Background: an optimization exercise with open tools, aiming at small area, a short achievable clock period and few clock cycles per item. Do not read the settings as production practice.
At most, simulation tests tie the RTL to the original design; equivalence was not proved.
The series may have gaps, and a smaller design here may also do less where the tests do not look.
For runs 3 to 7, only the layout was checked, not whether the RTL still works.
Power figures rest on the tool's default switching activity, not on a simulated workload.

--- flow/design.v: outline only ---
// module matvecmult: 2232 lines
// module mv_fa: 4 lines
// module mv_add7: 3 lines
// module mv_or2: 3 lines
// module mv_xnor2: 3 lines
module matvecmult(
    CLK,
    RST,
    vector_x,
    vector_b,
    vector_y,
    Q,
    A,
    finish
);
  // ...
==> flow/flow/run.sh <==
#!/bin/bash
set -euo pipefail
export PRE_GLOBAL_PLACE_TCL="$PWD/flow/buffer_ports.tcl"
bash standard.sh > standard_make.log 2>&1
==> flow/flow/buffer_ports.tcl <==
# Port buffers: buf_2 on the inputs that feed the partial products (Q and
# vector_x fan out to several gates), buf_1 on the other inputs and on the
# outputs.  Replaces the single buffer_ports call of global_place.tcl.
rename buffer_ports my_orig_buffer_ports
proc buffer_ports {args} {
  my_orig_buffer_ports -inputs -buffer_cell sky130_fd_sc_hd__buf_2
  my_orig_buffer_ports -outputs -buffer_cell sky130_fd_sc_hd__buf_1
  set small [get_lib_cells sky130_fd_sc_hd__buf_1]
  set n 0
  foreach bterm [[ord::get_db_block] getBTerms] {
    set name [$bterm getName]
    if {![string match {vector_b*} $name] && $name ne "RST"} { continue }
    foreach iterm [[$bterm getNet] getITerms] {
      set inst [$iterm getInst]
      if {[[$inst getMaster] getName] eq "sky130_fd_sc_hd__buf_2"} {
        replace_cell [get_cells [$inst getName]] $small
        incr n
      }
    }
  }
  puts "buffer_ports.tcl: $n input buffers set to buf_1"
}
==> flow/standard.sh <==
#!/bin/bash
# synth_recipe.tcl (not shown) runs the flow's synth.tcl, then flattens the netlist and writes it again
# the make line also repeats each setting of config.mk as NAME=value (left out here)
make -C /OpenROAD-flow-scripts/flow DESIGN_CONFIG=/design/flow/config.mk WORK_HOME=/design/flow/orfs CLKGATE_MAP_FILE= SYNTH_SCRIPT=/design/flow/synth_recipe.tcl "${@:-finish}"
==> flow/config.mk <==
export PLATFORM = sky130hd
export DESIGN_NAME = matvecmult
export DESIGN_NICKNAME = matvecmult
export VERILOG_FILES = /design/flow/design.v
export SDC_FILE = /design/flow/constraint.sdc
export NUM_CORES = 4
export LEC_CHECK = 0
export CAP_MARGIN = 20
export CORE_MARGIN = 2
export CORE_UTILIZATION = 40
export SLEW_MARGIN = 20
export SYNTH_HIERARCHICAL = 1
export SYNTH_MINIMUM_KEEP_SIZE = 0
==> flow/constraint.sdc <==
create_clock -name core_clock -period 10.0 [get_ports {CLK}]
set_input_delay 2.0000 -clock core_clock [delete_from_list [all_inputs] [get_ports {CLK}]]
set_output_delay 2.0000 -clock core_clock [all_outputs]
set_load 0.01 [all_outputs]
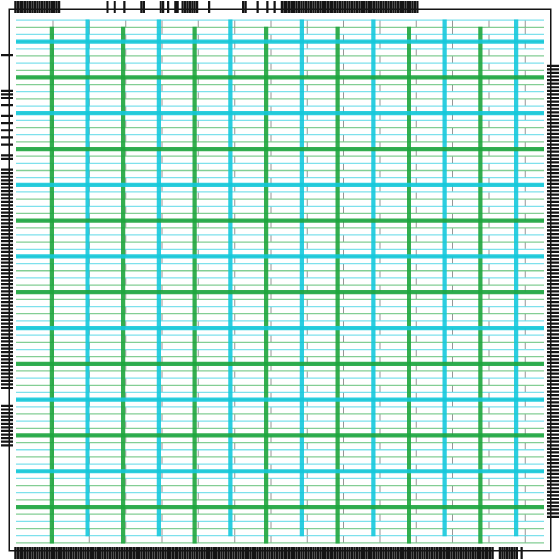
Figure 1: run 1, supply network.
Pins as bars on the die edge. Tap cells in grey.
legend:
  green:
    net: VSS
  cyan:
    net: VDD
signal pins: 519
met5 straps: 14
die width: 205 um
Core ar.: 39800 um^2

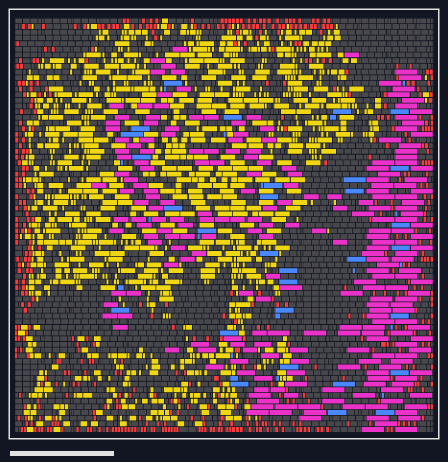
Figure 2: run 1, placement by cell class.
The bar under the picture is 50 um long. Fill, decap, tap and diode cells in grey.
legend:
  blue:
    class: clock drivers and dummy loads
    cells: 48
    share_of_their_area: 4.5%
  magenta:
    class: sequential cells
    cells: 239
    share_of_their_area: 32%
  yellow:
    class: remaining logic cells
    cells: 1103
    share_of_their_area: 52%
  red:
    class: remaining buffers and delay cells
    cells: 489
    share_of_their_area: 11%

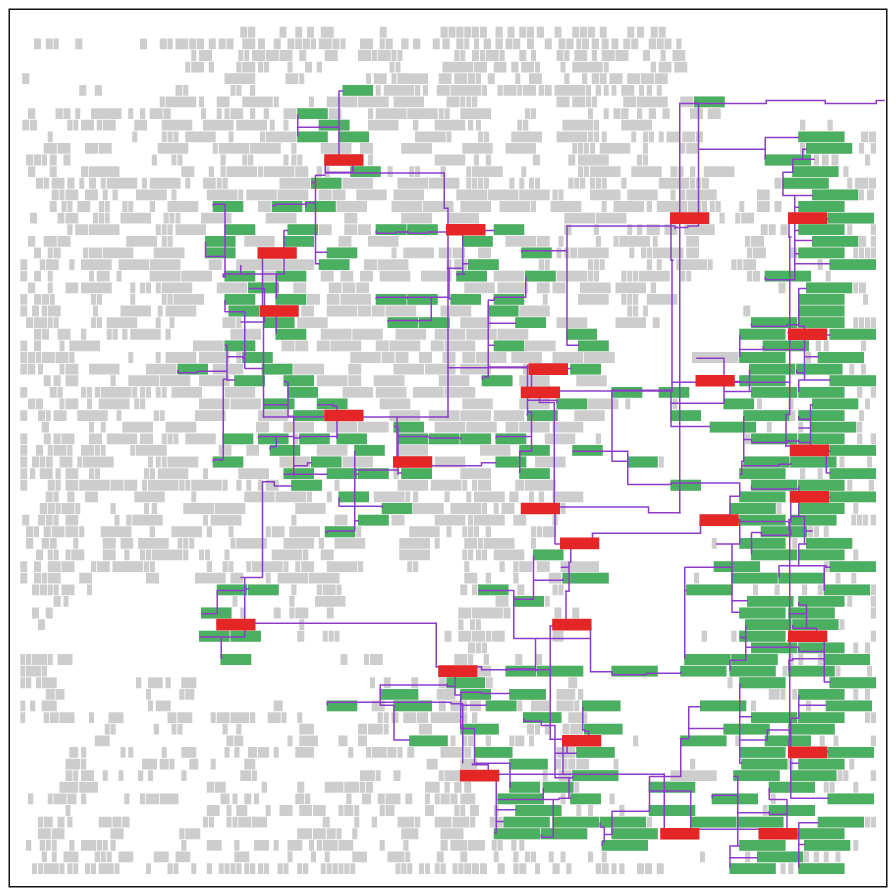
Figure 3: run 1, clock distribution.
legend:
  red:
    item: clock-net drivers
    count: 26
  green:
    item: flip-flops
    count: 239
  purple:
    item: clock wires
    length: 3010 um
routed clock nets: 27
flops lie: spread over the die
share of total power in the clock network: 13.8%
final setup skew: 0.0157 ns
Clock Power: 0.000960 W
worst-skew pair later-pin latency: 0.53 ns

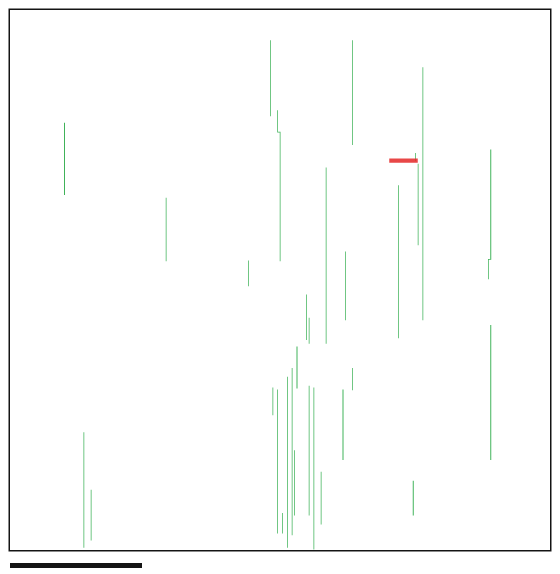
Figure 4: run 1, routed metal, one colour a layer.
The bar under the picture is 50 um long. Only two layers are drawn.
legend:
  red:
    layer: M5
    wire_length: 9.20 um
  green:
    layer: M4
    wire_length: 1070 um
Via Count: 11900
DR WL/cell: 20.8 um
final WL: 50200 um

==> flow_summary.ini, run 1 <==
[status]
outcome = timing/DRC/antenna clean

[logic_synthesis]
ys.flop_type = edfxtp_1
syn_inst = 1367
synthArstFlopShare_pct = 4.60
synth_top_family_by_area = adder cells
synth_fa_ha_area_share_pct = 32.1
synth_edf_count = 120
synth.most_common_cell = nand2_1
synthTopCellsByArea = fa_1 32%, edfxtp_1 22%, dfxtp_1 13%, nand2_1 11%, xnor2_1 11%
synth-xor-area-share_pct = 10.8
muxShareOfSynthArea_pct = 2.70

[power_and_ir_drop]
p_sw_w = 0.00287
p_leak_nw = 7.23
power_combinational_w = 0.00431
peakVddDrop_v = 0.000732
power.group.top = combinational logic
p_int_w = 0.00407

[critical_path]
required_ns = 10.41
reg2regPathDepth = 8
slowest_delay_ns = 0.58
cp_data_arrival_time_ns = 4.02
crit_path_end_kind = flip-flop
path_depth = 8
cpMostUsedCell = fa_1
critPathKind = reg -> reg
ff2ff_setup_slack_ns = 6.39

[sta]
fin_tns_setup_ns = 0
hold_viol = 0
rsz0062_at_grt = false

[cells_and_area]
nNonClkInverters = 19
final_common_cell = nand2_1
multi_input_area_um2 = 9890
nets = 2507
multi_input_area_share_pct = 50.3
clk_share_pct = 4.35

[placement]
pre_cts_ws_ns = 5.87
gp_congestion = 0.908

[cts]
cts.path.max_buffers = 3
h-tree-depth = 1
cts_inserted_buffers = 26
cts_setup_buffers = 0
cts_hold_buf = 0

[die]
design.portCount = 519
start_util_pct = 40.6
rows = 73
num_tap_cells = 525

[routing]
ant_nets = 0
top_layer_used = met5
drt-met1-wl_um = 21500

[grt]
use_met1_pct = 32.7
Testbench counts for the RTL of run 1, summed over its fixed seeds: cycles 43,200, items 2,400.
Figure 5. Placed standard cells (run 1).
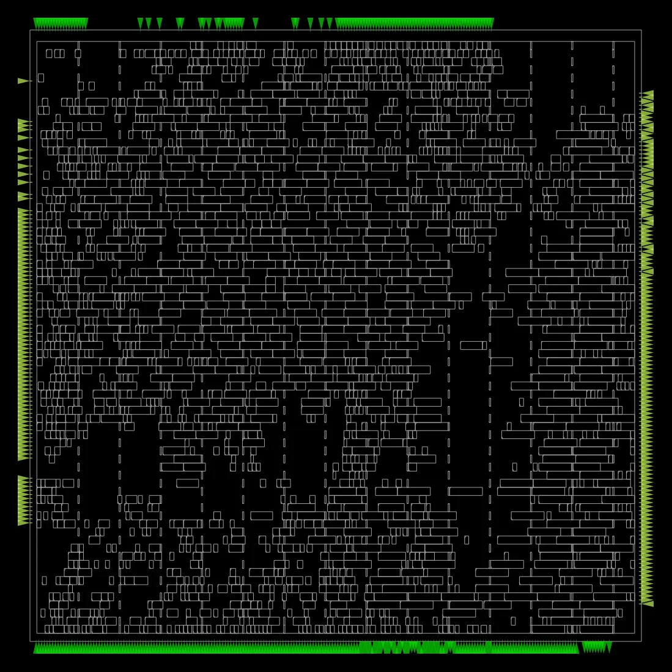

==> inputs of run 2 (changes only) <==
--- a/flow/config.mk
+++ b/flow/config.mk
@@ -7,7 +7,7 @@
 export LEC_CHECK = 0
 export CAP_MARGIN = 20
 export CORE_MARGIN = 2
-export CORE_UTILIZATION = 40
+export CORE_UTILIZATION = 50
 export SLEW_MARGIN = 20
 export SYNTH_HIERARCHICAL = 1
 export SYNTH_MINIMUM_KEEP_SIZE = 0
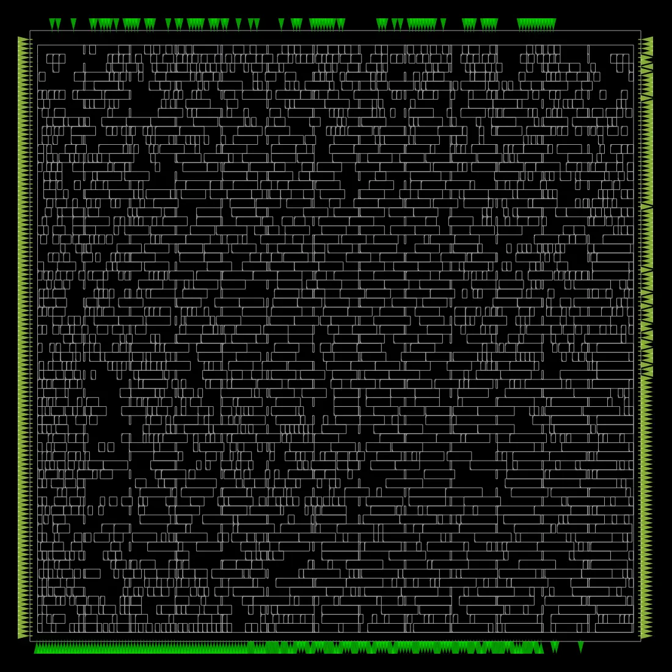
Figure 6: run 2, placed standard cells.
FP Rows: 65
Seq cells: 239

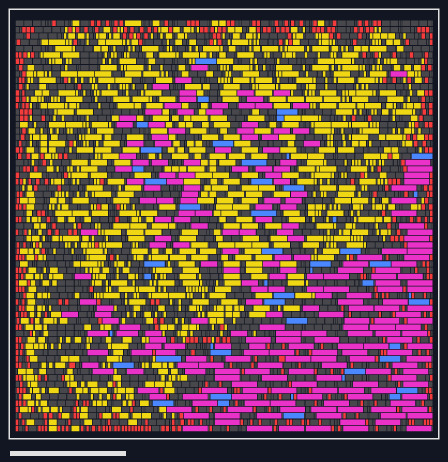
Figure 7: run 2, placement by cell class.
The bar under the picture is 50 um long. Fill, decap, tap and diode cells in grey.
legend:
  magenta:
    class: sequential cells
    cells: 239
    share_of_their_area: 32%
  yellow:
    class: remaining logic cells
    cells: 1103
    share_of_their_area: 52%
  red:
    class: remaining buffers and delay cells
    cells: 488
    share_of_their_area: 11%
  blue:
    class: clock drivers and dummy loads
    cells: 48
    share_of_their_area: 4.7%
sequential cell area share: 30.9%
Core ar.: 31700 um^2
Design Area, Final: 19600 um^2

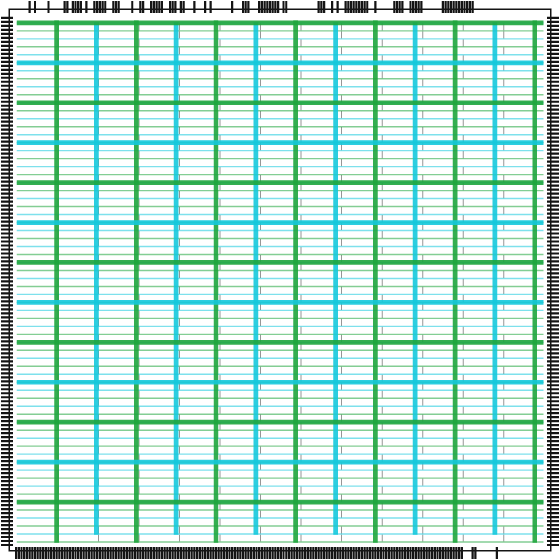
Figure 8: run 2, supply network.
Pins as bars on the die edge. Tap cells in grey.
legend:
  cyan:
    net: VDD
  green:
    net: VSS
met1 rails: 66
met4 straps: 13

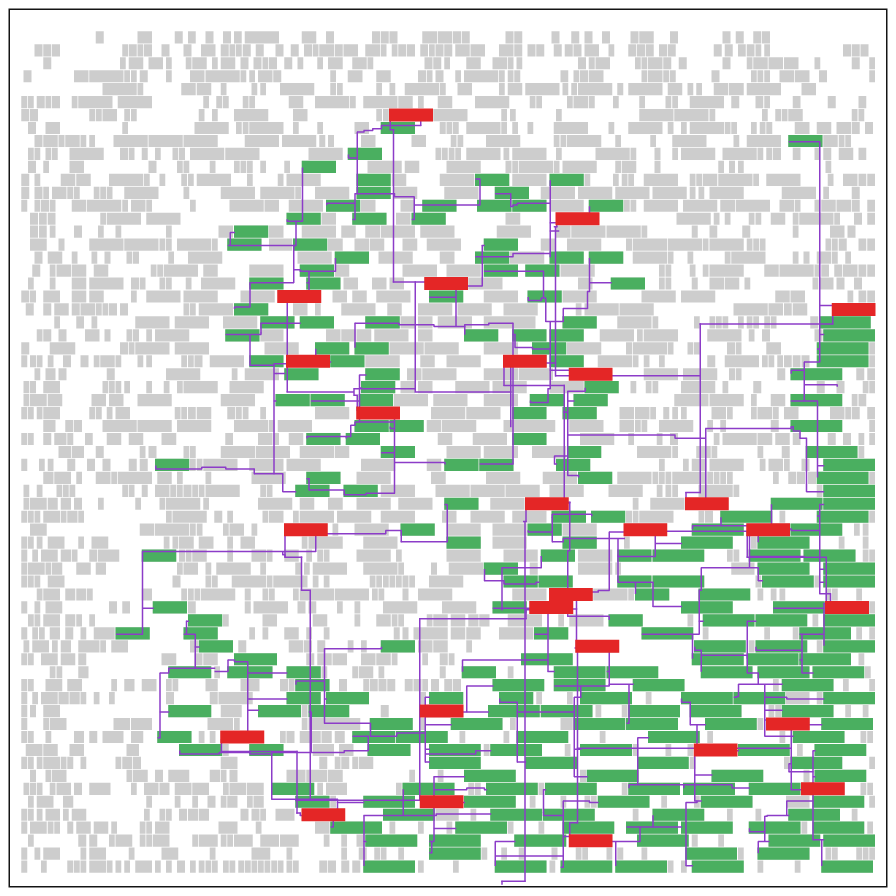
Figure 9: run 2, clock distribution.
legend:
  purple:
    item: clock wires
    length: 2980 um
  green:
    item: flip-flops
    count: 239
  red:
    item: clock-net drivers
    count: 26
routed clock nets: 27

==> flow_summary.ini, run 2 <==
[logic_synthesis]
synth_edf_count = 120
ys.flop_type = edfxtp_1
muxShareOfSynthArea_pct = 2.70
synth_fa_ha_area_share_pct = 32.1

[placement]
pre_cts_ws_ns = 5.87

[cells_and_area]
final_common_cell = nand2_1
clk_share_pct = 4.58
multi_input_area_um2 = 9890

[sta]
hold_viol = 0
finClkSkew_ns = 0.0219

[critical_path]
reg2regPathDepth = 8
critPathKind = in -> reg
ff2ff_setup_slack_ns = 6.45
cp_data_arrival_time_ns = 3.99
cpMostUsedCell = fa_1
path_depth = 5

[die]
start_util_pct = 51.0
design.portCount = 519

[grt]
use_met1_pct = 36.1

[cts]
cts_setup_buffers = 0
cts_hold_buf = 0
h-tree-depth = 1

[power_and_ir_drop]
clkPwrFrac_pct = 14.2
peakVddDrop_v = 0.000832

[routing]
ant_nets = 0

[status]
outcome = timing/DRC/antenna clean
Figure 10. Routed metal, one colour a layer (run 2).
The bar under the picture is 50 um long. Only two layers are drawn.
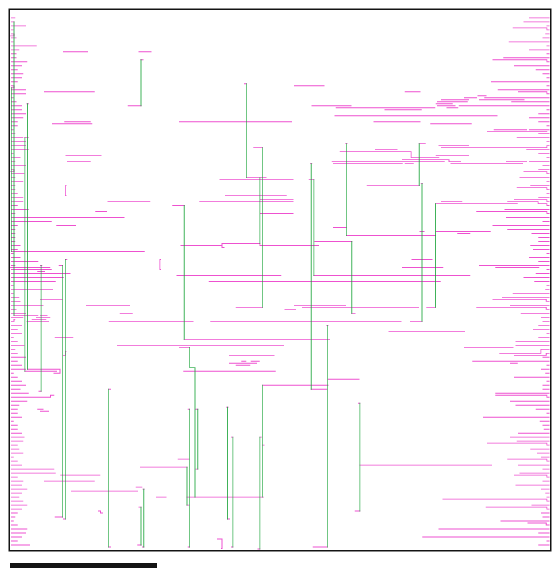

==> inputs of run 3 (changes only) <==
--- a/flow/design.v
+++ b/flow/design.v
@@ -1093,11 +1093,11 @@
 wire s1035;
 wire s1036;
 wire s1037;
-wire c1038;
+wire s1038;
 wire s1039;
-wire c1040;
+wire s1040;
 wire s1041;
-wire c1042;
+wire s1042;
 wire s1043;
 wire c1044;
 wire s1045;
@@ -1181,11 +1181,11 @@
 wire s1123;
 wire c1124;
 wire s1125;
-wire s1126;
+wire c1126;
 wire s1127;
-wire s1128;
+wire c1128;
 wire s1129;
-wire s1130;
+wire c1130;
 wire s1131;
 wire s1132;
 wire s1133;
@@ -2041,91 +2041,91 @@
 mv_xnor2 us1034 (.a(s1021), .b(s1022), .s(s1034));
 mv_xnor2 us1035 (.a(s1023), .b(s1024), .s(s1035));
 mv_xnor2 us1036 (.a(c859), .b(c861), .s(s1036));
-mv_fa us1037 (.a(k1_1), .b(k1_2), .c(k1_3), .s(s1037), .co(c1038));
-mv_fa us1039 (.a(k1_4), .b(k1_5), .c(s1037), .s(s1039), .co(c1040));
-mv_fa us1041 (.a(k1_10), .b(k1_11), .c(k1_12), .s(s1041), .co(c1042));
-mv_fa us1043 (.a(k1_6), .b(k1_7), .c(k1_8), .s(s1043), .co(c1044));
-mv_fa us1045 (.a(k1_9), .b(c1038), .c(s1041), .s(s1045), .co(c1046));
-mv_fa us1047 (.a(s1043), .b(c1040), .c(s1045), .s(s1047), .co(c1048));
-mv_fa us1049 (.a(k1_13), .b(k1_14), .c(k1_15), .s(s1049), .co(c1050));
-mv_fa us1051 (.a(k1_16), .b(k1_17), .c(k1_18), .s(s1051), .co(c1052));
-mv_fa us1053 (.a(k1_19), .b(k1_20), .c(k1_21), .s(s1053), .co(c1054));
-mv_fa us1055 (.a(k1_22), .b(k1_23), .c(k1_24), .s(s1055), .co(c1056));
-mv_fa us1057 (.a(k1_25), .b(c1042), .c(c1044), .s(s1057), .co(c1058));
-mv_fa us1059 (.a(s1049), .b(s1051), .c(s1053), .s(s1059), .co(c1060));
-mv_fa us1061 (.a(s1055), .b(c1046), .c(s1057), .s(s1061), .co(c1062));
-mv_fa us1063 (.a(s1059), .b(c1048), .c(s1061), .s(s1063), .co(c1064));
-mv_fa us1065 (.a(k1_26), .b(k1_27), .c(k1_28), .s(s1065), .co(c1066));
-mv_fa us1067 (.a(k1_29), .b(k1_30), .c(k1_31), .s(s1067), .co(c1068));
-mv_fa us1069 (.a(k1_32), .b(k1_33), .c(k1_34), .s(s1069), .co(c1070));
-mv_fa us1071 (.a(k1_35), .b(k1_36), .c(k1_37), .s(s1071), .co(c1072));
-mv_fa us1073 (.a(k1_38), .b(k1_39), .c(k1_40), .s(s1073), .co(c1074));
-mv_fa us1075 (.a(k1_41), .b(k1_42), .c(k1_43), .s(s1075), .co(c1076));
-mv_fa us1077 (.a(c1050), .b(c1052), .c(c1054), .s(s1077), .co(c1078));
-mv_fa us1079 (.a(c1056), .b(s1065), .c(s1067), .s(s1079), .co(c1080));
-mv_fa us1081 (.a(s1069), .b(s1071), .c(s1073), .s(s1081), .co(c1082));
-mv_fa us1083 (.a(s1075), .b(c1058), .c(c1060), .s(s1083), .co(c1084));
-mv_fa us1085 (.a(s1077), .b(s1079), .c(s1081), .s(s1085), .co(c1086));
-mv_fa us1087 (.a(c1062), .b(s1083), .c(s1085), .s(s1087), .co(c1088));
-mv_xnor2 us1089 (.a(c1064), .b(s1087), .s(s1089));
-assign c1090 = c1064 | s1087;
-mv_fa us1091 (.a(k1_44), .b(k1_45), .c(k1_46), .s(s1091), .co(c1092));
-mv_fa us1093 (.a(k1_47), .b(k1_48), .c(k1_49), .s(s1093), .co(c1094));
-mv_fa us1095 (.a(k1_50), .b(k1_51), .c(k1_52), .s(s1095), .co(c1096));
-mv_fa us1097 (.a(k1_53), .b(k1_54), .c(k1_55), .s(s1097), .co(c1098));
-mv_fa us1099 (.a(k1_56), .b(k1_57), .c(k1_58), .s(s1099), .co(c1100));
-mv_fa us1101 (.a(k1_59), .b(k1_60), .c(k1_61), .s(s1101), .co(c1102));
-mv_fa us1103 (.a(k1_62), .b(k1_63), .c(k1_64), .s(s1103), .co(c1104));
-mv_fa us1105 (.a(c1066), .b(c1068), .c(c1070), .s(s1105), .co(c1106));
-mv_fa us1107 (.a(c1072), .b(c1074), .c(c1076), .s(s1107), .co(c1108));
-mv_fa us1109 (.a(s1091), .b(s1093), .c(s1095), .s(s1109), .co(c1110));
-mv_fa us1111 (.a(s1097), .b(s1099), .c(s1101), .s(s1111), .co(c1112));
-mv_fa us1113 (.a(s1103), .b(c1078), .c(c1080), .s(s1113), .co(c1114));
-mv_fa us1115 (.a(c1082), .b(s1105), .c(s1107), .s(s1115), .co(c1116));
-mv_fa us1117 (.a(s1109), .b(s1111), .c(c1084), .s(s1117), .co(c1118));
-mv_fa us1119 (.a(c1086), .b(s1113), .c(s1115), .s(s1119), .co(c1120));
-mv_fa us1121 (.a(s1117), .b(c1088), .c(s1119), .s(s1121), .co(c1122));
-mv_xnor2 us1123 (.a(c1090), .b(s1121), .s(s1123));
-assign c1124 = c1090 | s1121;
-mv_xnor2 us1125 (.a(k1_65), .b(k1_66), .s(s1125));
-mv_xnor2 us1126 (.a(k1_67), .b(k1_68), .s(s1126));
-mv_xnor2 us1127 (.a(k1_69), .b(k1_70), .s(s1127));
-mv_xnor2 us1128 (.a(k1_71), .b(k1_72), .s(s1128));
-mv_xnor2 us1129 (.a(k1_73), .b(k1_74), .s(s1129));
-mv_xnor2 us1130 (.a(k1_75), .b(k1_76), .s(s1130));
-mv_xnor2 us1131 (.a(k1_77), .b(k1_78), .s(s1131));
-mv_xnor2 us1132 (.a(k1_79), .b(k1_80), .s(s1132));
-mv_xnor2 us1133 (.a(k1_81), .b(k1_82), .s(s1133));
-mv_xnor2 us1134 (.a(k1_83), .b(k1_84), .s(s1134));
-mv_xnor2 us1135 (.a(k1_85), .b(k1_86), .s(s1135));
-mv_xnor2 us1136 (.a(s1125), .b(s1126), .s(s1136));
-mv_xnor2 us1137 (.a(s1127), .b(s1128), .s(s1137));
-mv_xnor2 us1138 (.a(s1129), .b(s1130), .s(s1138));
+mv_xnor2 us1037 (.a(c863), .b(c865), .s(s1037));
+mv_xnor2 us1038 (.a(c867), .b(c869), .s(s1038));
+mv_xnor2 us1039 (.a(c871), .b(c873), .s(s1039));
+mv_xnor2 us1040 (.a(s1025), .b(s1026), .s(s1040));
+mv_xnor2 us1041 (.a(s1027), .b(s1028), .s(s1041));
+mv_xnor2 us1042 (.a(s1029), .b(s1030), .s(s1042));
+mv_fa us1043 (.a(k1_1), .b(k1_2), .c(k1_3), .s(s1043), .co(c1044));
+mv_fa us1045 (.a(k1_4), .b(k1_5), .c(s1043), .s(s1045), .co(c1046));
+mv_fa us1047 (.a(k1_10), .b(k1_11), .c(k1_12), .s(s1047), .co(c1048));
+mv_fa us1049 (.a(k1_6), .b(k1_7), .c(k1_8), .s(s1049), .co(c1050));
+mv_fa us1051 (.a(k1_9), .b(c1044), .c(s1047), .s(s1051), .co(c1052));
+mv_fa us1053 (.a(s1049), .b(c1046), .c(s1051), .s(s1053), .co(c1054));
+mv_fa us1055 (.a(k1_13), .b(k1_14), .c(k1_15), .s(s1055), .co(c1056));
+mv_fa us1057 (.a(k1_16), .b(k1_17), .c(k1_18), .s(s1057), .co(c1058));
+mv_fa us1059 (.a(k1_19), .b(k1_20), .c(k1_21), .s(s1059), .co(c1060));
+mv_fa us1061 (.a(k1_22), .b(k1_23), .c(k1_24), .s(s1061), .co(c1062));
+mv_fa us1063 (.a(k1_25), .b(c1048), .c(c1050), .s(s1063), .co(c1064));
+mv_fa us1065 (.a(s1055), .b(s1057), .c(s1059), .s(s1065), .co(c1066));
+mv_fa us1067 (.a(s1061), .b(c1052), .c(s1063), .s(s1067), .co(c1068));
+mv_fa us1069 (.a(s1065), .b(c1054), .c(s1067), .s(s1069), .co(c1070));
+mv_fa us1071 (.a(k1_26), .b(k1_27), .c(k1_28), .s(s1071), .co(c1072));
+mv_fa us1073 (.a(k1_29), .b(k1_30), .c(k1_31), .s(s1073), .co(c1074));
+mv_fa us1075 (.a(k1_32), .b(k1_33), .c(k1_34), .s(s1075), .co(c1076));
+mv_fa us1077 (.a(k1_35), .b(k1_36), .c(k1_37), .s(s1077), .co(c1078));
+mv_fa us1079 (.a(k1_38), .b(k1_39), .c(k1_40), .s(s1079), .co(c1080));
+mv_fa us1081 (.a(k1_41), .b(k1_42), .c(k1_43), .s(s1081), .co(c1082));
+mv_fa us1083 (.a(c1056), .b(c1058), .c(c1060), .s(s1083), .co(c1084));
+mv_fa us1085 (.a(c1062), .b(s1071), .c(s1073), .s(s1085), .co(c1086));
+mv_fa us1087 (.a(s1075), .b(s1077), .c(s1079), .s(s1087), .co(c1088));
+mv_fa us1089 (.a(s1081), .b(c1064), .c(c1066), .s(s1089), .co(c1090));
+mv_fa us1091 (.a(s1083), .b(s1085), .c(s1087), .s(s1091), .co(c1092));
+mv_fa us1093 (.a(c1068), .b(s1089), .c(s1091), .s(s1093), .co(c1094));
+mv_xnor2 us1095 (.a(c1070), .b(s1093), .s(s1095));
+assign c1096 = c1070 | s1093;
+mv_fa us1097 (.a(k1_44), .b(k1_45), .c(k1_46), .s(s1097), .co(c1098));
+mv_fa us1099 (.a(k1_47), .b(k1_48), .c(k1_49), .s(s1099), .co(c1100));
+mv_fa us1101 (.a(k1_50), .b(k1_51), .c(k1_52), .s(s1101), .co(c1102));
+mv_fa us1103 (.a(k1_53), .b(k1_54), .c(k1_55), .s(s1103), .co(c1104));
+mv_fa us1105 (.a(k1_56), .b(k1_57), .c(k1_58), .s(s1105), .co(c1106));
+mv_fa us1107 (.a(k1_59), .b(k1_60), .c(k1_61), .s(s1107), .co(c1108));
+mv_fa us1109 (.a(k1_62), .b(k1_63), .c(k1_64), .s(s1109), .co(c1110));
+mv_fa us1111 (.a(c1072), .b(c1074), .c(c1076), .s(s1111), .co(c1112));
+mv_fa us1113 (.a(c1078), .b(c1080), .c(c1082), .s(s1113), .co(c1114));
+mv_fa us1115 (.a(s1097), .b(s1099), .c(s1101), .s(s1115), .co(c1116));
+mv_fa us1117 (.a(s1103), .b(s1105), .c(s1107), .s(s1117), .co(c1118));
+mv_fa us1119 (.a(s1109), .b(c1084), .c(c1086), .s(s1119), .co(c1120));
+mv_fa us1121 (.a(c1088), .b(s1111), .c(s1113), .s(s1121), .co(c1122));
+mv_fa us1123 (.a(s1115), .b(s1117), .c(c1090), .s(s1123), .co(c1124));
+mv_fa us1125 (.a(c1092), .b(s1119), .c(s1121), .s(s1125), .co(c1126));
+mv_fa us1127 (.a(s1123), .b(c1094), .c(s1125), .s(s1127), .co(c1128));
+mv_xnor2 us1129 (.a(c1096), .b(s1127), .s(s1129));
+assign c1130 = c1096 | s1127;
+mv_xnor2 us1131 (.a(k1_65), .b(k1_66), .s(s1131));
+mv_xnor2 us1132 (.a(k1_67), .b(k1_68), .s(s1132));
+mv_xnor2 us1133 (.a(k1_69), .b(k1_70), .s(s1133));
+mv_xnor2 us1134 (.a(k1_71), .b(k1_72), .s(s1134));
+mv_xnor2 us1135 (.a(k1_73), .b(k1_74), .s(s1135));
+mv_xnor2 us1136 (.a(k1_75), .b(k1_76), .s(s1136));
+mv_xnor2 us1137 (.a(k1_77), .b(k1_78), .s(s1137));
+mv_xnor2 us1138 (.a(k1_79), .b(k1_80), .s(s1138));
 mv_xnor2 us1139 (.a(s1131), .b(s1132), .s(s1139));
 mv_xnor2 us1140 (.a(s1133), .b(s1134), .s(s1140));
-mv_xnor2 us1141 (.a(s1135), .b(c1092), .s(s1141));
-mv_xnor2 us1142 (.a(c1094), .b(c1096), .s(s1142));
+mv_xnor2 us1141 (.a(s1135), .b(s1136), .s(s1141));
+mv_xnor2 us1142 (.a(s1137), .b(s1138), .s(s1142));
 mv_xnor2 us1143 (.a(c1098), .b(c1100), .s(s1143));
 mv_xnor2 us1144 (.a(c1102), .b(c1104), .s(s1144));
-mv_xnor2 us1145 (.a(s1136), .b(s1137), .s(s1145));
-mv_xnor2 us1146 (.a(s1138), .b(s1139), .s(s1146));
+mv_xnor2 us1145 (.a(c1106), .b(c1108), .s(s1145));
+mv_xnor2 us1146 (.a(c1110), .b(s1139), .s(s1146));
 mv_xnor2 us1147 (.a(s1140), .b(s1141), .s(s1147));
 mv_xnor2 us1148 (.a(s1142), .b(s1143), .s(s1148));
 mv_xnor2 us1149 (.a(s1144), .b(s1145), .s(s1149));
-mv_xnor2 us1150 (.a(s1146), .b(c1106), .s(s1150));
-mv_xnor2 us1151 (.a(c1108), .b(c1110), .s(s1151));
-mv_xnor2 us1152 (.a(c1112), .b(s1147), .s(s1152));
+mv_xnor2 us1150 (.a(s1146), .b(s1147), .s(s1150));
+mv_xnor2 us1151 (.a(c1112), .b(c1114), .s(s1151));
+mv_xnor2 us1152 (.a(c1116), .b(c1118), .s(s1152));
 mv_xnor2 us1153 (.a(s1148), .b(s1149), .s(s1153));
 mv_xnor2 us1154 (.a(s1150), .b(s1151), .s(s1154));
-mv_xnor2 us1155 (.a(s1152), .b(c1114), .s(s1155));
-mv_xnor2 us1156 (.a(c1116), .b(s1153), .s(s1156));
+mv_xnor2 us1155 (.a(s1152), .b(s1153), .s(s1155));
+mv_xnor2 us1156 (.a(c1120), .b(c1122), .s(s1156));
 mv_xnor2 us1157 (.a(s1154), .b(s1155), .s(s1157));
-mv_xnor2 us1158 (.a(s1156), .b(c1118), .s(s1158));
-mv_xnor2 us1159 (.a(c1120), .b(s1157), .s(s1159));
+mv_xnor2 us1158 (.a(s1156), .b(c1124), .s(s1158));
+mv_xnor2 us1159 (.a(s1157), .b(c1126), .s(s1159));
 mv_xnor2 us1160 (.a(s1158), .b(s1159), .s(s1160));
-mv_xnor2 us1161 (.a(c1122), .b(s1160), .s(s1161));
-mv_xnor2 us1162 (.a(c1124), .b(s1161), .s(s1162));
-reg [86:0] cut1;
+mv_xnor2 us1161 (.a(c1128), .b(s1160), .s(s1161));
+mv_xnor2 us1162 (.a(s1161), .b(c1130), .s(s1162));
+reg [80:0] cut1;
 wire k1_0 = cut1[0];
 wire k1_1 = cut1[1];
 wire k1_2 = cut1[2];
@@ -2207,18 +2207,12 @@
 wire k1_78 = cut1[78];
 wire k1_79 = cut1[79];
 wire k1_80 = cut1[80];
-wire k1_81 = cut1[81];
-wire k1_82 = cut1[82];
-wire k1_83 = cut1[83];
-wire k1_84 = cut1[84];
-wire k1_85 = cut1[85];
-wire k1_86 = cut1[86];
 always @(posedge CLK)
-    cut1 <= {s1036, s1035, s1034, s1033, s1032, s1031, c881, c879, c877, c875, s1030, s1029, s1028, s1027, s1026, s1025, c873, c871, c869, c867, c865, c863, s880, s878, s876, s874, s872, s870, s868, s866, s864, s862, c753, c751, c749, s860, s858, c747, c745, c743, c741, c739, c737, s752, s750, s748, s746, s744, s742, s740, c649, c647, s738, s736, c645, c643, c641, c639, c637, s734, s732, s648, s646, s644, s642, s640, s638, c567, c565, s636, c563, c561, c559, s634, s566, s564, s562, s560, s558, c507, c505, s506, s504, c471, s502, s500, s470};
+    cut1 <= {s1042, s1041, s1040, s1039, s1038, s1037, s1036, s1035, s1034, s1033, s1032, s1031, c881, c879, c877, c875, s880, s878, s876, s874, s872, s870, s868, s866, s864, s862, c753, c751, c749, s860, s858, c747, c745, c743, c741, c739, c737, s752, s750, s748, s746, s744, s742, s740, c649, c647, s738, s736, c645, c643, c641, c639, c637, s734, s732, s648, s646, s644, s642, s640, s638, c567, c565, s636, c563, c561, c559, s634, s566, s564, s562, s560, s558, c507, c505, s506, s504, c471, s502, s500, s470};
 reg b0_1;
 always @(posedge CLK)
     b0_1 <= bsel[0];
-wire [6:0] sum = ~{s1162, s1123, s1089, s1063, s1047, s1039, k1_0};
+wire [6:0] sum = ~{s1162, s1129, s1095, s1069, s1053, s1045, k1_0};
 always @(posedge CLK) begin
     if (val[2])
         for (i = 0; i < 15; i = i + 1)
==> flow/flow/buffer_ports.tcl (replaced) <==
# Port buffers: buf_2 on the inputs (they fan out to several gates), buf_1 on
# the outputs.  Replaces the single buffer_ports call of global_place.tcl.
rename buffer_ports my_orig_buffer_ports
proc buffer_ports {args} {
  my_orig_buffer_ports -inputs -buffer_cell sky130_fd_sc_hd__buf_2
  my_orig_buffer_ports -outputs -buffer_cell sky130_fd_sc_hd__buf_1
}
--- a/flow/config.mk
+++ b/flow/config.mk
@@ -7,7 +7,7 @@
 export LEC_CHECK = 0
 export CAP_MARGIN = 20
 export CORE_MARGIN = 2
-export CORE_UTILIZATION = 50
+export CORE_UTILIZATION = 40
 export SLEW_MARGIN = 20
 export SYNTH_HIERARCHICAL = 1
 export SYNTH_MINIMUM_KEEP_SIZE = 0
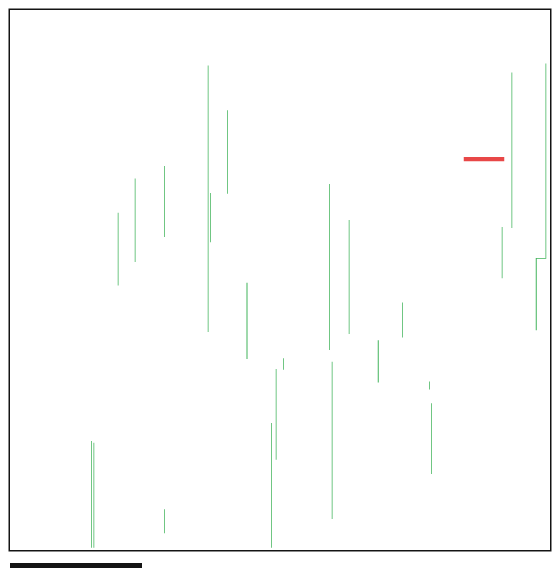
Figure 11: run 3, routed metal, one colour a layer.
The bar under the picture is 50 um long. Only two layers are drawn.
legend:
  green:
    layer: M4
    wire_length: 841 um
  red:
    layer: M5
    wire_length: 13.8 um
final WL: 49500 um
Via Count: 11900
DR WL/cell: 20.6 um

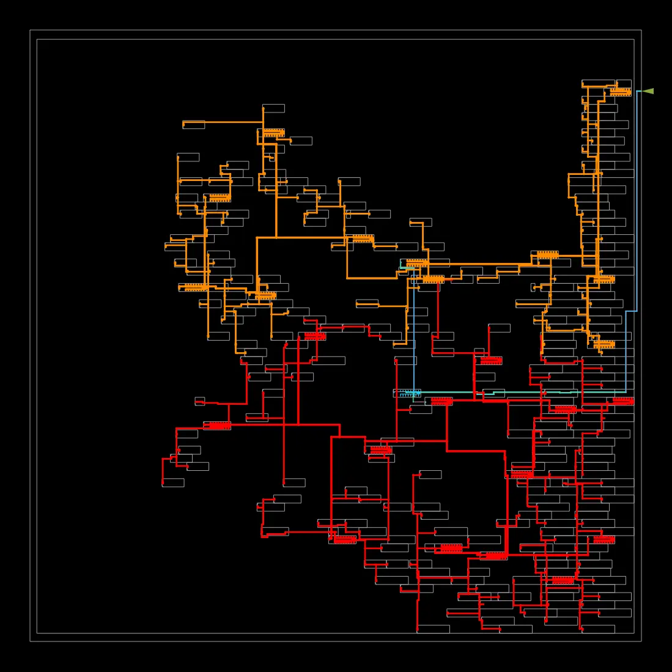
Figure 12: run 3, clock tree branches.
H-tree levels: 1
Seq cells: 233

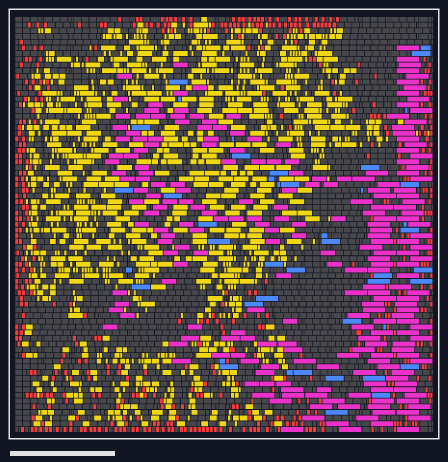
Figure 13: run 3, placement by cell class.
The bar under the picture is 50 um long. Fill, decap, tap and diode cells in grey.
legend:
  yellow:
    class: remaining logic cells
    cells: 1103
    share_of_their_area: 52%
  blue:
    class: clock drivers and dummy loads
    cells: 44
    share_of_their_area: 4.7%
  magenta:
    class: sequential cells
    cells: 233
    share_of_their_area: 31%
  red:
    class: remaining buffers and delay cells
    cells: 489
    share_of_their_area: 12%
fin util: 49.8%
FP Rows: 73

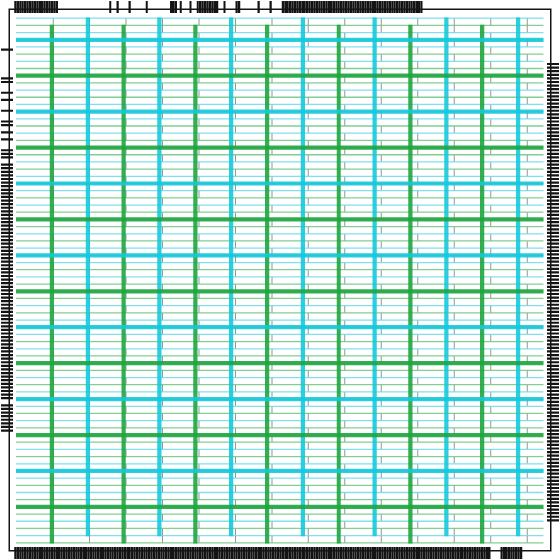
Figure 14: run 3, supply network.
Pins as bars on the die edge. Tap cells in grey.
legend:
  green:
    net: VSS
  cyan:
    net: VDD
rows: 73
met5 straps: 14
met1 rails: 74
tap cells: 525

==> flow_summary.ini, run 3 <==
[power_and_ir_drop]
p_sw_w = 0.00284
power_combinational_w = 0.00429
p_leak_nw = 7.56
power.group.top = combinational logic
clk-power_w = 0.00100
clkPwrFrac_pct = 14.5

[cells_and_area]
nNonClkInverters = 19
multi_input_area_um2 = 9890
multi_input_area_share_pct = 50.1
final_common_cell = nand2_1
sh_seq_area_pct = 30.0
nets = 2500
clk_share_pct = 4.53

[critical_path]
crit_path_end_kind = flip-flop
slowest_delay_ns = 0.63
ff2ff_setup_slack_ns = 6.52
critPathKind = in -> reg
required_ns = 10.39
reg2regPathDepth = 8

[cts]
cts_inserted_buffers = 25
clock_latency_ns = 0.52
cts_setup_buffers = 0
cts.path.max_buffers = 3

[die]
die_w_um = 204
core_um2 = 39600

[logic_synthesis]
synth_top_family_by_area = adder cells
synthArstFlopShare_pct = 4.72
syn_inst = 1361
muxShareOfSynthArea_pct = 2.72
synth_fa_ha_area_share_pct = 32.4
ys.flop_type = edfxtp_1
synth.most_common_cell = nand2_1
synth_edf_count = 120

[placement]
pre_cts_ws_ns = 5.80

[sta]
finClkSkew_ns = 0.0119

[status]
outcome = timing/DRC/antenna clean

[grt]
use_met1_pct = 32.4

[routing]
top_layer_used = met5
drt-met1-wl_um = 21100
Figure 15. Placed standard cells (run 3).
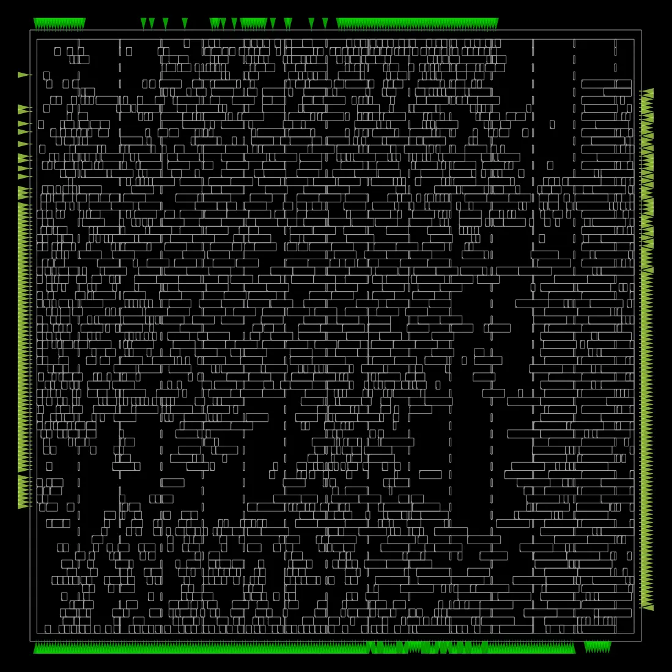

==> inputs of run 4 (changes only) <==
--- a/flow/design.v
+++ b/flow/design.v
@@ -1092,100 +1092,100 @@
 wire s1034;
 wire s1035;
 wire s1036;
-wire s1037;
+wire c1037;
 wire s1038;
-wire s1039;
+wire c1039;
 wire s1040;
-wire s1041;
+wire c1041;
 wire s1042;
-wire s1043;
-wire c1044;
-wire s1045;
-wire c1046;
-wire s1047;
-wire c1048;
-wire s1049;
-wire c1050;
-wire s1051;
-wire c1052;
-wire s1053;
-wire c1054;
-wire s1055;
-wire c1056;
-wire s1057;
-wire c1058;
-wire s1059;
-wire c1060;
-wire s1061;
-wire c1062;
-wire s1063;
-wire c1064;
-wire s1065;
-wire c1066;
-wire s1067;
-wire c1068;
-wire s1069;
-wire c1070;
-wire s1071;
-wire c1072;
-wire s1073;
-wire c1074;
-wire s1075;
-wire c1076;
-wire s1077;
-wire c1078;
-wire s1079;
-wire c1080;
-wire s1081;
-wire c1082;
-wire s1083;
-wire c1084;
-wire s1085;
-wire c1086;
-wire s1087;
-wire c1088;
-wire s1089;
-wire c1090;
-wire s1091;
-wire c1092;
-wire s1093;
-wire c1094;
-wire s1095;
-wire c1096;
-wire s1097;
-wire c1098;
-wire s1099;
-wire c1100;
-wire s1101;
-wire c1102;
-wire s1103;
-wire c1104;
-wire s1105;
-wire c1106;
-wire s1107;
-wire c1108;
-wire s1109;
-wire c1110;
-wire s1111;
-wire c1112;
-wire s1113;
-wire c1114;
-wire s1115;
-wire c1116;
-wire s1117;
-wire c1118;
-wire s1119;
-wire c1120;
-wire s1121;
-wire c1122;
-wire s1123;
-wire c1124;
+wire c1043;
+wire s1044;
+wire c1045;
+wire s1046;
+wire c1047;
+wire s1048;
+wire c1049;
+wire s1050;
+wire c1051;
+wire s1052;
+wire c1053;
+wire s1054;
+wire c1055;
+wire s1056;
+wire c1057;
+wire s1058;
+wire c1059;
+wire s1060;
+wire c1061;
+wire s1062;
+wire c1063;
+wire s1064;
+wire c1065;
+wire s1066;
+wire c1067;
+wire s1068;
+wire c1069;
+wire s1070;
+wire c1071;
+wire s1072;
+wire c1073;
+wire s1074;
+wire c1075;
+wire s1076;
+wire c1077;
+wire s1078;
+wire c1079;
+wire s1080;
+wire c1081;
+wire s1082;
+wire c1083;
+wire s1084;
+wire c1085;
+wire s1086;
+wire c1087;
+wire s1088;
+wire c1089;
+wire s1090;
+wire c1091;
+wire s1092;
+wire c1093;
+wire s1094;
+wire c1095;
+wire s1096;
+wire c1097;
+wire s1098;
+wire c1099;
+wire s1100;
+wire c1101;
+wire s1102;
+wire c1103;
+wire s1104;
+wire c1105;
+wire s1106;
+wire c1107;
+wire s1108;
+wire c1109;
+wire s1110;
+wire c1111;
+wire s1112;
+wire c1113;
+wire s1114;
+wire c1115;
+wire s1116;
+wire c1117;
+wire s1118;
+wire c1119;
+wire s1120;
+wire c1121;
+wire s1122;
+wire c1123;
+wire s1124;
 wire s1125;
-wire c1126;
+wire s1126;
 wire s1127;
-wire c1128;
+wire s1128;
 wire s1129;
-wire c1130;
+wire s1130;
 wire s1131;
 wire s1132;
 wire s1133;
@@ -2040,92 +2040,92 @@
 mv_xnor2 us1033 (.a(s1019), .b(s1020), .s(s1033));
 mv_xnor2 us1034 (.a(s1021), .b(s1022), .s(s1034));
 mv_xnor2 us1035 (.a(s1023), .b(s1024), .s(s1035));
-mv_xnor2 us1036 (.a(c859), .b(c861), .s(s1036));
-mv_xnor2 us1037 (.a(c863), .b(c865), .s(s1037));
-mv_xnor2 us1038 (.a(c867), .b(c869), .s(s1038));
-mv_xnor2 us1039 (.a(c871), .b(c873), .s(s1039));
-mv_xnor2 us1040 (.a(s1025), .b(s1026), .s(s1040));
-mv_xnor2 us1041 (.a(s1027), .b(s1028), .s(s1041));
-mv_xnor2 us1042 (.a(s1029), .b(s1030), .s(s1042));
-mv_fa us1043 (.a(k1_1), .b(k1_2), .c(k1_3), .s(s1043), .co(c1044));
-mv_fa us1045 (.a(k1_4), .b(k1_5), .c(s1043), .s(s1045), .co(c1046));
-mv_fa us1047 (.a(k1_10), .b(k1_11), .c(k1_12), .s(s1047), .co(c1048));
-mv_fa us1049 (.a(k1_6), .b(k1_7), .c(k1_8), .s(s1049), .co(c1050));
-mv_fa us1051 (.a(k1_9), .b(c1044), .c(s1047), .s(s1051), .co(c1052));
-mv_fa us1053 (.a(s1049), .b(c1046), .c(s1051), .s(s1053), .co(c1054));
-mv_fa us1055 (.a(k1_13), .b(k1_14), .c(k1_15), .s(s1055), .co(c1056));
-mv_fa us1057 (.a(k1_16), .b(k1_17), .c(k1_18), .s(s1057), .co(c1058));
-mv_fa us1059 (.a(k1_19), .b(k1_20), .c(k1_21), .s(s1059), .co(c1060));
-mv_fa us1061 (.a(k1_22), .b(k1_23), .c(k1_24), .s(s1061), .co(c1062));
-mv_fa us1063 (.a(k1_25), .b(c1048), .c(c1050), .s(s1063), .co(c1064));
-mv_fa us1065 (.a(s1055), .b(s1057), .c(s1059), .s(s1065), .co(c1066));
-mv_fa us1067 (.a(s1061), .b(c1052), .c(s1063), .s(s1067), .co(c1068));
-mv_fa us1069 (.a(s1065), .b(c1054), .c(s1067), .s(s1069), .co(c1070));
-mv_fa us1071 (.a(k1_26), .b(k1_27), .c(k1_28), .s(s1071), .co(c1072));
-mv_fa us1073 (.a(k1_29), .b(k1_30), .c(k1_31), .s(s1073), .co(c1074));
-mv_fa us1075 (.a(k1_32), .b(k1_33), .c(k1_34), .s(s1075), .co(c1076));
-mv_fa us1077 (.a(k1_35), .b(k1_36), .c(k1_37), .s(s1077), .co(c1078));
-mv_fa us1079 (.a(k1_38), .b(k1_39), .c(k1_40), .s(s1079), .co(c1080));
-mv_fa us1081 (.a(k1_41), .b(k1_42), .c(k1_43), .s(s1081), .co(c1082));
-mv_fa us1083 (.a(c1056), .b(c1058), .c(c1060), .s(s1083), .co(c1084));
-mv_fa us1085 (.a(c1062), .b(s1071), .c(s1073), .s(s1085), .co(c1086));
-mv_fa us1087 (.a(s1075), .b(s1077), .c(s1079), .s(s1087), .co(c1088));
-mv_fa us1089 (.a(s1081), .b(c1064), .c(c1066), .s(s1089), .co(c1090));
-mv_fa us1091 (.a(s1083), .b(s1085), .c(s1087), .s(s1091), .co(c1092));
-mv_fa us1093 (.a(c1068), .b(s1089), .c(s1091), .s(s1093), .co(c1094));
-mv_xnor2 us1095 (.a(c1070), .b(s1093), .s(s1095));
-assign c1096 = c1070 | s1093;
-mv_fa us1097 (.a(k1_44), .b(k1_45), .c(k1_46), .s(s1097), .co(c1098));
-mv_fa us1099 (.a(k1_47), .b(k1_48), .c(k1_49), .s(s1099), .co(c1100));
-mv_fa us1101 (.a(k1_50), .b(k1_51), .c(k1_52), .s(s1101), .co(c1102));
-mv_fa us1103 (.a(k1_53), .b(k1_54), .c(k1_55), .s(s1103), .co(c1104));
-mv_fa us1105 (.a(k1_56), .b(k1_57), .c(k1_58), .s(s1105), .co(c1106));
-mv_fa us1107 (.a(k1_59), .b(k1_60), .c(k1_61), .s(s1107), .co(c1108));
-mv_fa us1109 (.a(k1_62), .b(k1_63), .c(k1_64), .s(s1109), .co(c1110));
-mv_fa us1111 (.a(c1072), .b(c1074), .c(c1076), .s(s1111), .co(c1112));
-mv_fa us1113 (.a(c1078), .b(c1080), .c(c1082), .s(s1113), .co(c1114));
-mv_fa us1115 (.a(s1097), .b(s1099), .c(s1101), .s(s1115), .co(c1116));
-mv_fa us1117 (.a(s1103), .b(s1105), .c(s1107), .s(s1117), .co(c1118));
-mv_fa us1119 (.a(s1109), .b(c1084), .c(c1086), .s(s1119), .co(c1120));
-mv_fa us1121 (.a(c1088), .b(s1111), .c(s1113), .s(s1121), .co(c1122));
-mv_fa us1123 (.a(s1115), .b(s1117), .c(c1090), .s(s1123), .co(c1124));
-mv_fa us1125 (.a(c1092), .b(s1119), .c(s1121), .s(s1125), .co(c1126));
-mv_fa us1127 (.a(s1123), .b(c1094), .c(s1125), .s(s1127), .co(c1128));
-mv_xnor2 us1129 (.a(c1096), .b(s1127), .s(s1129));
-assign c1130 = c1096 | s1127;
-mv_xnor2 us1131 (.a(k1_65), .b(k1_66), .s(s1131));
-mv_xnor2 us1132 (.a(k1_67), .b(k1_68), .s(s1132));
-mv_xnor2 us1133 (.a(k1_69), .b(k1_70), .s(s1133));
-mv_xnor2 us1134 (.a(k1_71), .b(k1_72), .s(s1134));
-mv_xnor2 us1135 (.a(k1_73), .b(k1_74), .s(s1135));
-mv_xnor2 us1136 (.a(k1_75), .b(k1_76), .s(s1136));
-mv_xnor2 us1137 (.a(k1_77), .b(k1_78), .s(s1137));
-mv_xnor2 us1138 (.a(k1_79), .b(k1_80), .s(s1138));
+mv_fa us1036 (.a(k1_1), .b(k1_2), .c(k1_3), .s(s1036), .co(c1037));
+mv_fa us1038 (.a(k1_4), .b(k1_5), .c(s1036), .s(s1038), .co(c1039));
+mv_fa us1040 (.a(k1_10), .b(k1_11), .c(k1_12), .s(s1040), .co(c1041));
+mv_fa us1042 (.a(k1_6), .b(k1_7), .c(k1_8), .s(s1042), .co(c1043));
+mv_fa us1044 (.a(k1_9), .b(c1037), .c(s1040), .s(s1044), .co(c1045));
+mv_fa us1046 (.a(s1042), .b(c1039), .c(s1044), .s(s1046), .co(c1047));
+mv_fa us1048 (.a(k1_13), .b(k1_14), .c(k1_15), .s(s1048), .co(c1049));
+mv_fa us1050 (.a(k1_16), .b(k1_17), .c(k1_18), .s(s1050), .co(c1051));
+mv_fa us1052 (.a(k1_19), .b(k1_20), .c(k1_21), .s(s1052), .co(c1053));
+mv_fa us1054 (.a(k1_22), .b(k1_23), .c(k1_24), .s(s1054), .co(c1055));
+mv_fa us1056 (.a(k1_25), .b(c1041), .c(c1043), .s(s1056), .co(c1057));
+mv_fa us1058 (.a(s1048), .b(s1050), .c(s1052), .s(s1058), .co(c1059));
+mv_fa us1060 (.a(s1054), .b(c1045), .c(s1056), .s(s1060), .co(c1061));
+mv_fa us1062 (.a(s1058), .b(c1047), .c(s1060), .s(s1062), .co(c1063));
+mv_fa us1064 (.a(k1_26), .b(k1_27), .c(k1_28), .s(s1064), .co(c1065));
+mv_fa us1066 (.a(k1_29), .b(k1_30), .c(k1_31), .s(s1066), .co(c1067));
+mv_fa us1068 (.a(k1_32), .b(k1_33), .c(k1_34), .s(s1068), .co(c1069));
+mv_fa us1070 (.a(k1_35), .b(k1_36), .c(k1_37), .s(s1070), .co(c1071));
+mv_fa us1072 (.a(k1_38), .b(k1_39), .c(k1_40), .s(s1072), .co(c1073));
+mv_fa us1074 (.a(k1_41), .b(k1_42), .c(k1_43), .s(s1074), .co(c1075));
+mv_fa us1076 (.a(c1049), .b(c1051), .c(c1053), .s(s1076), .co(c1077));
+mv_fa us1078 (.a(c1055), .b(s1064), .c(s1066), .s(s1078), .co(c1079));
+mv_fa us1080 (.a(s1068), .b(s1070), .c(s1072), .s(s1080), .co(c1081));
+mv_fa us1082 (.a(s1074), .b(c1057), .c(c1059), .s(s1082), .co(c1083));
+mv_fa us1084 (.a(s1076), .b(s1078), .c(s1080), .s(s1084), .co(c1085));
+mv_fa us1086 (.a(c1061), .b(s1082), .c(s1084), .s(s1086), .co(c1087));
+mv_xor2 us1088 (.a(c1063), .b(s1086), .s(s1088));
+assign c1089 = c1063 | s1086;
+mv_fa us1090 (.a(k1_44), .b(k1_45), .c(k1_46), .s(s1090), .co(c1091));
+mv_fa us1092 (.a(k1_47), .b(k1_48), .c(k1_49), .s(s1092), .co(c1093));
+mv_fa us1094 (.a(k1_50), .b(k1_51), .c(k1_52), .s(s1094), .co(c1095));
+mv_fa us1096 (.a(k1_53), .b(k1_54), .c(k1_55), .s(s1096), .co(c1097));
+mv_fa us1098 (.a(k1_56), .b(k1_57), .c(k1_58), .s(s1098), .co(c1099));
+mv_fa us1100 (.a(k1_59), .b(k1_60), .c(k1_61), .s(s1100), .co(c1101));
+mv_fa us1102 (.a(k1_62), .b(k1_63), .c(k1_64), .s(s1102), .co(c1103));
+mv_fa us1104 (.a(c1065), .b(c1067), .c(c1069), .s(s1104), .co(c1105));
+mv_fa us1106 (.a(c1071), .b(c1073), .c(c1075), .s(s1106), .co(c1107));
+mv_fa us1108 (.a(s1090), .b(s1092), .c(s1094), .s(s1108), .co(c1109));
+mv_fa us1110 (.a(s1096), .b(s1098), .c(s1100), .s(s1110), .co(c1111));
+mv_fa us1112 (.a(s1102), .b(c1077), .c(c1079), .s(s1112), .co(c1113));
+mv_fa us1114 (.a(c1081), .b(s1104), .c(s1106), .s(s1114), .co(c1115));
+mv_fa us1116 (.a(s1108), .b(s1110), .c(c1083), .s(s1116), .co(c1117));
+mv_fa us1118 (.a(c1085), .b(s1112), .c(s1114), .s(s1118), .co(c1119));
+mv_fa us1120 (.a(s1116), .b(c1087), .c(s1118), .s(s1120), .co(c1121));
+mv_xor2 us1122 (.a(c1089), .b(s1120), .s(s1122));
+assign c1123 = c1089 | s1120;
+mv_xnor2 us1124 (.a(k1_65), .b(k1_66), .s(s1124));
+mv_xnor2 us1125 (.a(k1_67), .b(k1_68), .s(s1125));
+mv_xnor2 us1126 (.a(k1_69), .b(k1_70), .s(s1126));
+mv_xnor2 us1127 (.a(k1_71), .b(k1_72), .s(s1127));
+mv_xnor2 us1128 (.a(k1_73), .b(k1_74), .s(s1128));
+mv_xnor2 us1129 (.a(k1_75), .b(k1_76), .s(s1129));
+mv_xnor2 us1130 (.a(k1_77), .b(k1_78), .s(s1130));
+mv_xnor2 us1131 (.a(k1_79), .b(k1_80), .s(s1131));
+mv_xnor2 us1132 (.a(k1_81), .b(k1_82), .s(s1132));
+mv_xnor2 us1133 (.a(k1_83), .b(k1_84), .s(s1133));
+mv_xnor2 us1134 (.a(k1_85), .b(k1_86), .s(s1134));
+mv_xnor2 us1135 (.a(k1_87), .b(s1124), .s(s1135));
+mv_xnor2 us1136 (.a(s1125), .b(s1126), .s(s1136));
+mv_xnor2 us1137 (.a(s1127), .b(s1128), .s(s1137));
+mv_xnor2 us1138 (.a(s1129), .b(s1130), .s(s1138));
 mv_xnor2 us1139 (.a(s1131), .b(s1132), .s(s1139));
 mv_xnor2 us1140 (.a(s1133), .b(s1134), .s(s1140));
-mv_xnor2 us1141 (.a(s1135), .b(s1136), .s(s1141));
-mv_xnor2 us1142 (.a(s1137), .b(s1138), .s(s1142));
-mv_xnor2 us1143 (.a(c1098), .b(c1100), .s(s1143));
-mv_xnor2 us1144 (.a(c1102), .b(c1104), .s(s1144));
-mv_xnor2 us1145 (.a(c1106), .b(c1108), .s(s1145));
-mv_xnor2 us1146 (.a(c1110), .b(s1139), .s(s1146));
+mv_xnor2 us1141 (.a(c1091), .b(c1093), .s(s1141));
+mv_xnor2 us1142 (.a(c1095), .b(c1097), .s(s1142));
+mv_xnor2 us1143 (.a(c1099), .b(c1101), .s(s1143));
+mv_xnor2 us1144 (.a(c1103), .b(s1135), .s(s1144));
+mv_xnor2 us1145 (.a(s1136), .b(s1137), .s(s1145));
+mv_xnor2 us1146 (.a(s1138), .b(s1139), .s(s1146));
 mv_xnor2 us1147 (.a(s1140), .b(s1141), .s(s1147));
 mv_xnor2 us1148 (.a(s1142), .b(s1143), .s(s1148));
 mv_xnor2 us1149 (.a(s1144), .b(s1145), .s(s1149));
-mv_xnor2 us1150 (.a(s1146), .b(s1147), .s(s1150));
-mv_xnor2 us1151 (.a(c1112), .b(c1114), .s(s1151));
-mv_xnor2 us1152 (.a(c1116), .b(c1118), .s(s1152));
+mv_xnor2 us1150 (.a(s1146), .b(c1105), .s(s1150));
+mv_xnor2 us1151 (.a(c1107), .b(c1109), .s(s1151));
+mv_xnor2 us1152 (.a(c1111), .b(s1147), .s(s1152));
 mv_xnor2 us1153 (.a(s1148), .b(s1149), .s(s1153));
 mv_xnor2 us1154 (.a(s1150), .b(s1151), .s(s1154));
-mv_xnor2 us1155 (.a(s1152), .b(s1153), .s(s1155));
-mv_xnor2 us1156 (.a(c1120), .b(c1122), .s(s1156));
+mv_xnor2 us1155 (.a(s1152), .b(c1113), .s(s1155));
+mv_xnor2 us1156 (.a(c1115), .b(s1153), .s(s1156));
 mv_xnor2 us1157 (.a(s1154), .b(s1155), .s(s1157));
-mv_xnor2 us1158 (.a(s1156), .b(c1124), .s(s1158));
-mv_xnor2 us1159 (.a(s1157), .b(c1126), .s(s1159));
+mv_xnor2 us1158 (.a(s1156), .b(c1117), .s(s1158));
+mv_xnor2 us1159 (.a(c1119), .b(s1157), .s(s1159));
 mv_xnor2 us1160 (.a(s1158), .b(s1159), .s(s1160));
-mv_xnor2 us1161 (.a(c1128), .b(s1160), .s(s1161));
-mv_xnor2 us1162 (.a(s1161), .b(c1130), .s(s1162));
-reg [80:0] cut1;
+mv_xnor2 us1161 (.a(c1121), .b(s1160), .s(s1161));
+mv_xor2 us1162 (.a(c1123), .b(s1161), .s(s1162));
+reg [87:0] cut1;
 wire k1_0 = cut1[0];
 wire k1_1 = cut1[1];
 wire k1_2 = cut1[2];
@@ -2207,12 +2207,19 @@
 wire k1_78 = cut1[78];
 wire k1_79 = cut1[79];
 wire k1_80 = cut1[80];
+wire k1_81 = cut1[81];
+wire k1_82 = cut1[82];
+wire k1_83 = cut1[83];
+wire k1_84 = cut1[84];
+wire k1_85 = cut1[85];
+wire k1_86 = cut1[86];
+wire k1_87 = cut1[87];
 always @(posedge CLK)
-    cut1 <= {s1042, s1041, s1040, s1039, s1038, s1037, s1036, s1035, s1034, s1033, s1032, s1031, c881, c879, c877, c875, s880, s878, s876, s874, s872, s870, s868, s866, s864, s862, c753, c751, c749, s860, s858, c747, c745, c743, c741, c739, c737, s752, s750, s748, s746, s744, s742, s740, c649, c647, s738, s736, c645, c643, c641, c639, c637, s734, s732, s648, s646, s644, s642, s640, s638, c567, c565, s636, c563, c561, c559, s634, s566, s564, s562, s560, s558, c507, c505, s506, s504, c471, s502, s500, s470};
+    cut1 <= {s1035, s1034, s1033, s1032, s1031, c881, c879, c877, c875, s1030, s1029, s1028, s1027, s1026, s1025, c873, c871, c869, c867, c865, c863, c861, c859, s880, s878, s876, s874, s872, s870, s868, s866, s864, s862, c753, c751, c749, s860, s858, c747, c745, c743, c741, c739, c737, s752, s750, s748, s746, s744, s742, s740, c649, c647, s738, s736, c645, c643, c641, c639, c637, s734, s732, s648, s646, s644, s642, s640, s638, c567, c565, s636, c563, c561, c559, s634, s566, s564, s562, s560, s558, c507, c505, s506, s504, c471, s502, s500, s470};
 reg b0_1;
 always @(posedge CLK)
     b0_1 <= bsel[0];
-wire [6:0] sum = ~{s1162, s1129, s1095, s1069, s1053, s1045, k1_0};
+wire [6:0] sum = {s1162, s1122, s1088, ~s1062, ~s1046, ~s1038, ~k1_0};
 always @(posedge CLK) begin
     if (val[2])
         for (i = 0; i < 15; i = i + 1)
@@ -2234,6 +2241,9 @@
 module mv_or2(input a, input b, output y);
 assign y = a | b;
 endmodule
+module mv_xor2(input a, input b, output s);
+assign s = a ^ b;
+endmodule
 module mv_xnor2(input a, input b, output s);
 assign s = ~(a ^ b);
 endmodule
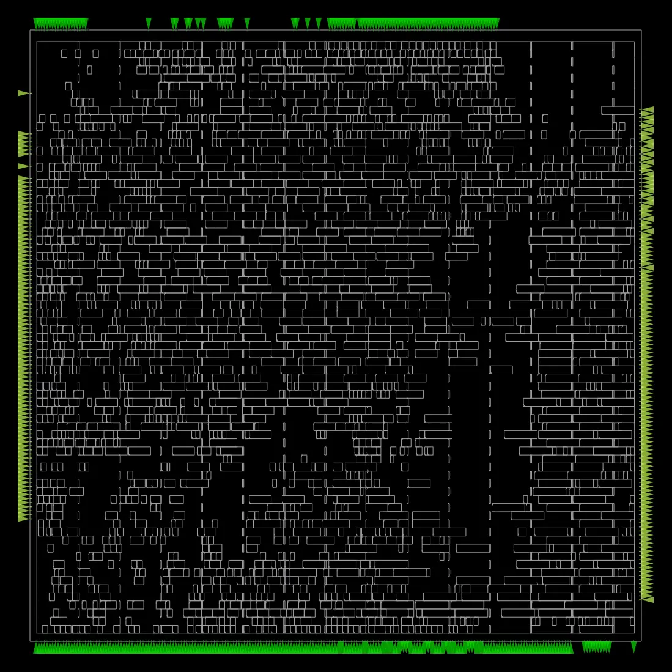
Figure 16: run 4, placed standard cells.
layout filler cell count: 3754
Core ar.: 39800 um^2

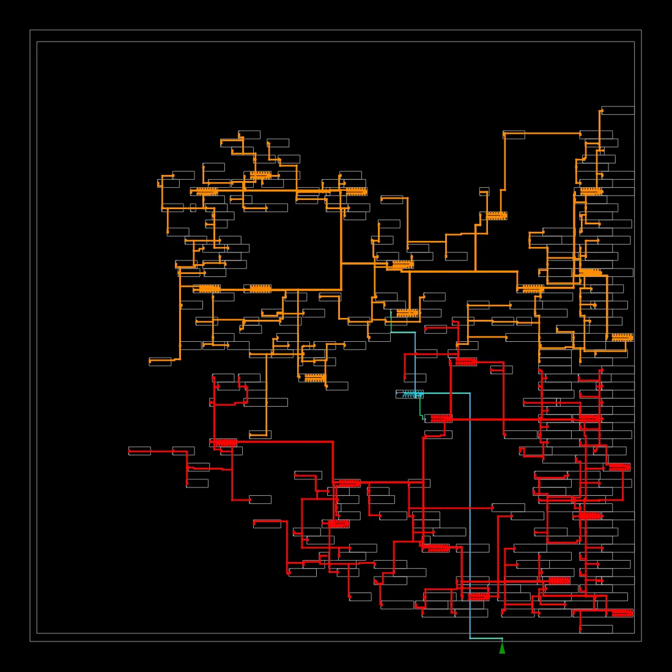
Figure 17: run 4, clock tree branches.
Root Buffer: clkbuf_16
CTS sink cnt: 240
Seq cells: 240
total CTS buffers: 26

==> flow_summary.ini, run 4 <==
[status]
outcome = timing/DRC/antenna clean

[logic_synthesis]
synth-xor-area-share_pct = 10.8
ys.flop_type = edfxtp_1
muxShareOfSynthArea_pct = 2.70
synth_compound_area_share_pct = 3.45
synthArstFlopShare_pct = 4.58
synth_edf_count = 120
synthTopCellsByArea = fa_1 32%, edfxtp_1 22%, dfxtp_1 13%, nand2_1 11%, xnor2_1 11%
syn_area_um2 = 16200
synth_top_family_by_area = adder cells

[critical_path]
critPathKind = in -> reg
cpMostUsedCell = fa_1
path_depth = 5
required_ns = 10.40
cp_data_arrival_time_ns = 4.00
crit_path_end_kind = flip-flop
reg2regPathDepth = 7

[die]
start_util_pct = 40.7
num_tap_cells = 525
rows = 73
design.portCount = 519

[power_and_ir_drop]
p_leak_nw = 7.55
power_combinational_w = 0.00397
clk-power_w = 0.000904
seq-power_w = 0.00165
power.group.top = combinational logic
p_int_w = 0.00379
p_sw_w = 0.00273
peakVddDrop_v = 0.000805

[cts]
h-tree-depth = 1
cts_hold_buf = 0
cts_tree = yes
clock_latency_ns = 0.52
cts_setup_buffers = 0
cts.path.max_buffers = 3

[cells_and_area]
final_cell_mix = 470 x nand2_1, 353 x buf_2, 256 x fa_1, 196 x xnor2_1, 133 x buf_1
stdcell_area_um2 = 19800
multi_input_cells = 1084
nets = 2505
largest_reg_flops = 128
sh_seq_area_pct = 30.7
multi_input_area_share_pct = 50.0
utilization_pct = 49.7
nNonClkInverters = 16
clk_share_pct = 4.04

[routing]
num_vias = 11800
drt_wl_total_um = 49500
drt-met1-wl_um = 21500
top_layer_used = met4
ant_nets = 0
wire_per_inst_um = 20.6

[grt]
use_met1_pct = 33.0
grt_util_met2_pct = 39.4

[sta]
hold_viol = 0
fin_tns_setup_ns = 0
fin_crit_ns = 3.60
finClkSkew_ns = 0.0118
rsz0062_at_grt = false

[placement]
pre_cts_ws_ns = 5.85
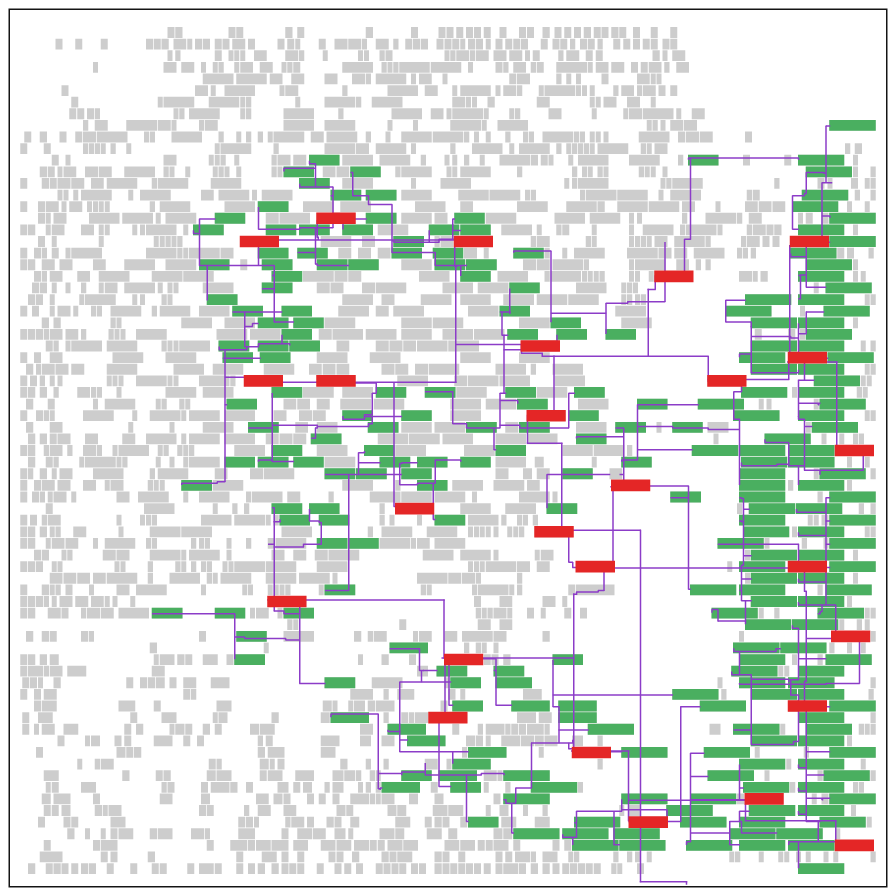
Figure 18: run 4, clock distribution.
legend:
  green:
    item: flip-flops
    count: 240
  red:
    item: clock-net drivers
    count: 26
  purple:
    item: clock wires
    length: 3110 um
flops lie: spread over the die
routed clock nets: 27

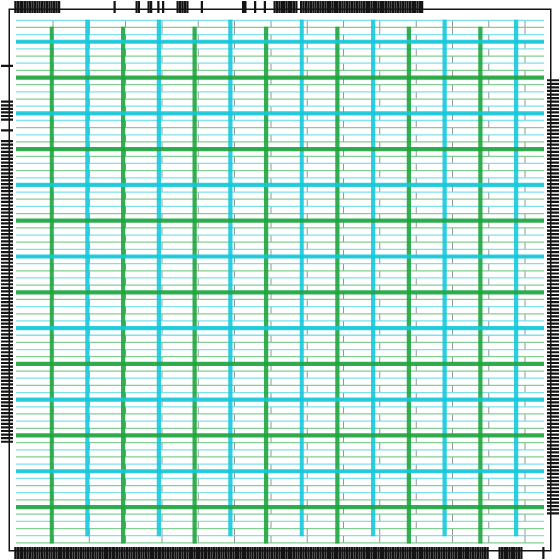
Figure 19: run 4, supply network.
Pins as bars on the die edge. Tap cells in grey.
legend:
  green:
    net: VSS
  cyan:
    net: VDD
met4 straps: 14
met1 rails: 74
met5 straps: 14
signal pins: 519

Figure 20. Routed metal, one colour a layer (run 4).
The bar under the picture is 50 um long. Only two layers are drawn.
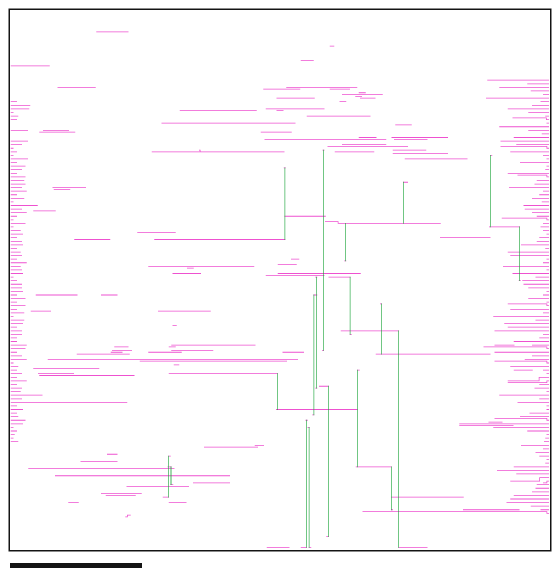

--- run 5: outline of the changes from run 4 ---
flow/design.v: 2249 -> 2261 lines; modules unchanged: 4
  matvecmult: edited, 2233 -> 2248 lines
  removed: mv_xor2
--- a/flow/config.mk
+++ b/flow/config.mk
@@ -8,5 +8,6 @@
 export CAP_MARGIN = 20
 export CORE_MARGIN = 2
-export CORE_UTILIZATION = 40
+export CORE_UTILIZATION = 55
+export PLACE_DENSITY = 0.7
 export SLEW_MARGIN = 20
 export SYNTH_HIERARCHICAL = 1
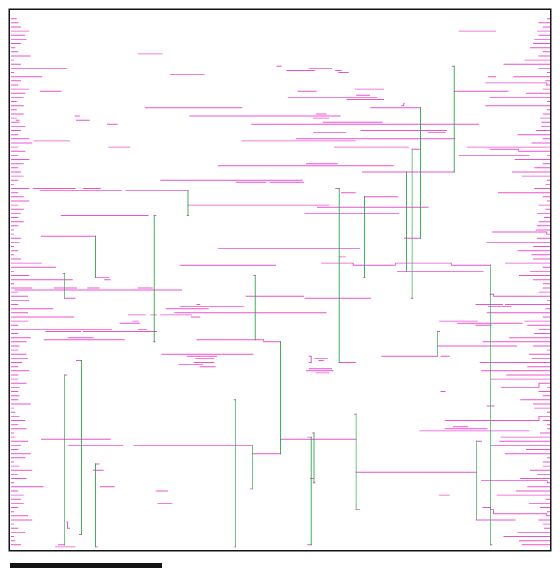
Figure 21: run 5, routed metal, one colour a layer.
The bar under the picture is 50 um long. Only two layers are drawn.
legend:
  green:
    layer: M4
    wire_length: 783 um
  magenta:
    layer: M3
    wire_length: 3440 um

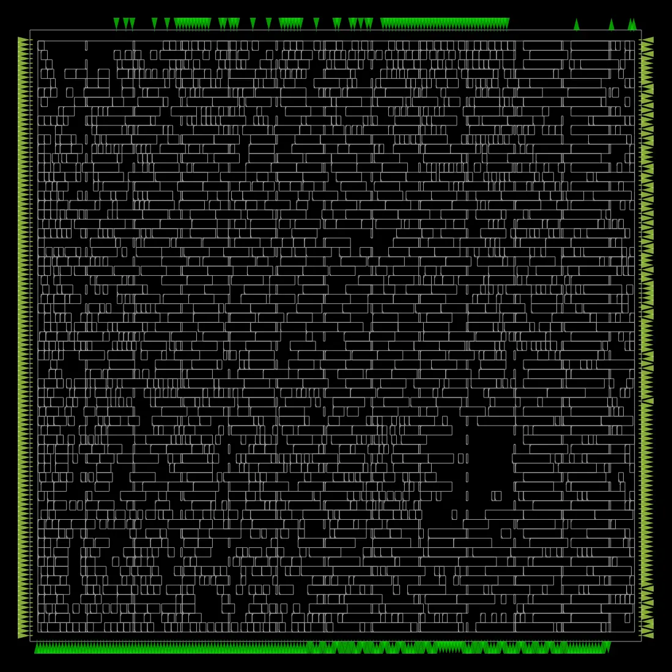
Figure 22: run 5, placed standard cells.
layout filler cell count: 2324
Tapcell Cnt: 390
Core ar.: 29600 um^2

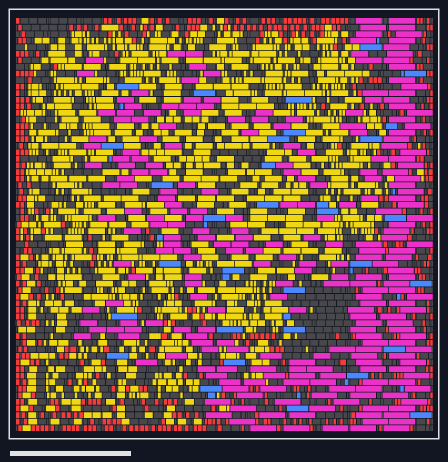
Figure 23: run 5, placement by cell class.
The bar under the picture is 50 um long. Fill, decap, tap and diode cells in grey.
legend:
  blue:
    class: clock drivers and dummy loads
    cells: 47
    share_of_their_area: 4.4%
  yellow:
    class: remaining logic cells
    cells: 1093
    share_of_their_area: 51%
  red:
    class: remaining buffers and delay cells
    cells: 491
    share_of_their_area: 12%
  magenta:
    class: sequential cells
    cells: 255
    share_of_their_area: 33%
sequential cell area share: 31.7%
FP Rows: 63
Design Area, Final: 20100 um^2
fin util: 67.7%

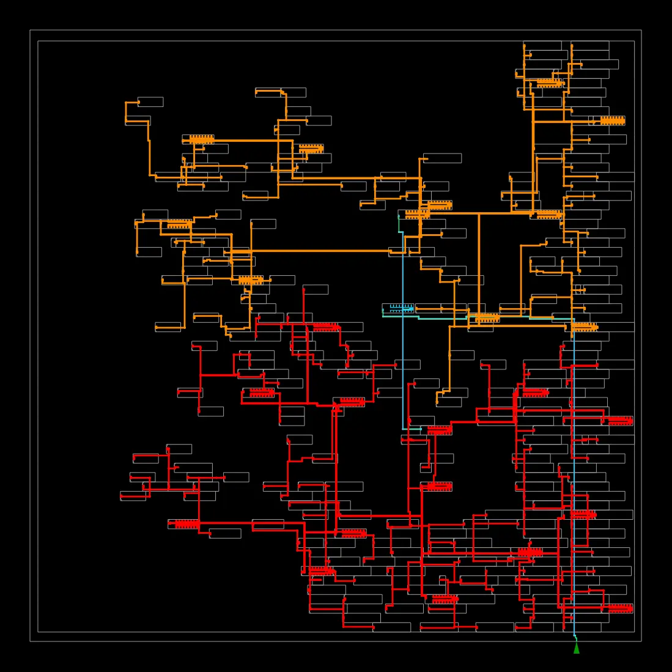
Figure 24: run 5, clock tree branches.
Seq cells: 255
CTS sink cnt: 255

==> flow_summary.ini, run 5 <==
[critical_path]
critPathKind = reg -> reg
crit_path_end_kind = flip-flop
cpMostUsedCell = fa_1
path_depth = 9
slowest_delay_ns = 0.60
required_ns = 10.43

[logic_synthesis]
synth_compound_area_share_pct = 2.97
synth_edf_count = 120
synthTopCellsByArea = fa_1 31%, edfxtp_1 22%, dfxtp_1 15%, nand2_1 11%, xnor2_1 11%
muxShareOfSynthArea_pct = 3.16
syn_inst = 1373
synth_fa_ha_area_share_pct = 31.5
synthArstFlopShare_pct = 4.31
syn_area_um2 = 16500
synth_top_family_by_area = adder cells
ys.flop_type = dfxtp_1

[placement]
gp_congestion = 0.888
pre_cts_ws_ns = 5.86

[status]
outcome = timing/DRC/antenna clean

[sta]
fin_tns_setup_ns = 0
hold_viol = 0
fin_crit_ns = 4.17
rsz0062_at_grt = false

[routing]
top_layer_used = met4
wire_per_inst_um = 20.9
drt-met1-wl_um = 19300
num_vias = 12000
drt_wl_total_um = 47600
ant_nets = 0

[cells_and_area]
multi_input_area_um2 = 9940
final_common_cell = nand2_1
nets = 2515
final_cell_mix = 476 x nand2_1, 353 x buf_2, 256 x fa_1, 199 x xnor2_1, 133 x buf_1
multi_input_area_share_pct = 49.6
clk_share_pct = 4.32
largest_reg_flops = 128
multi_input_cells = 1074

[power_and_ir_drop]
clkPwrFrac_pct = 12.8
peakVddDrop_v = 0.000926
seq-power_w = 0.00177
power_combinational_w = 0.00498
power.group.top = combinational logic
clk-power_w = 0.000987
p_leak_nw = 7.75

[cts]
cts.path.max_buffers = 3
cts_hold_buf = 0
cts_setup_buffers = 0
h-tree-depth = 1
cts_tree = yes
clock_latency_ns = 0.55

[die]
start_util_pct = 55.7
die_w_um = 177

[grt]
use_met1_pct = 41.0
grt_util_met2_pct = 53.0
Figure 25. Supply network (run 5).
Pins as bars on the die edge. Tap cells in grey.
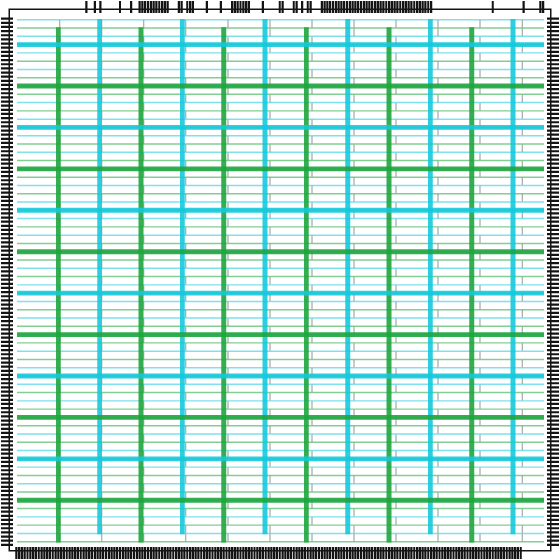

==> inputs of run 6 (changes only) <==
--- a/flow/design.v
+++ b/flow/design.v
@@ -2060,7 +2060,7 @@
 mv_fa us1072 (.a(s1062), .b(s1064), .c(s1066), .s(s1072), .co(c1073));
 mv_fa us1074 (.a(s1068), .b(c1043), .c(c1045), .s(s1074), .co(c1075));
 mv_fa us1076 (.a(s1070), .b(s1072), .c(c1047), .s(s1076), .co(c1077));
-mv_xnor2 us1078 (.a(s1074), .b(s1076), .s(s1078));
+mv_xor2 us1078 (.a(s1074), .b(s1076), .s(s1078));
 assign c1079 = s1074 | s1076;
 mv_fa us1080 (.a(k1_56), .b(k1_57), .c(k1_58), .s(s1080), .co(c1081));
 mv_fa us1082 (.a(k1_59), .b(k1_60), .c(k1_61), .s(s1082), .co(c1083));
@@ -2082,7 +2082,7 @@
 mv_fa us1114 (.a(s1106), .b(c1073), .c(s1108), .s(s1114), .co(c1115));
 mv_fa us1116 (.a(s1110), .b(c1075), .c(s1112), .s(s1116), .co(c1117));
 mv_fa us1118 (.a(s1114), .b(c1077), .c(s1116), .s(s1118), .co(c1119));
-mv_xnor2 us1120 (.a(c1079), .b(s1118), .s(s1120));
+mv_xor2 us1120 (.a(c1079), .b(s1118), .s(s1120));
 assign c1121 = c1079 | s1118;
 mv_xnor2 us1122 (.a(k1_100), .b(k1_101), .s(s1122));
 mv_xnor2 us1123 (.a(k1_102), .b(k1_82), .s(s1123));
@@ -2124,7 +2124,7 @@
 mv_xnor2 us1159 (.a(s1157), .b(s1158), .s(s1159));
 mv_xnor2 us1160 (.a(c1117), .b(s1159), .s(s1160));
 mv_xnor2 us1161 (.a(s1160), .b(c1119), .s(s1161));
-mv_xnor2 us1162 (.a(s1161), .b(c1121), .s(s1162));
+mv_xor2 us1162 (.a(s1161), .b(c1121), .s(s1162));
 reg [102:0] cut1;
 wire k1_0 = cut1[0];
 wire k1_1 = cut1[1];
@@ -2234,7 +2234,7 @@
 reg b0_1;
 always @(posedge CLK)
     b0_1 <= bsel[0];
-wire [6:0] sum = ~{s1162, s1120, s1078, s1046, s1026, s1014, s1008};
+wire [6:0] sum = {s1162, s1120, s1078, ~s1046, ~s1026, ~s1014, ~s1008};
 always @(posedge CLK) begin
     if (val[2])
         for (i = 0; i < 15; i = i + 1)
@@ -2256,6 +2256,9 @@
 module mv_or2(input a, input b, output y);
 assign y = a | b;
 endmodule
+module mv_xor2(input a, input b, output s);
+assign s = a ^ b;
+endmodule
 module mv_xnor2(input a, input b, output s);
 assign s = ~(a ^ b);
 endmodule
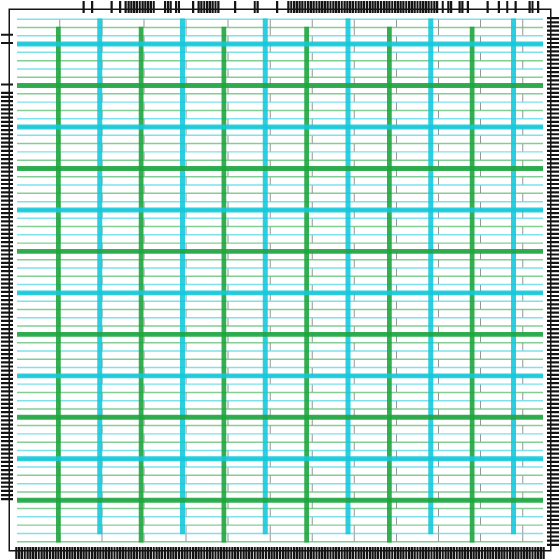
Figure 26: run 6, supply network.
Pins as bars on the die edge. Tap cells in grey.
legend:
  cyan:
    net: VDD
  green:
    net: VSS
signal pins: 519
met5 straps: 12
tap cells: 390
VDD IR-drop max: 0.00109 V
Core ar.: 29600 um^2
die height: 177 um
die width: 177 um

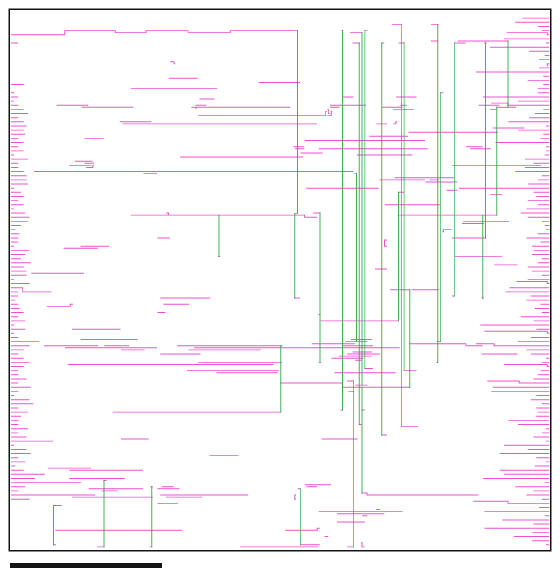
Figure 27: run 6, routed metal, one colour a layer.
The bar under the picture is 50 um long. Only two layers are drawn.
legend:
  green:
    layer: M4
    wire_length: 1730 um
  magenta:
    layer: M3
    wire_length: 3590 um

==> flow_summary.ini, run 6 <==
[cts]
h-tree-depth = 1
cts_root_buf = clkbuf_16
cts.path.max_buffers = 3
cts_setup_buffers = 0

[sta]
rsz0062_at_grt = false
finClkSkew_ns = 0.00863
fin_crit_ns = 3.89
fin_tns_setup_ns = 0

[logic_synthesis]
synthTopCellsByArea = fa_1 31%, edfxtp_1 22%, dfxtp_1 15%, nand2_1 11%, xnor2_1 10%
synth_fa_ha_area_share_pct = 31.6
synth_edf_count = 120
ys.flop_type = dfxtp_1
synth-xor-area-share_pct = 10.6

[power_and_ir_drop]
p_int_w = 0.00434
clk-power_w = 0.00107

[cells_and_area]
multi_input_cells = 1069
final_common_cell = nand2_1
final_cell_mix = 476 x nand2_1, 353 x buf_2, 256 x fa_1, 196 x xnor2_1, 133 x buf_1
design.seq.count = 255
sh_seq_area_pct = 31.7
multi_input_area_um2 = 9930
nFillCells = 2276
largest_reg_flops = 128
clk_share_pct = 4.81

[placement]
pre_cts_ws_ns = 5.92
gp_congestion = 0.920

[grt]
use_met1_pct = 43.2

[routing]
drt-met1-wl_um = 20200
num_vias = 12000
drt_wl_total_um = 48700
top_layer_used = met4

[critical_path]
path_depth = 8
cpMostUsedCell = fa_1

[die]
design.portCount = 519
rows = 63
num_tap_cells = 390

[status]
outcome = timing/DRC/antenna clean
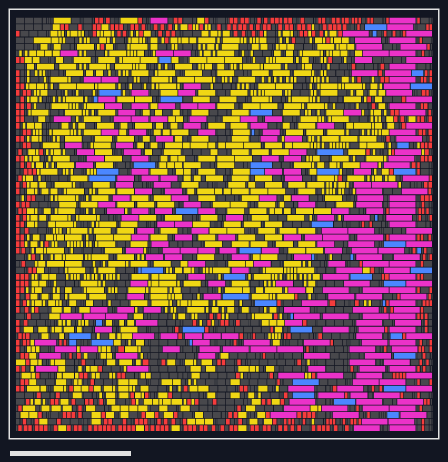
Figure 28: run 6, placement by cell class.
The bar under the picture is 50 um long. Fill, decap, tap and diode cells in grey.
legend:
  red:
    class: remaining buffers and delay cells
    cells: 489
    share_of_their_area: 12%
  yellow:
    class: remaining logic cells
    cells: 1084
    share_of_their_area: 51%
  blue:
    class: clock drivers and dummy loads
    cells: 51
    share_of_their_area: 4.9%
  magenta:
    class: sequential cells
    cells: 255
    share_of_their_area: 32%
Design Area, Final: 20100 um^2
fin util: 68.0%

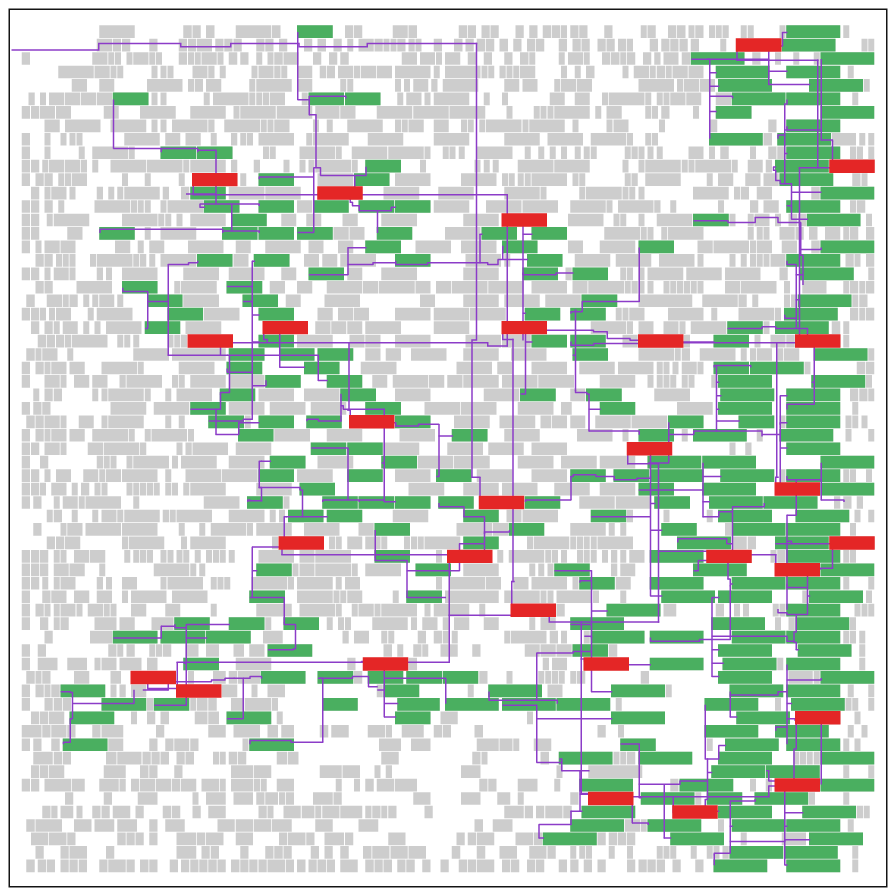
Figure 29: run 6, clock distribution.
legend:
  red:
    item: clock-net drivers
    count: 28
  purple:
    item: clock wires
    length: 3120 um
  green:
    item: flip-flops
    count: 255
flops lie: spread over the die

Figure 30. Clock tree branches (run 6).
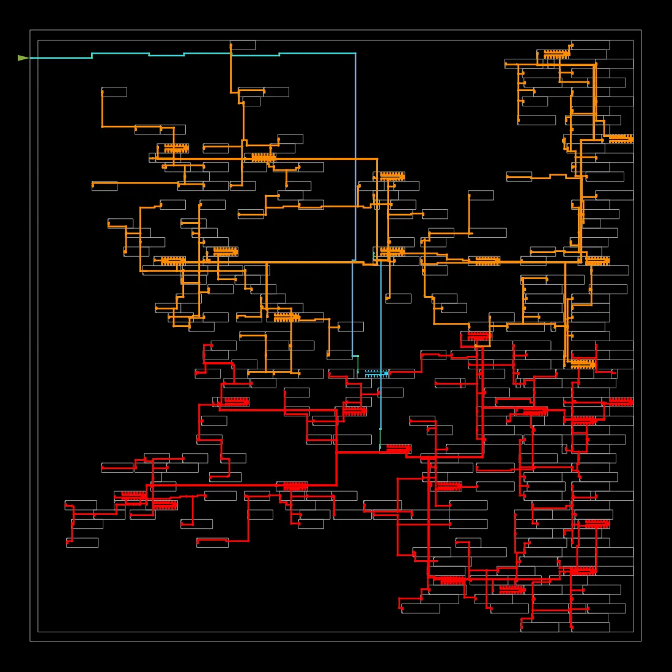

==> run 7: too many edits to list; what changed since run 6 <==
flow/design.v: 2264 -> 2248 lines; modules unchanged: 5
  matvecmult: edited, 2248 -> 2232 lines
--- a/flow/config.mk
+++ b/flow/config.mk
@@ -8,6 +8,5 @@
 export CAP_MARGIN = 20
 export CORE_MARGIN = 2
-export CORE_UTILIZATION = 55
-export PLACE_DENSITY = 0.7
+export CORE_UTILIZATION = 40
 export SLEW_MARGIN = 20
 export SYNTH_HIERARCHICAL = 1
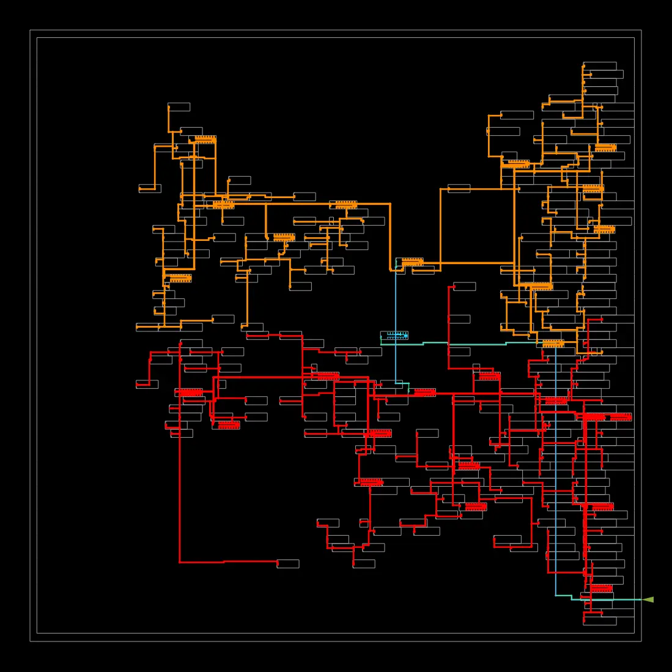
Figure 31: run 7, clock tree branches.
total CTS buffers: 27
CTS sink cnt: 242
Seq cells: 242

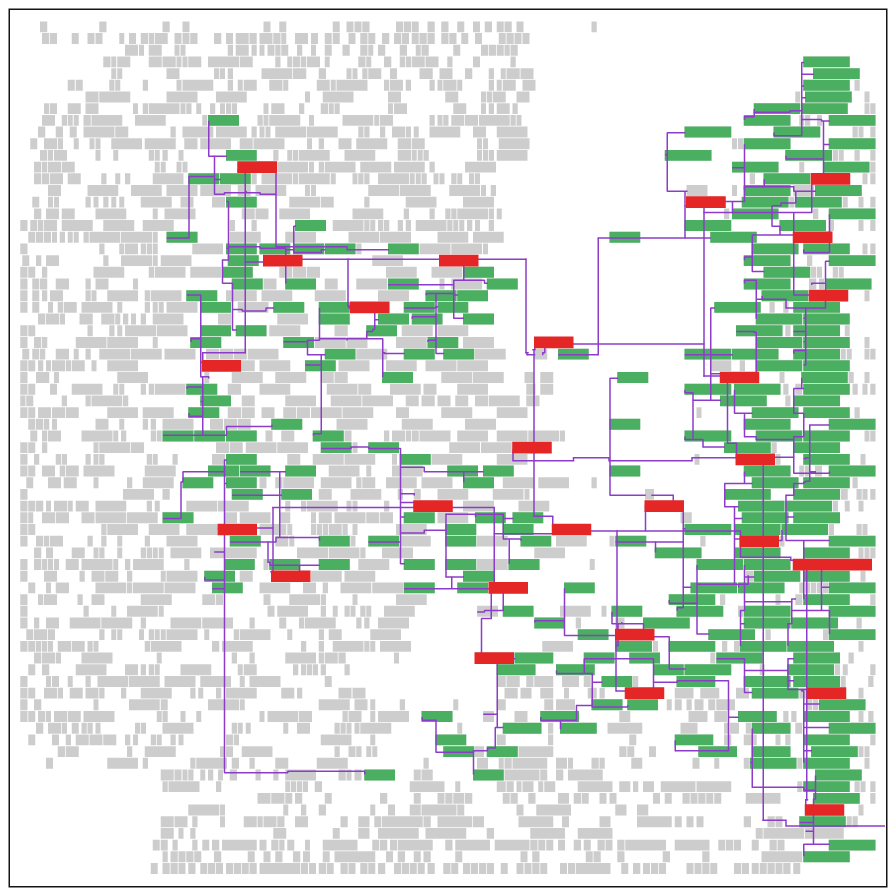
Figure 32: run 7, clock distribution.
legend:
  red:
    item: clock-net drivers
    count: 27
  green:
    item: flip-flops
    count: 242
  purple:
    item: clock wires
    length: 2970 um
routed clock nets: 28
final setup skew: 0.0162 ns
Clock Power: 0.000970 W
share of total power in the clock network: 14.9%

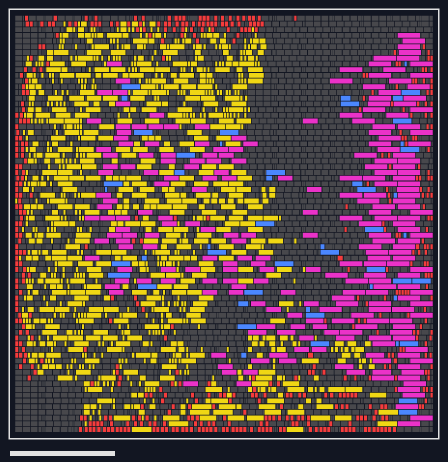
Figure 33: run 7, placement by cell class.
The bar under the picture is 50 um long. Fill, decap, tap and diode cells in grey.
legend:
  red:
    class: remaining buffers and delay cells
    cells: 488
    share_of_their_area: 12%
  yellow:
    class: remaining logic cells
    cells: 1009
    share_of_their_area: 51%
  blue:
    class: clock drivers and dummy loads
    cells: 50
    share_of_their_area: 4.7%
  magenta:
    class: sequential cells
    cells: 242
    share_of_their_area: 32%
sequential cell area share: 31.0%
FP Rows: 73
Core ar.: 39500 um^2

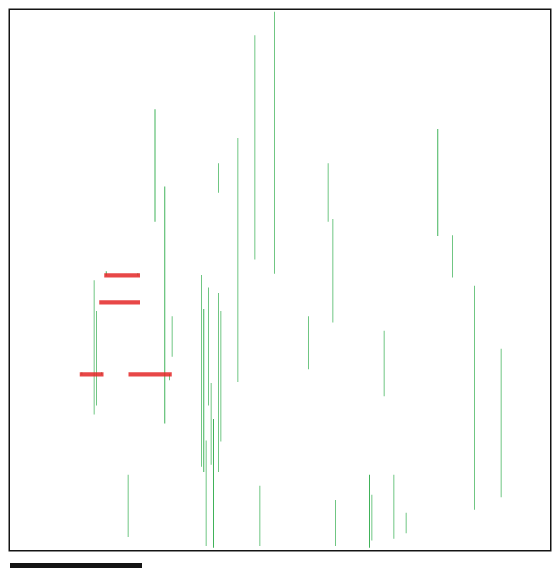
Figure 34: run 7, routed metal, one colour a layer.
The bar under the picture is 50 um long. Only two layers are drawn.
legend:
  red:
    layer: M5
    wire_length: 47.8 um
  green:
    layer: M4
    wire_length: 1370 um
Via Count: 11400
final WL: 47400 um
overall routing resource usage: 22.9%

==> flow_summary.ini, run 7 <==
[sta]
fin_tns_setup_ns = 0
rsz0062_at_grt = false
fin_crit_ns = 3.65

[routing]
ant_nets = 0
wire_per_inst_um = 20.4
top_layer_used = met5

[cells_and_area]
nNonClkInverters = 14
multi_input_cells = 995
utilization_pct = 49.8
clk_share_pct = 4.52
largest_reg_flops = 128
multi_input_area_share_pct = 49.3
multi_input_area_um2 = 9710
nets = 2416

[status]
outcome = timing/DRC/antenna clean

[cts]
clock_latency_ns = 0.53
cts.path.max_buffers = 3
cts_root_buf = clkbuf_16

[logic_synthesis]
syn_area_um2 = 16000
syn_inst = 1265
synth-xor-area-share_pct = 11.0
synthTopCellsByArea = fa_1 32%, edfxtp_1 23%, dfxtp_1 14%, nand2_1 11%, xnor2_1 11%
synth.most_common_cell = nand2_1
ys.flop_type = edfxtp_1
synth_compound_area_share_pct = 0.940

[placement]
pre_cts_ws_ns = 5.86

[power_and_ir_drop]
p_leak_nw = 7.56
power_combinational_w = 0.00386
p_int_w = 0.00394
seq-power_w = 0.00166

[die]
die_h_um = 204
die_w_um = 204
design.portCount = 519
num_tap_cells = 525

[critical_path]
cp_data_arrival_time_ns = 4.05
path_depth = 9
required_ns = 10.40
cpMostUsedCell = fa_1
slowest_delay_ns = 0.51
reg2regPathDepth = 9
ff2ff_setup_slack_ns = 6.35

[grt]
grt_util_met2_pct = 40.0

==> separate check: timing with driven ports <==
The flow's constraints put no driver on any port. The routed layouts listed below were extracted and timed again, unchanged, in two steps. Step 1: set_driving_cell puts a clkbuf_16 on CLK and a buf_2 on each other input, an assumption about the parent block. Step 2 also shifts input and output timing later by t, the mid clock arrival at the registers, as if the neighbouring blocks saw the same clock. Slacks: ideal ports / drivers / drivers and shift; pairs: ideal ports / drivers.
run | shift t [ns] | slack for setup (ns) | hold slack, ns | pins driven straight from the clock port
run 1 | 0.570 | 6.394 / 6.394 / 5.856 | 0.327 / 0.327 / 0.327 | 1
run 2 | 0.573 | 6.408 / 6.419 / 5.846 | 0.322 / 0.322 / 0.322 | 1
run 3 | 0.572 | 6.336 / 6.368 / 5.796 | 0.324 / 0.324 / 0.324 | 1
run 4 | 0.555 | 6.397 / 6.414 / 5.859 | 0.328 / 0.328 / 0.328 | 1
run 5 | 0.589 | 5.829 / 5.829 / 5.829 | 0.322 / 0.322 / 0.322 | 1
run 6 | 0.595 | 6.115 / 6.115 / 5.900 | 0.325 / 0.325 / 0.325 | 1
run 7 | 0.570 | 6.346 / 6.346 / 5.864 | 0.329 / 0.329 / 0.329 | 1
After both steps setup and hold are still met in every run listed. For run 2, which loses most, drivers alone change the setup slack by +0.011 ns; drivers and shift together by -0.562 ns.
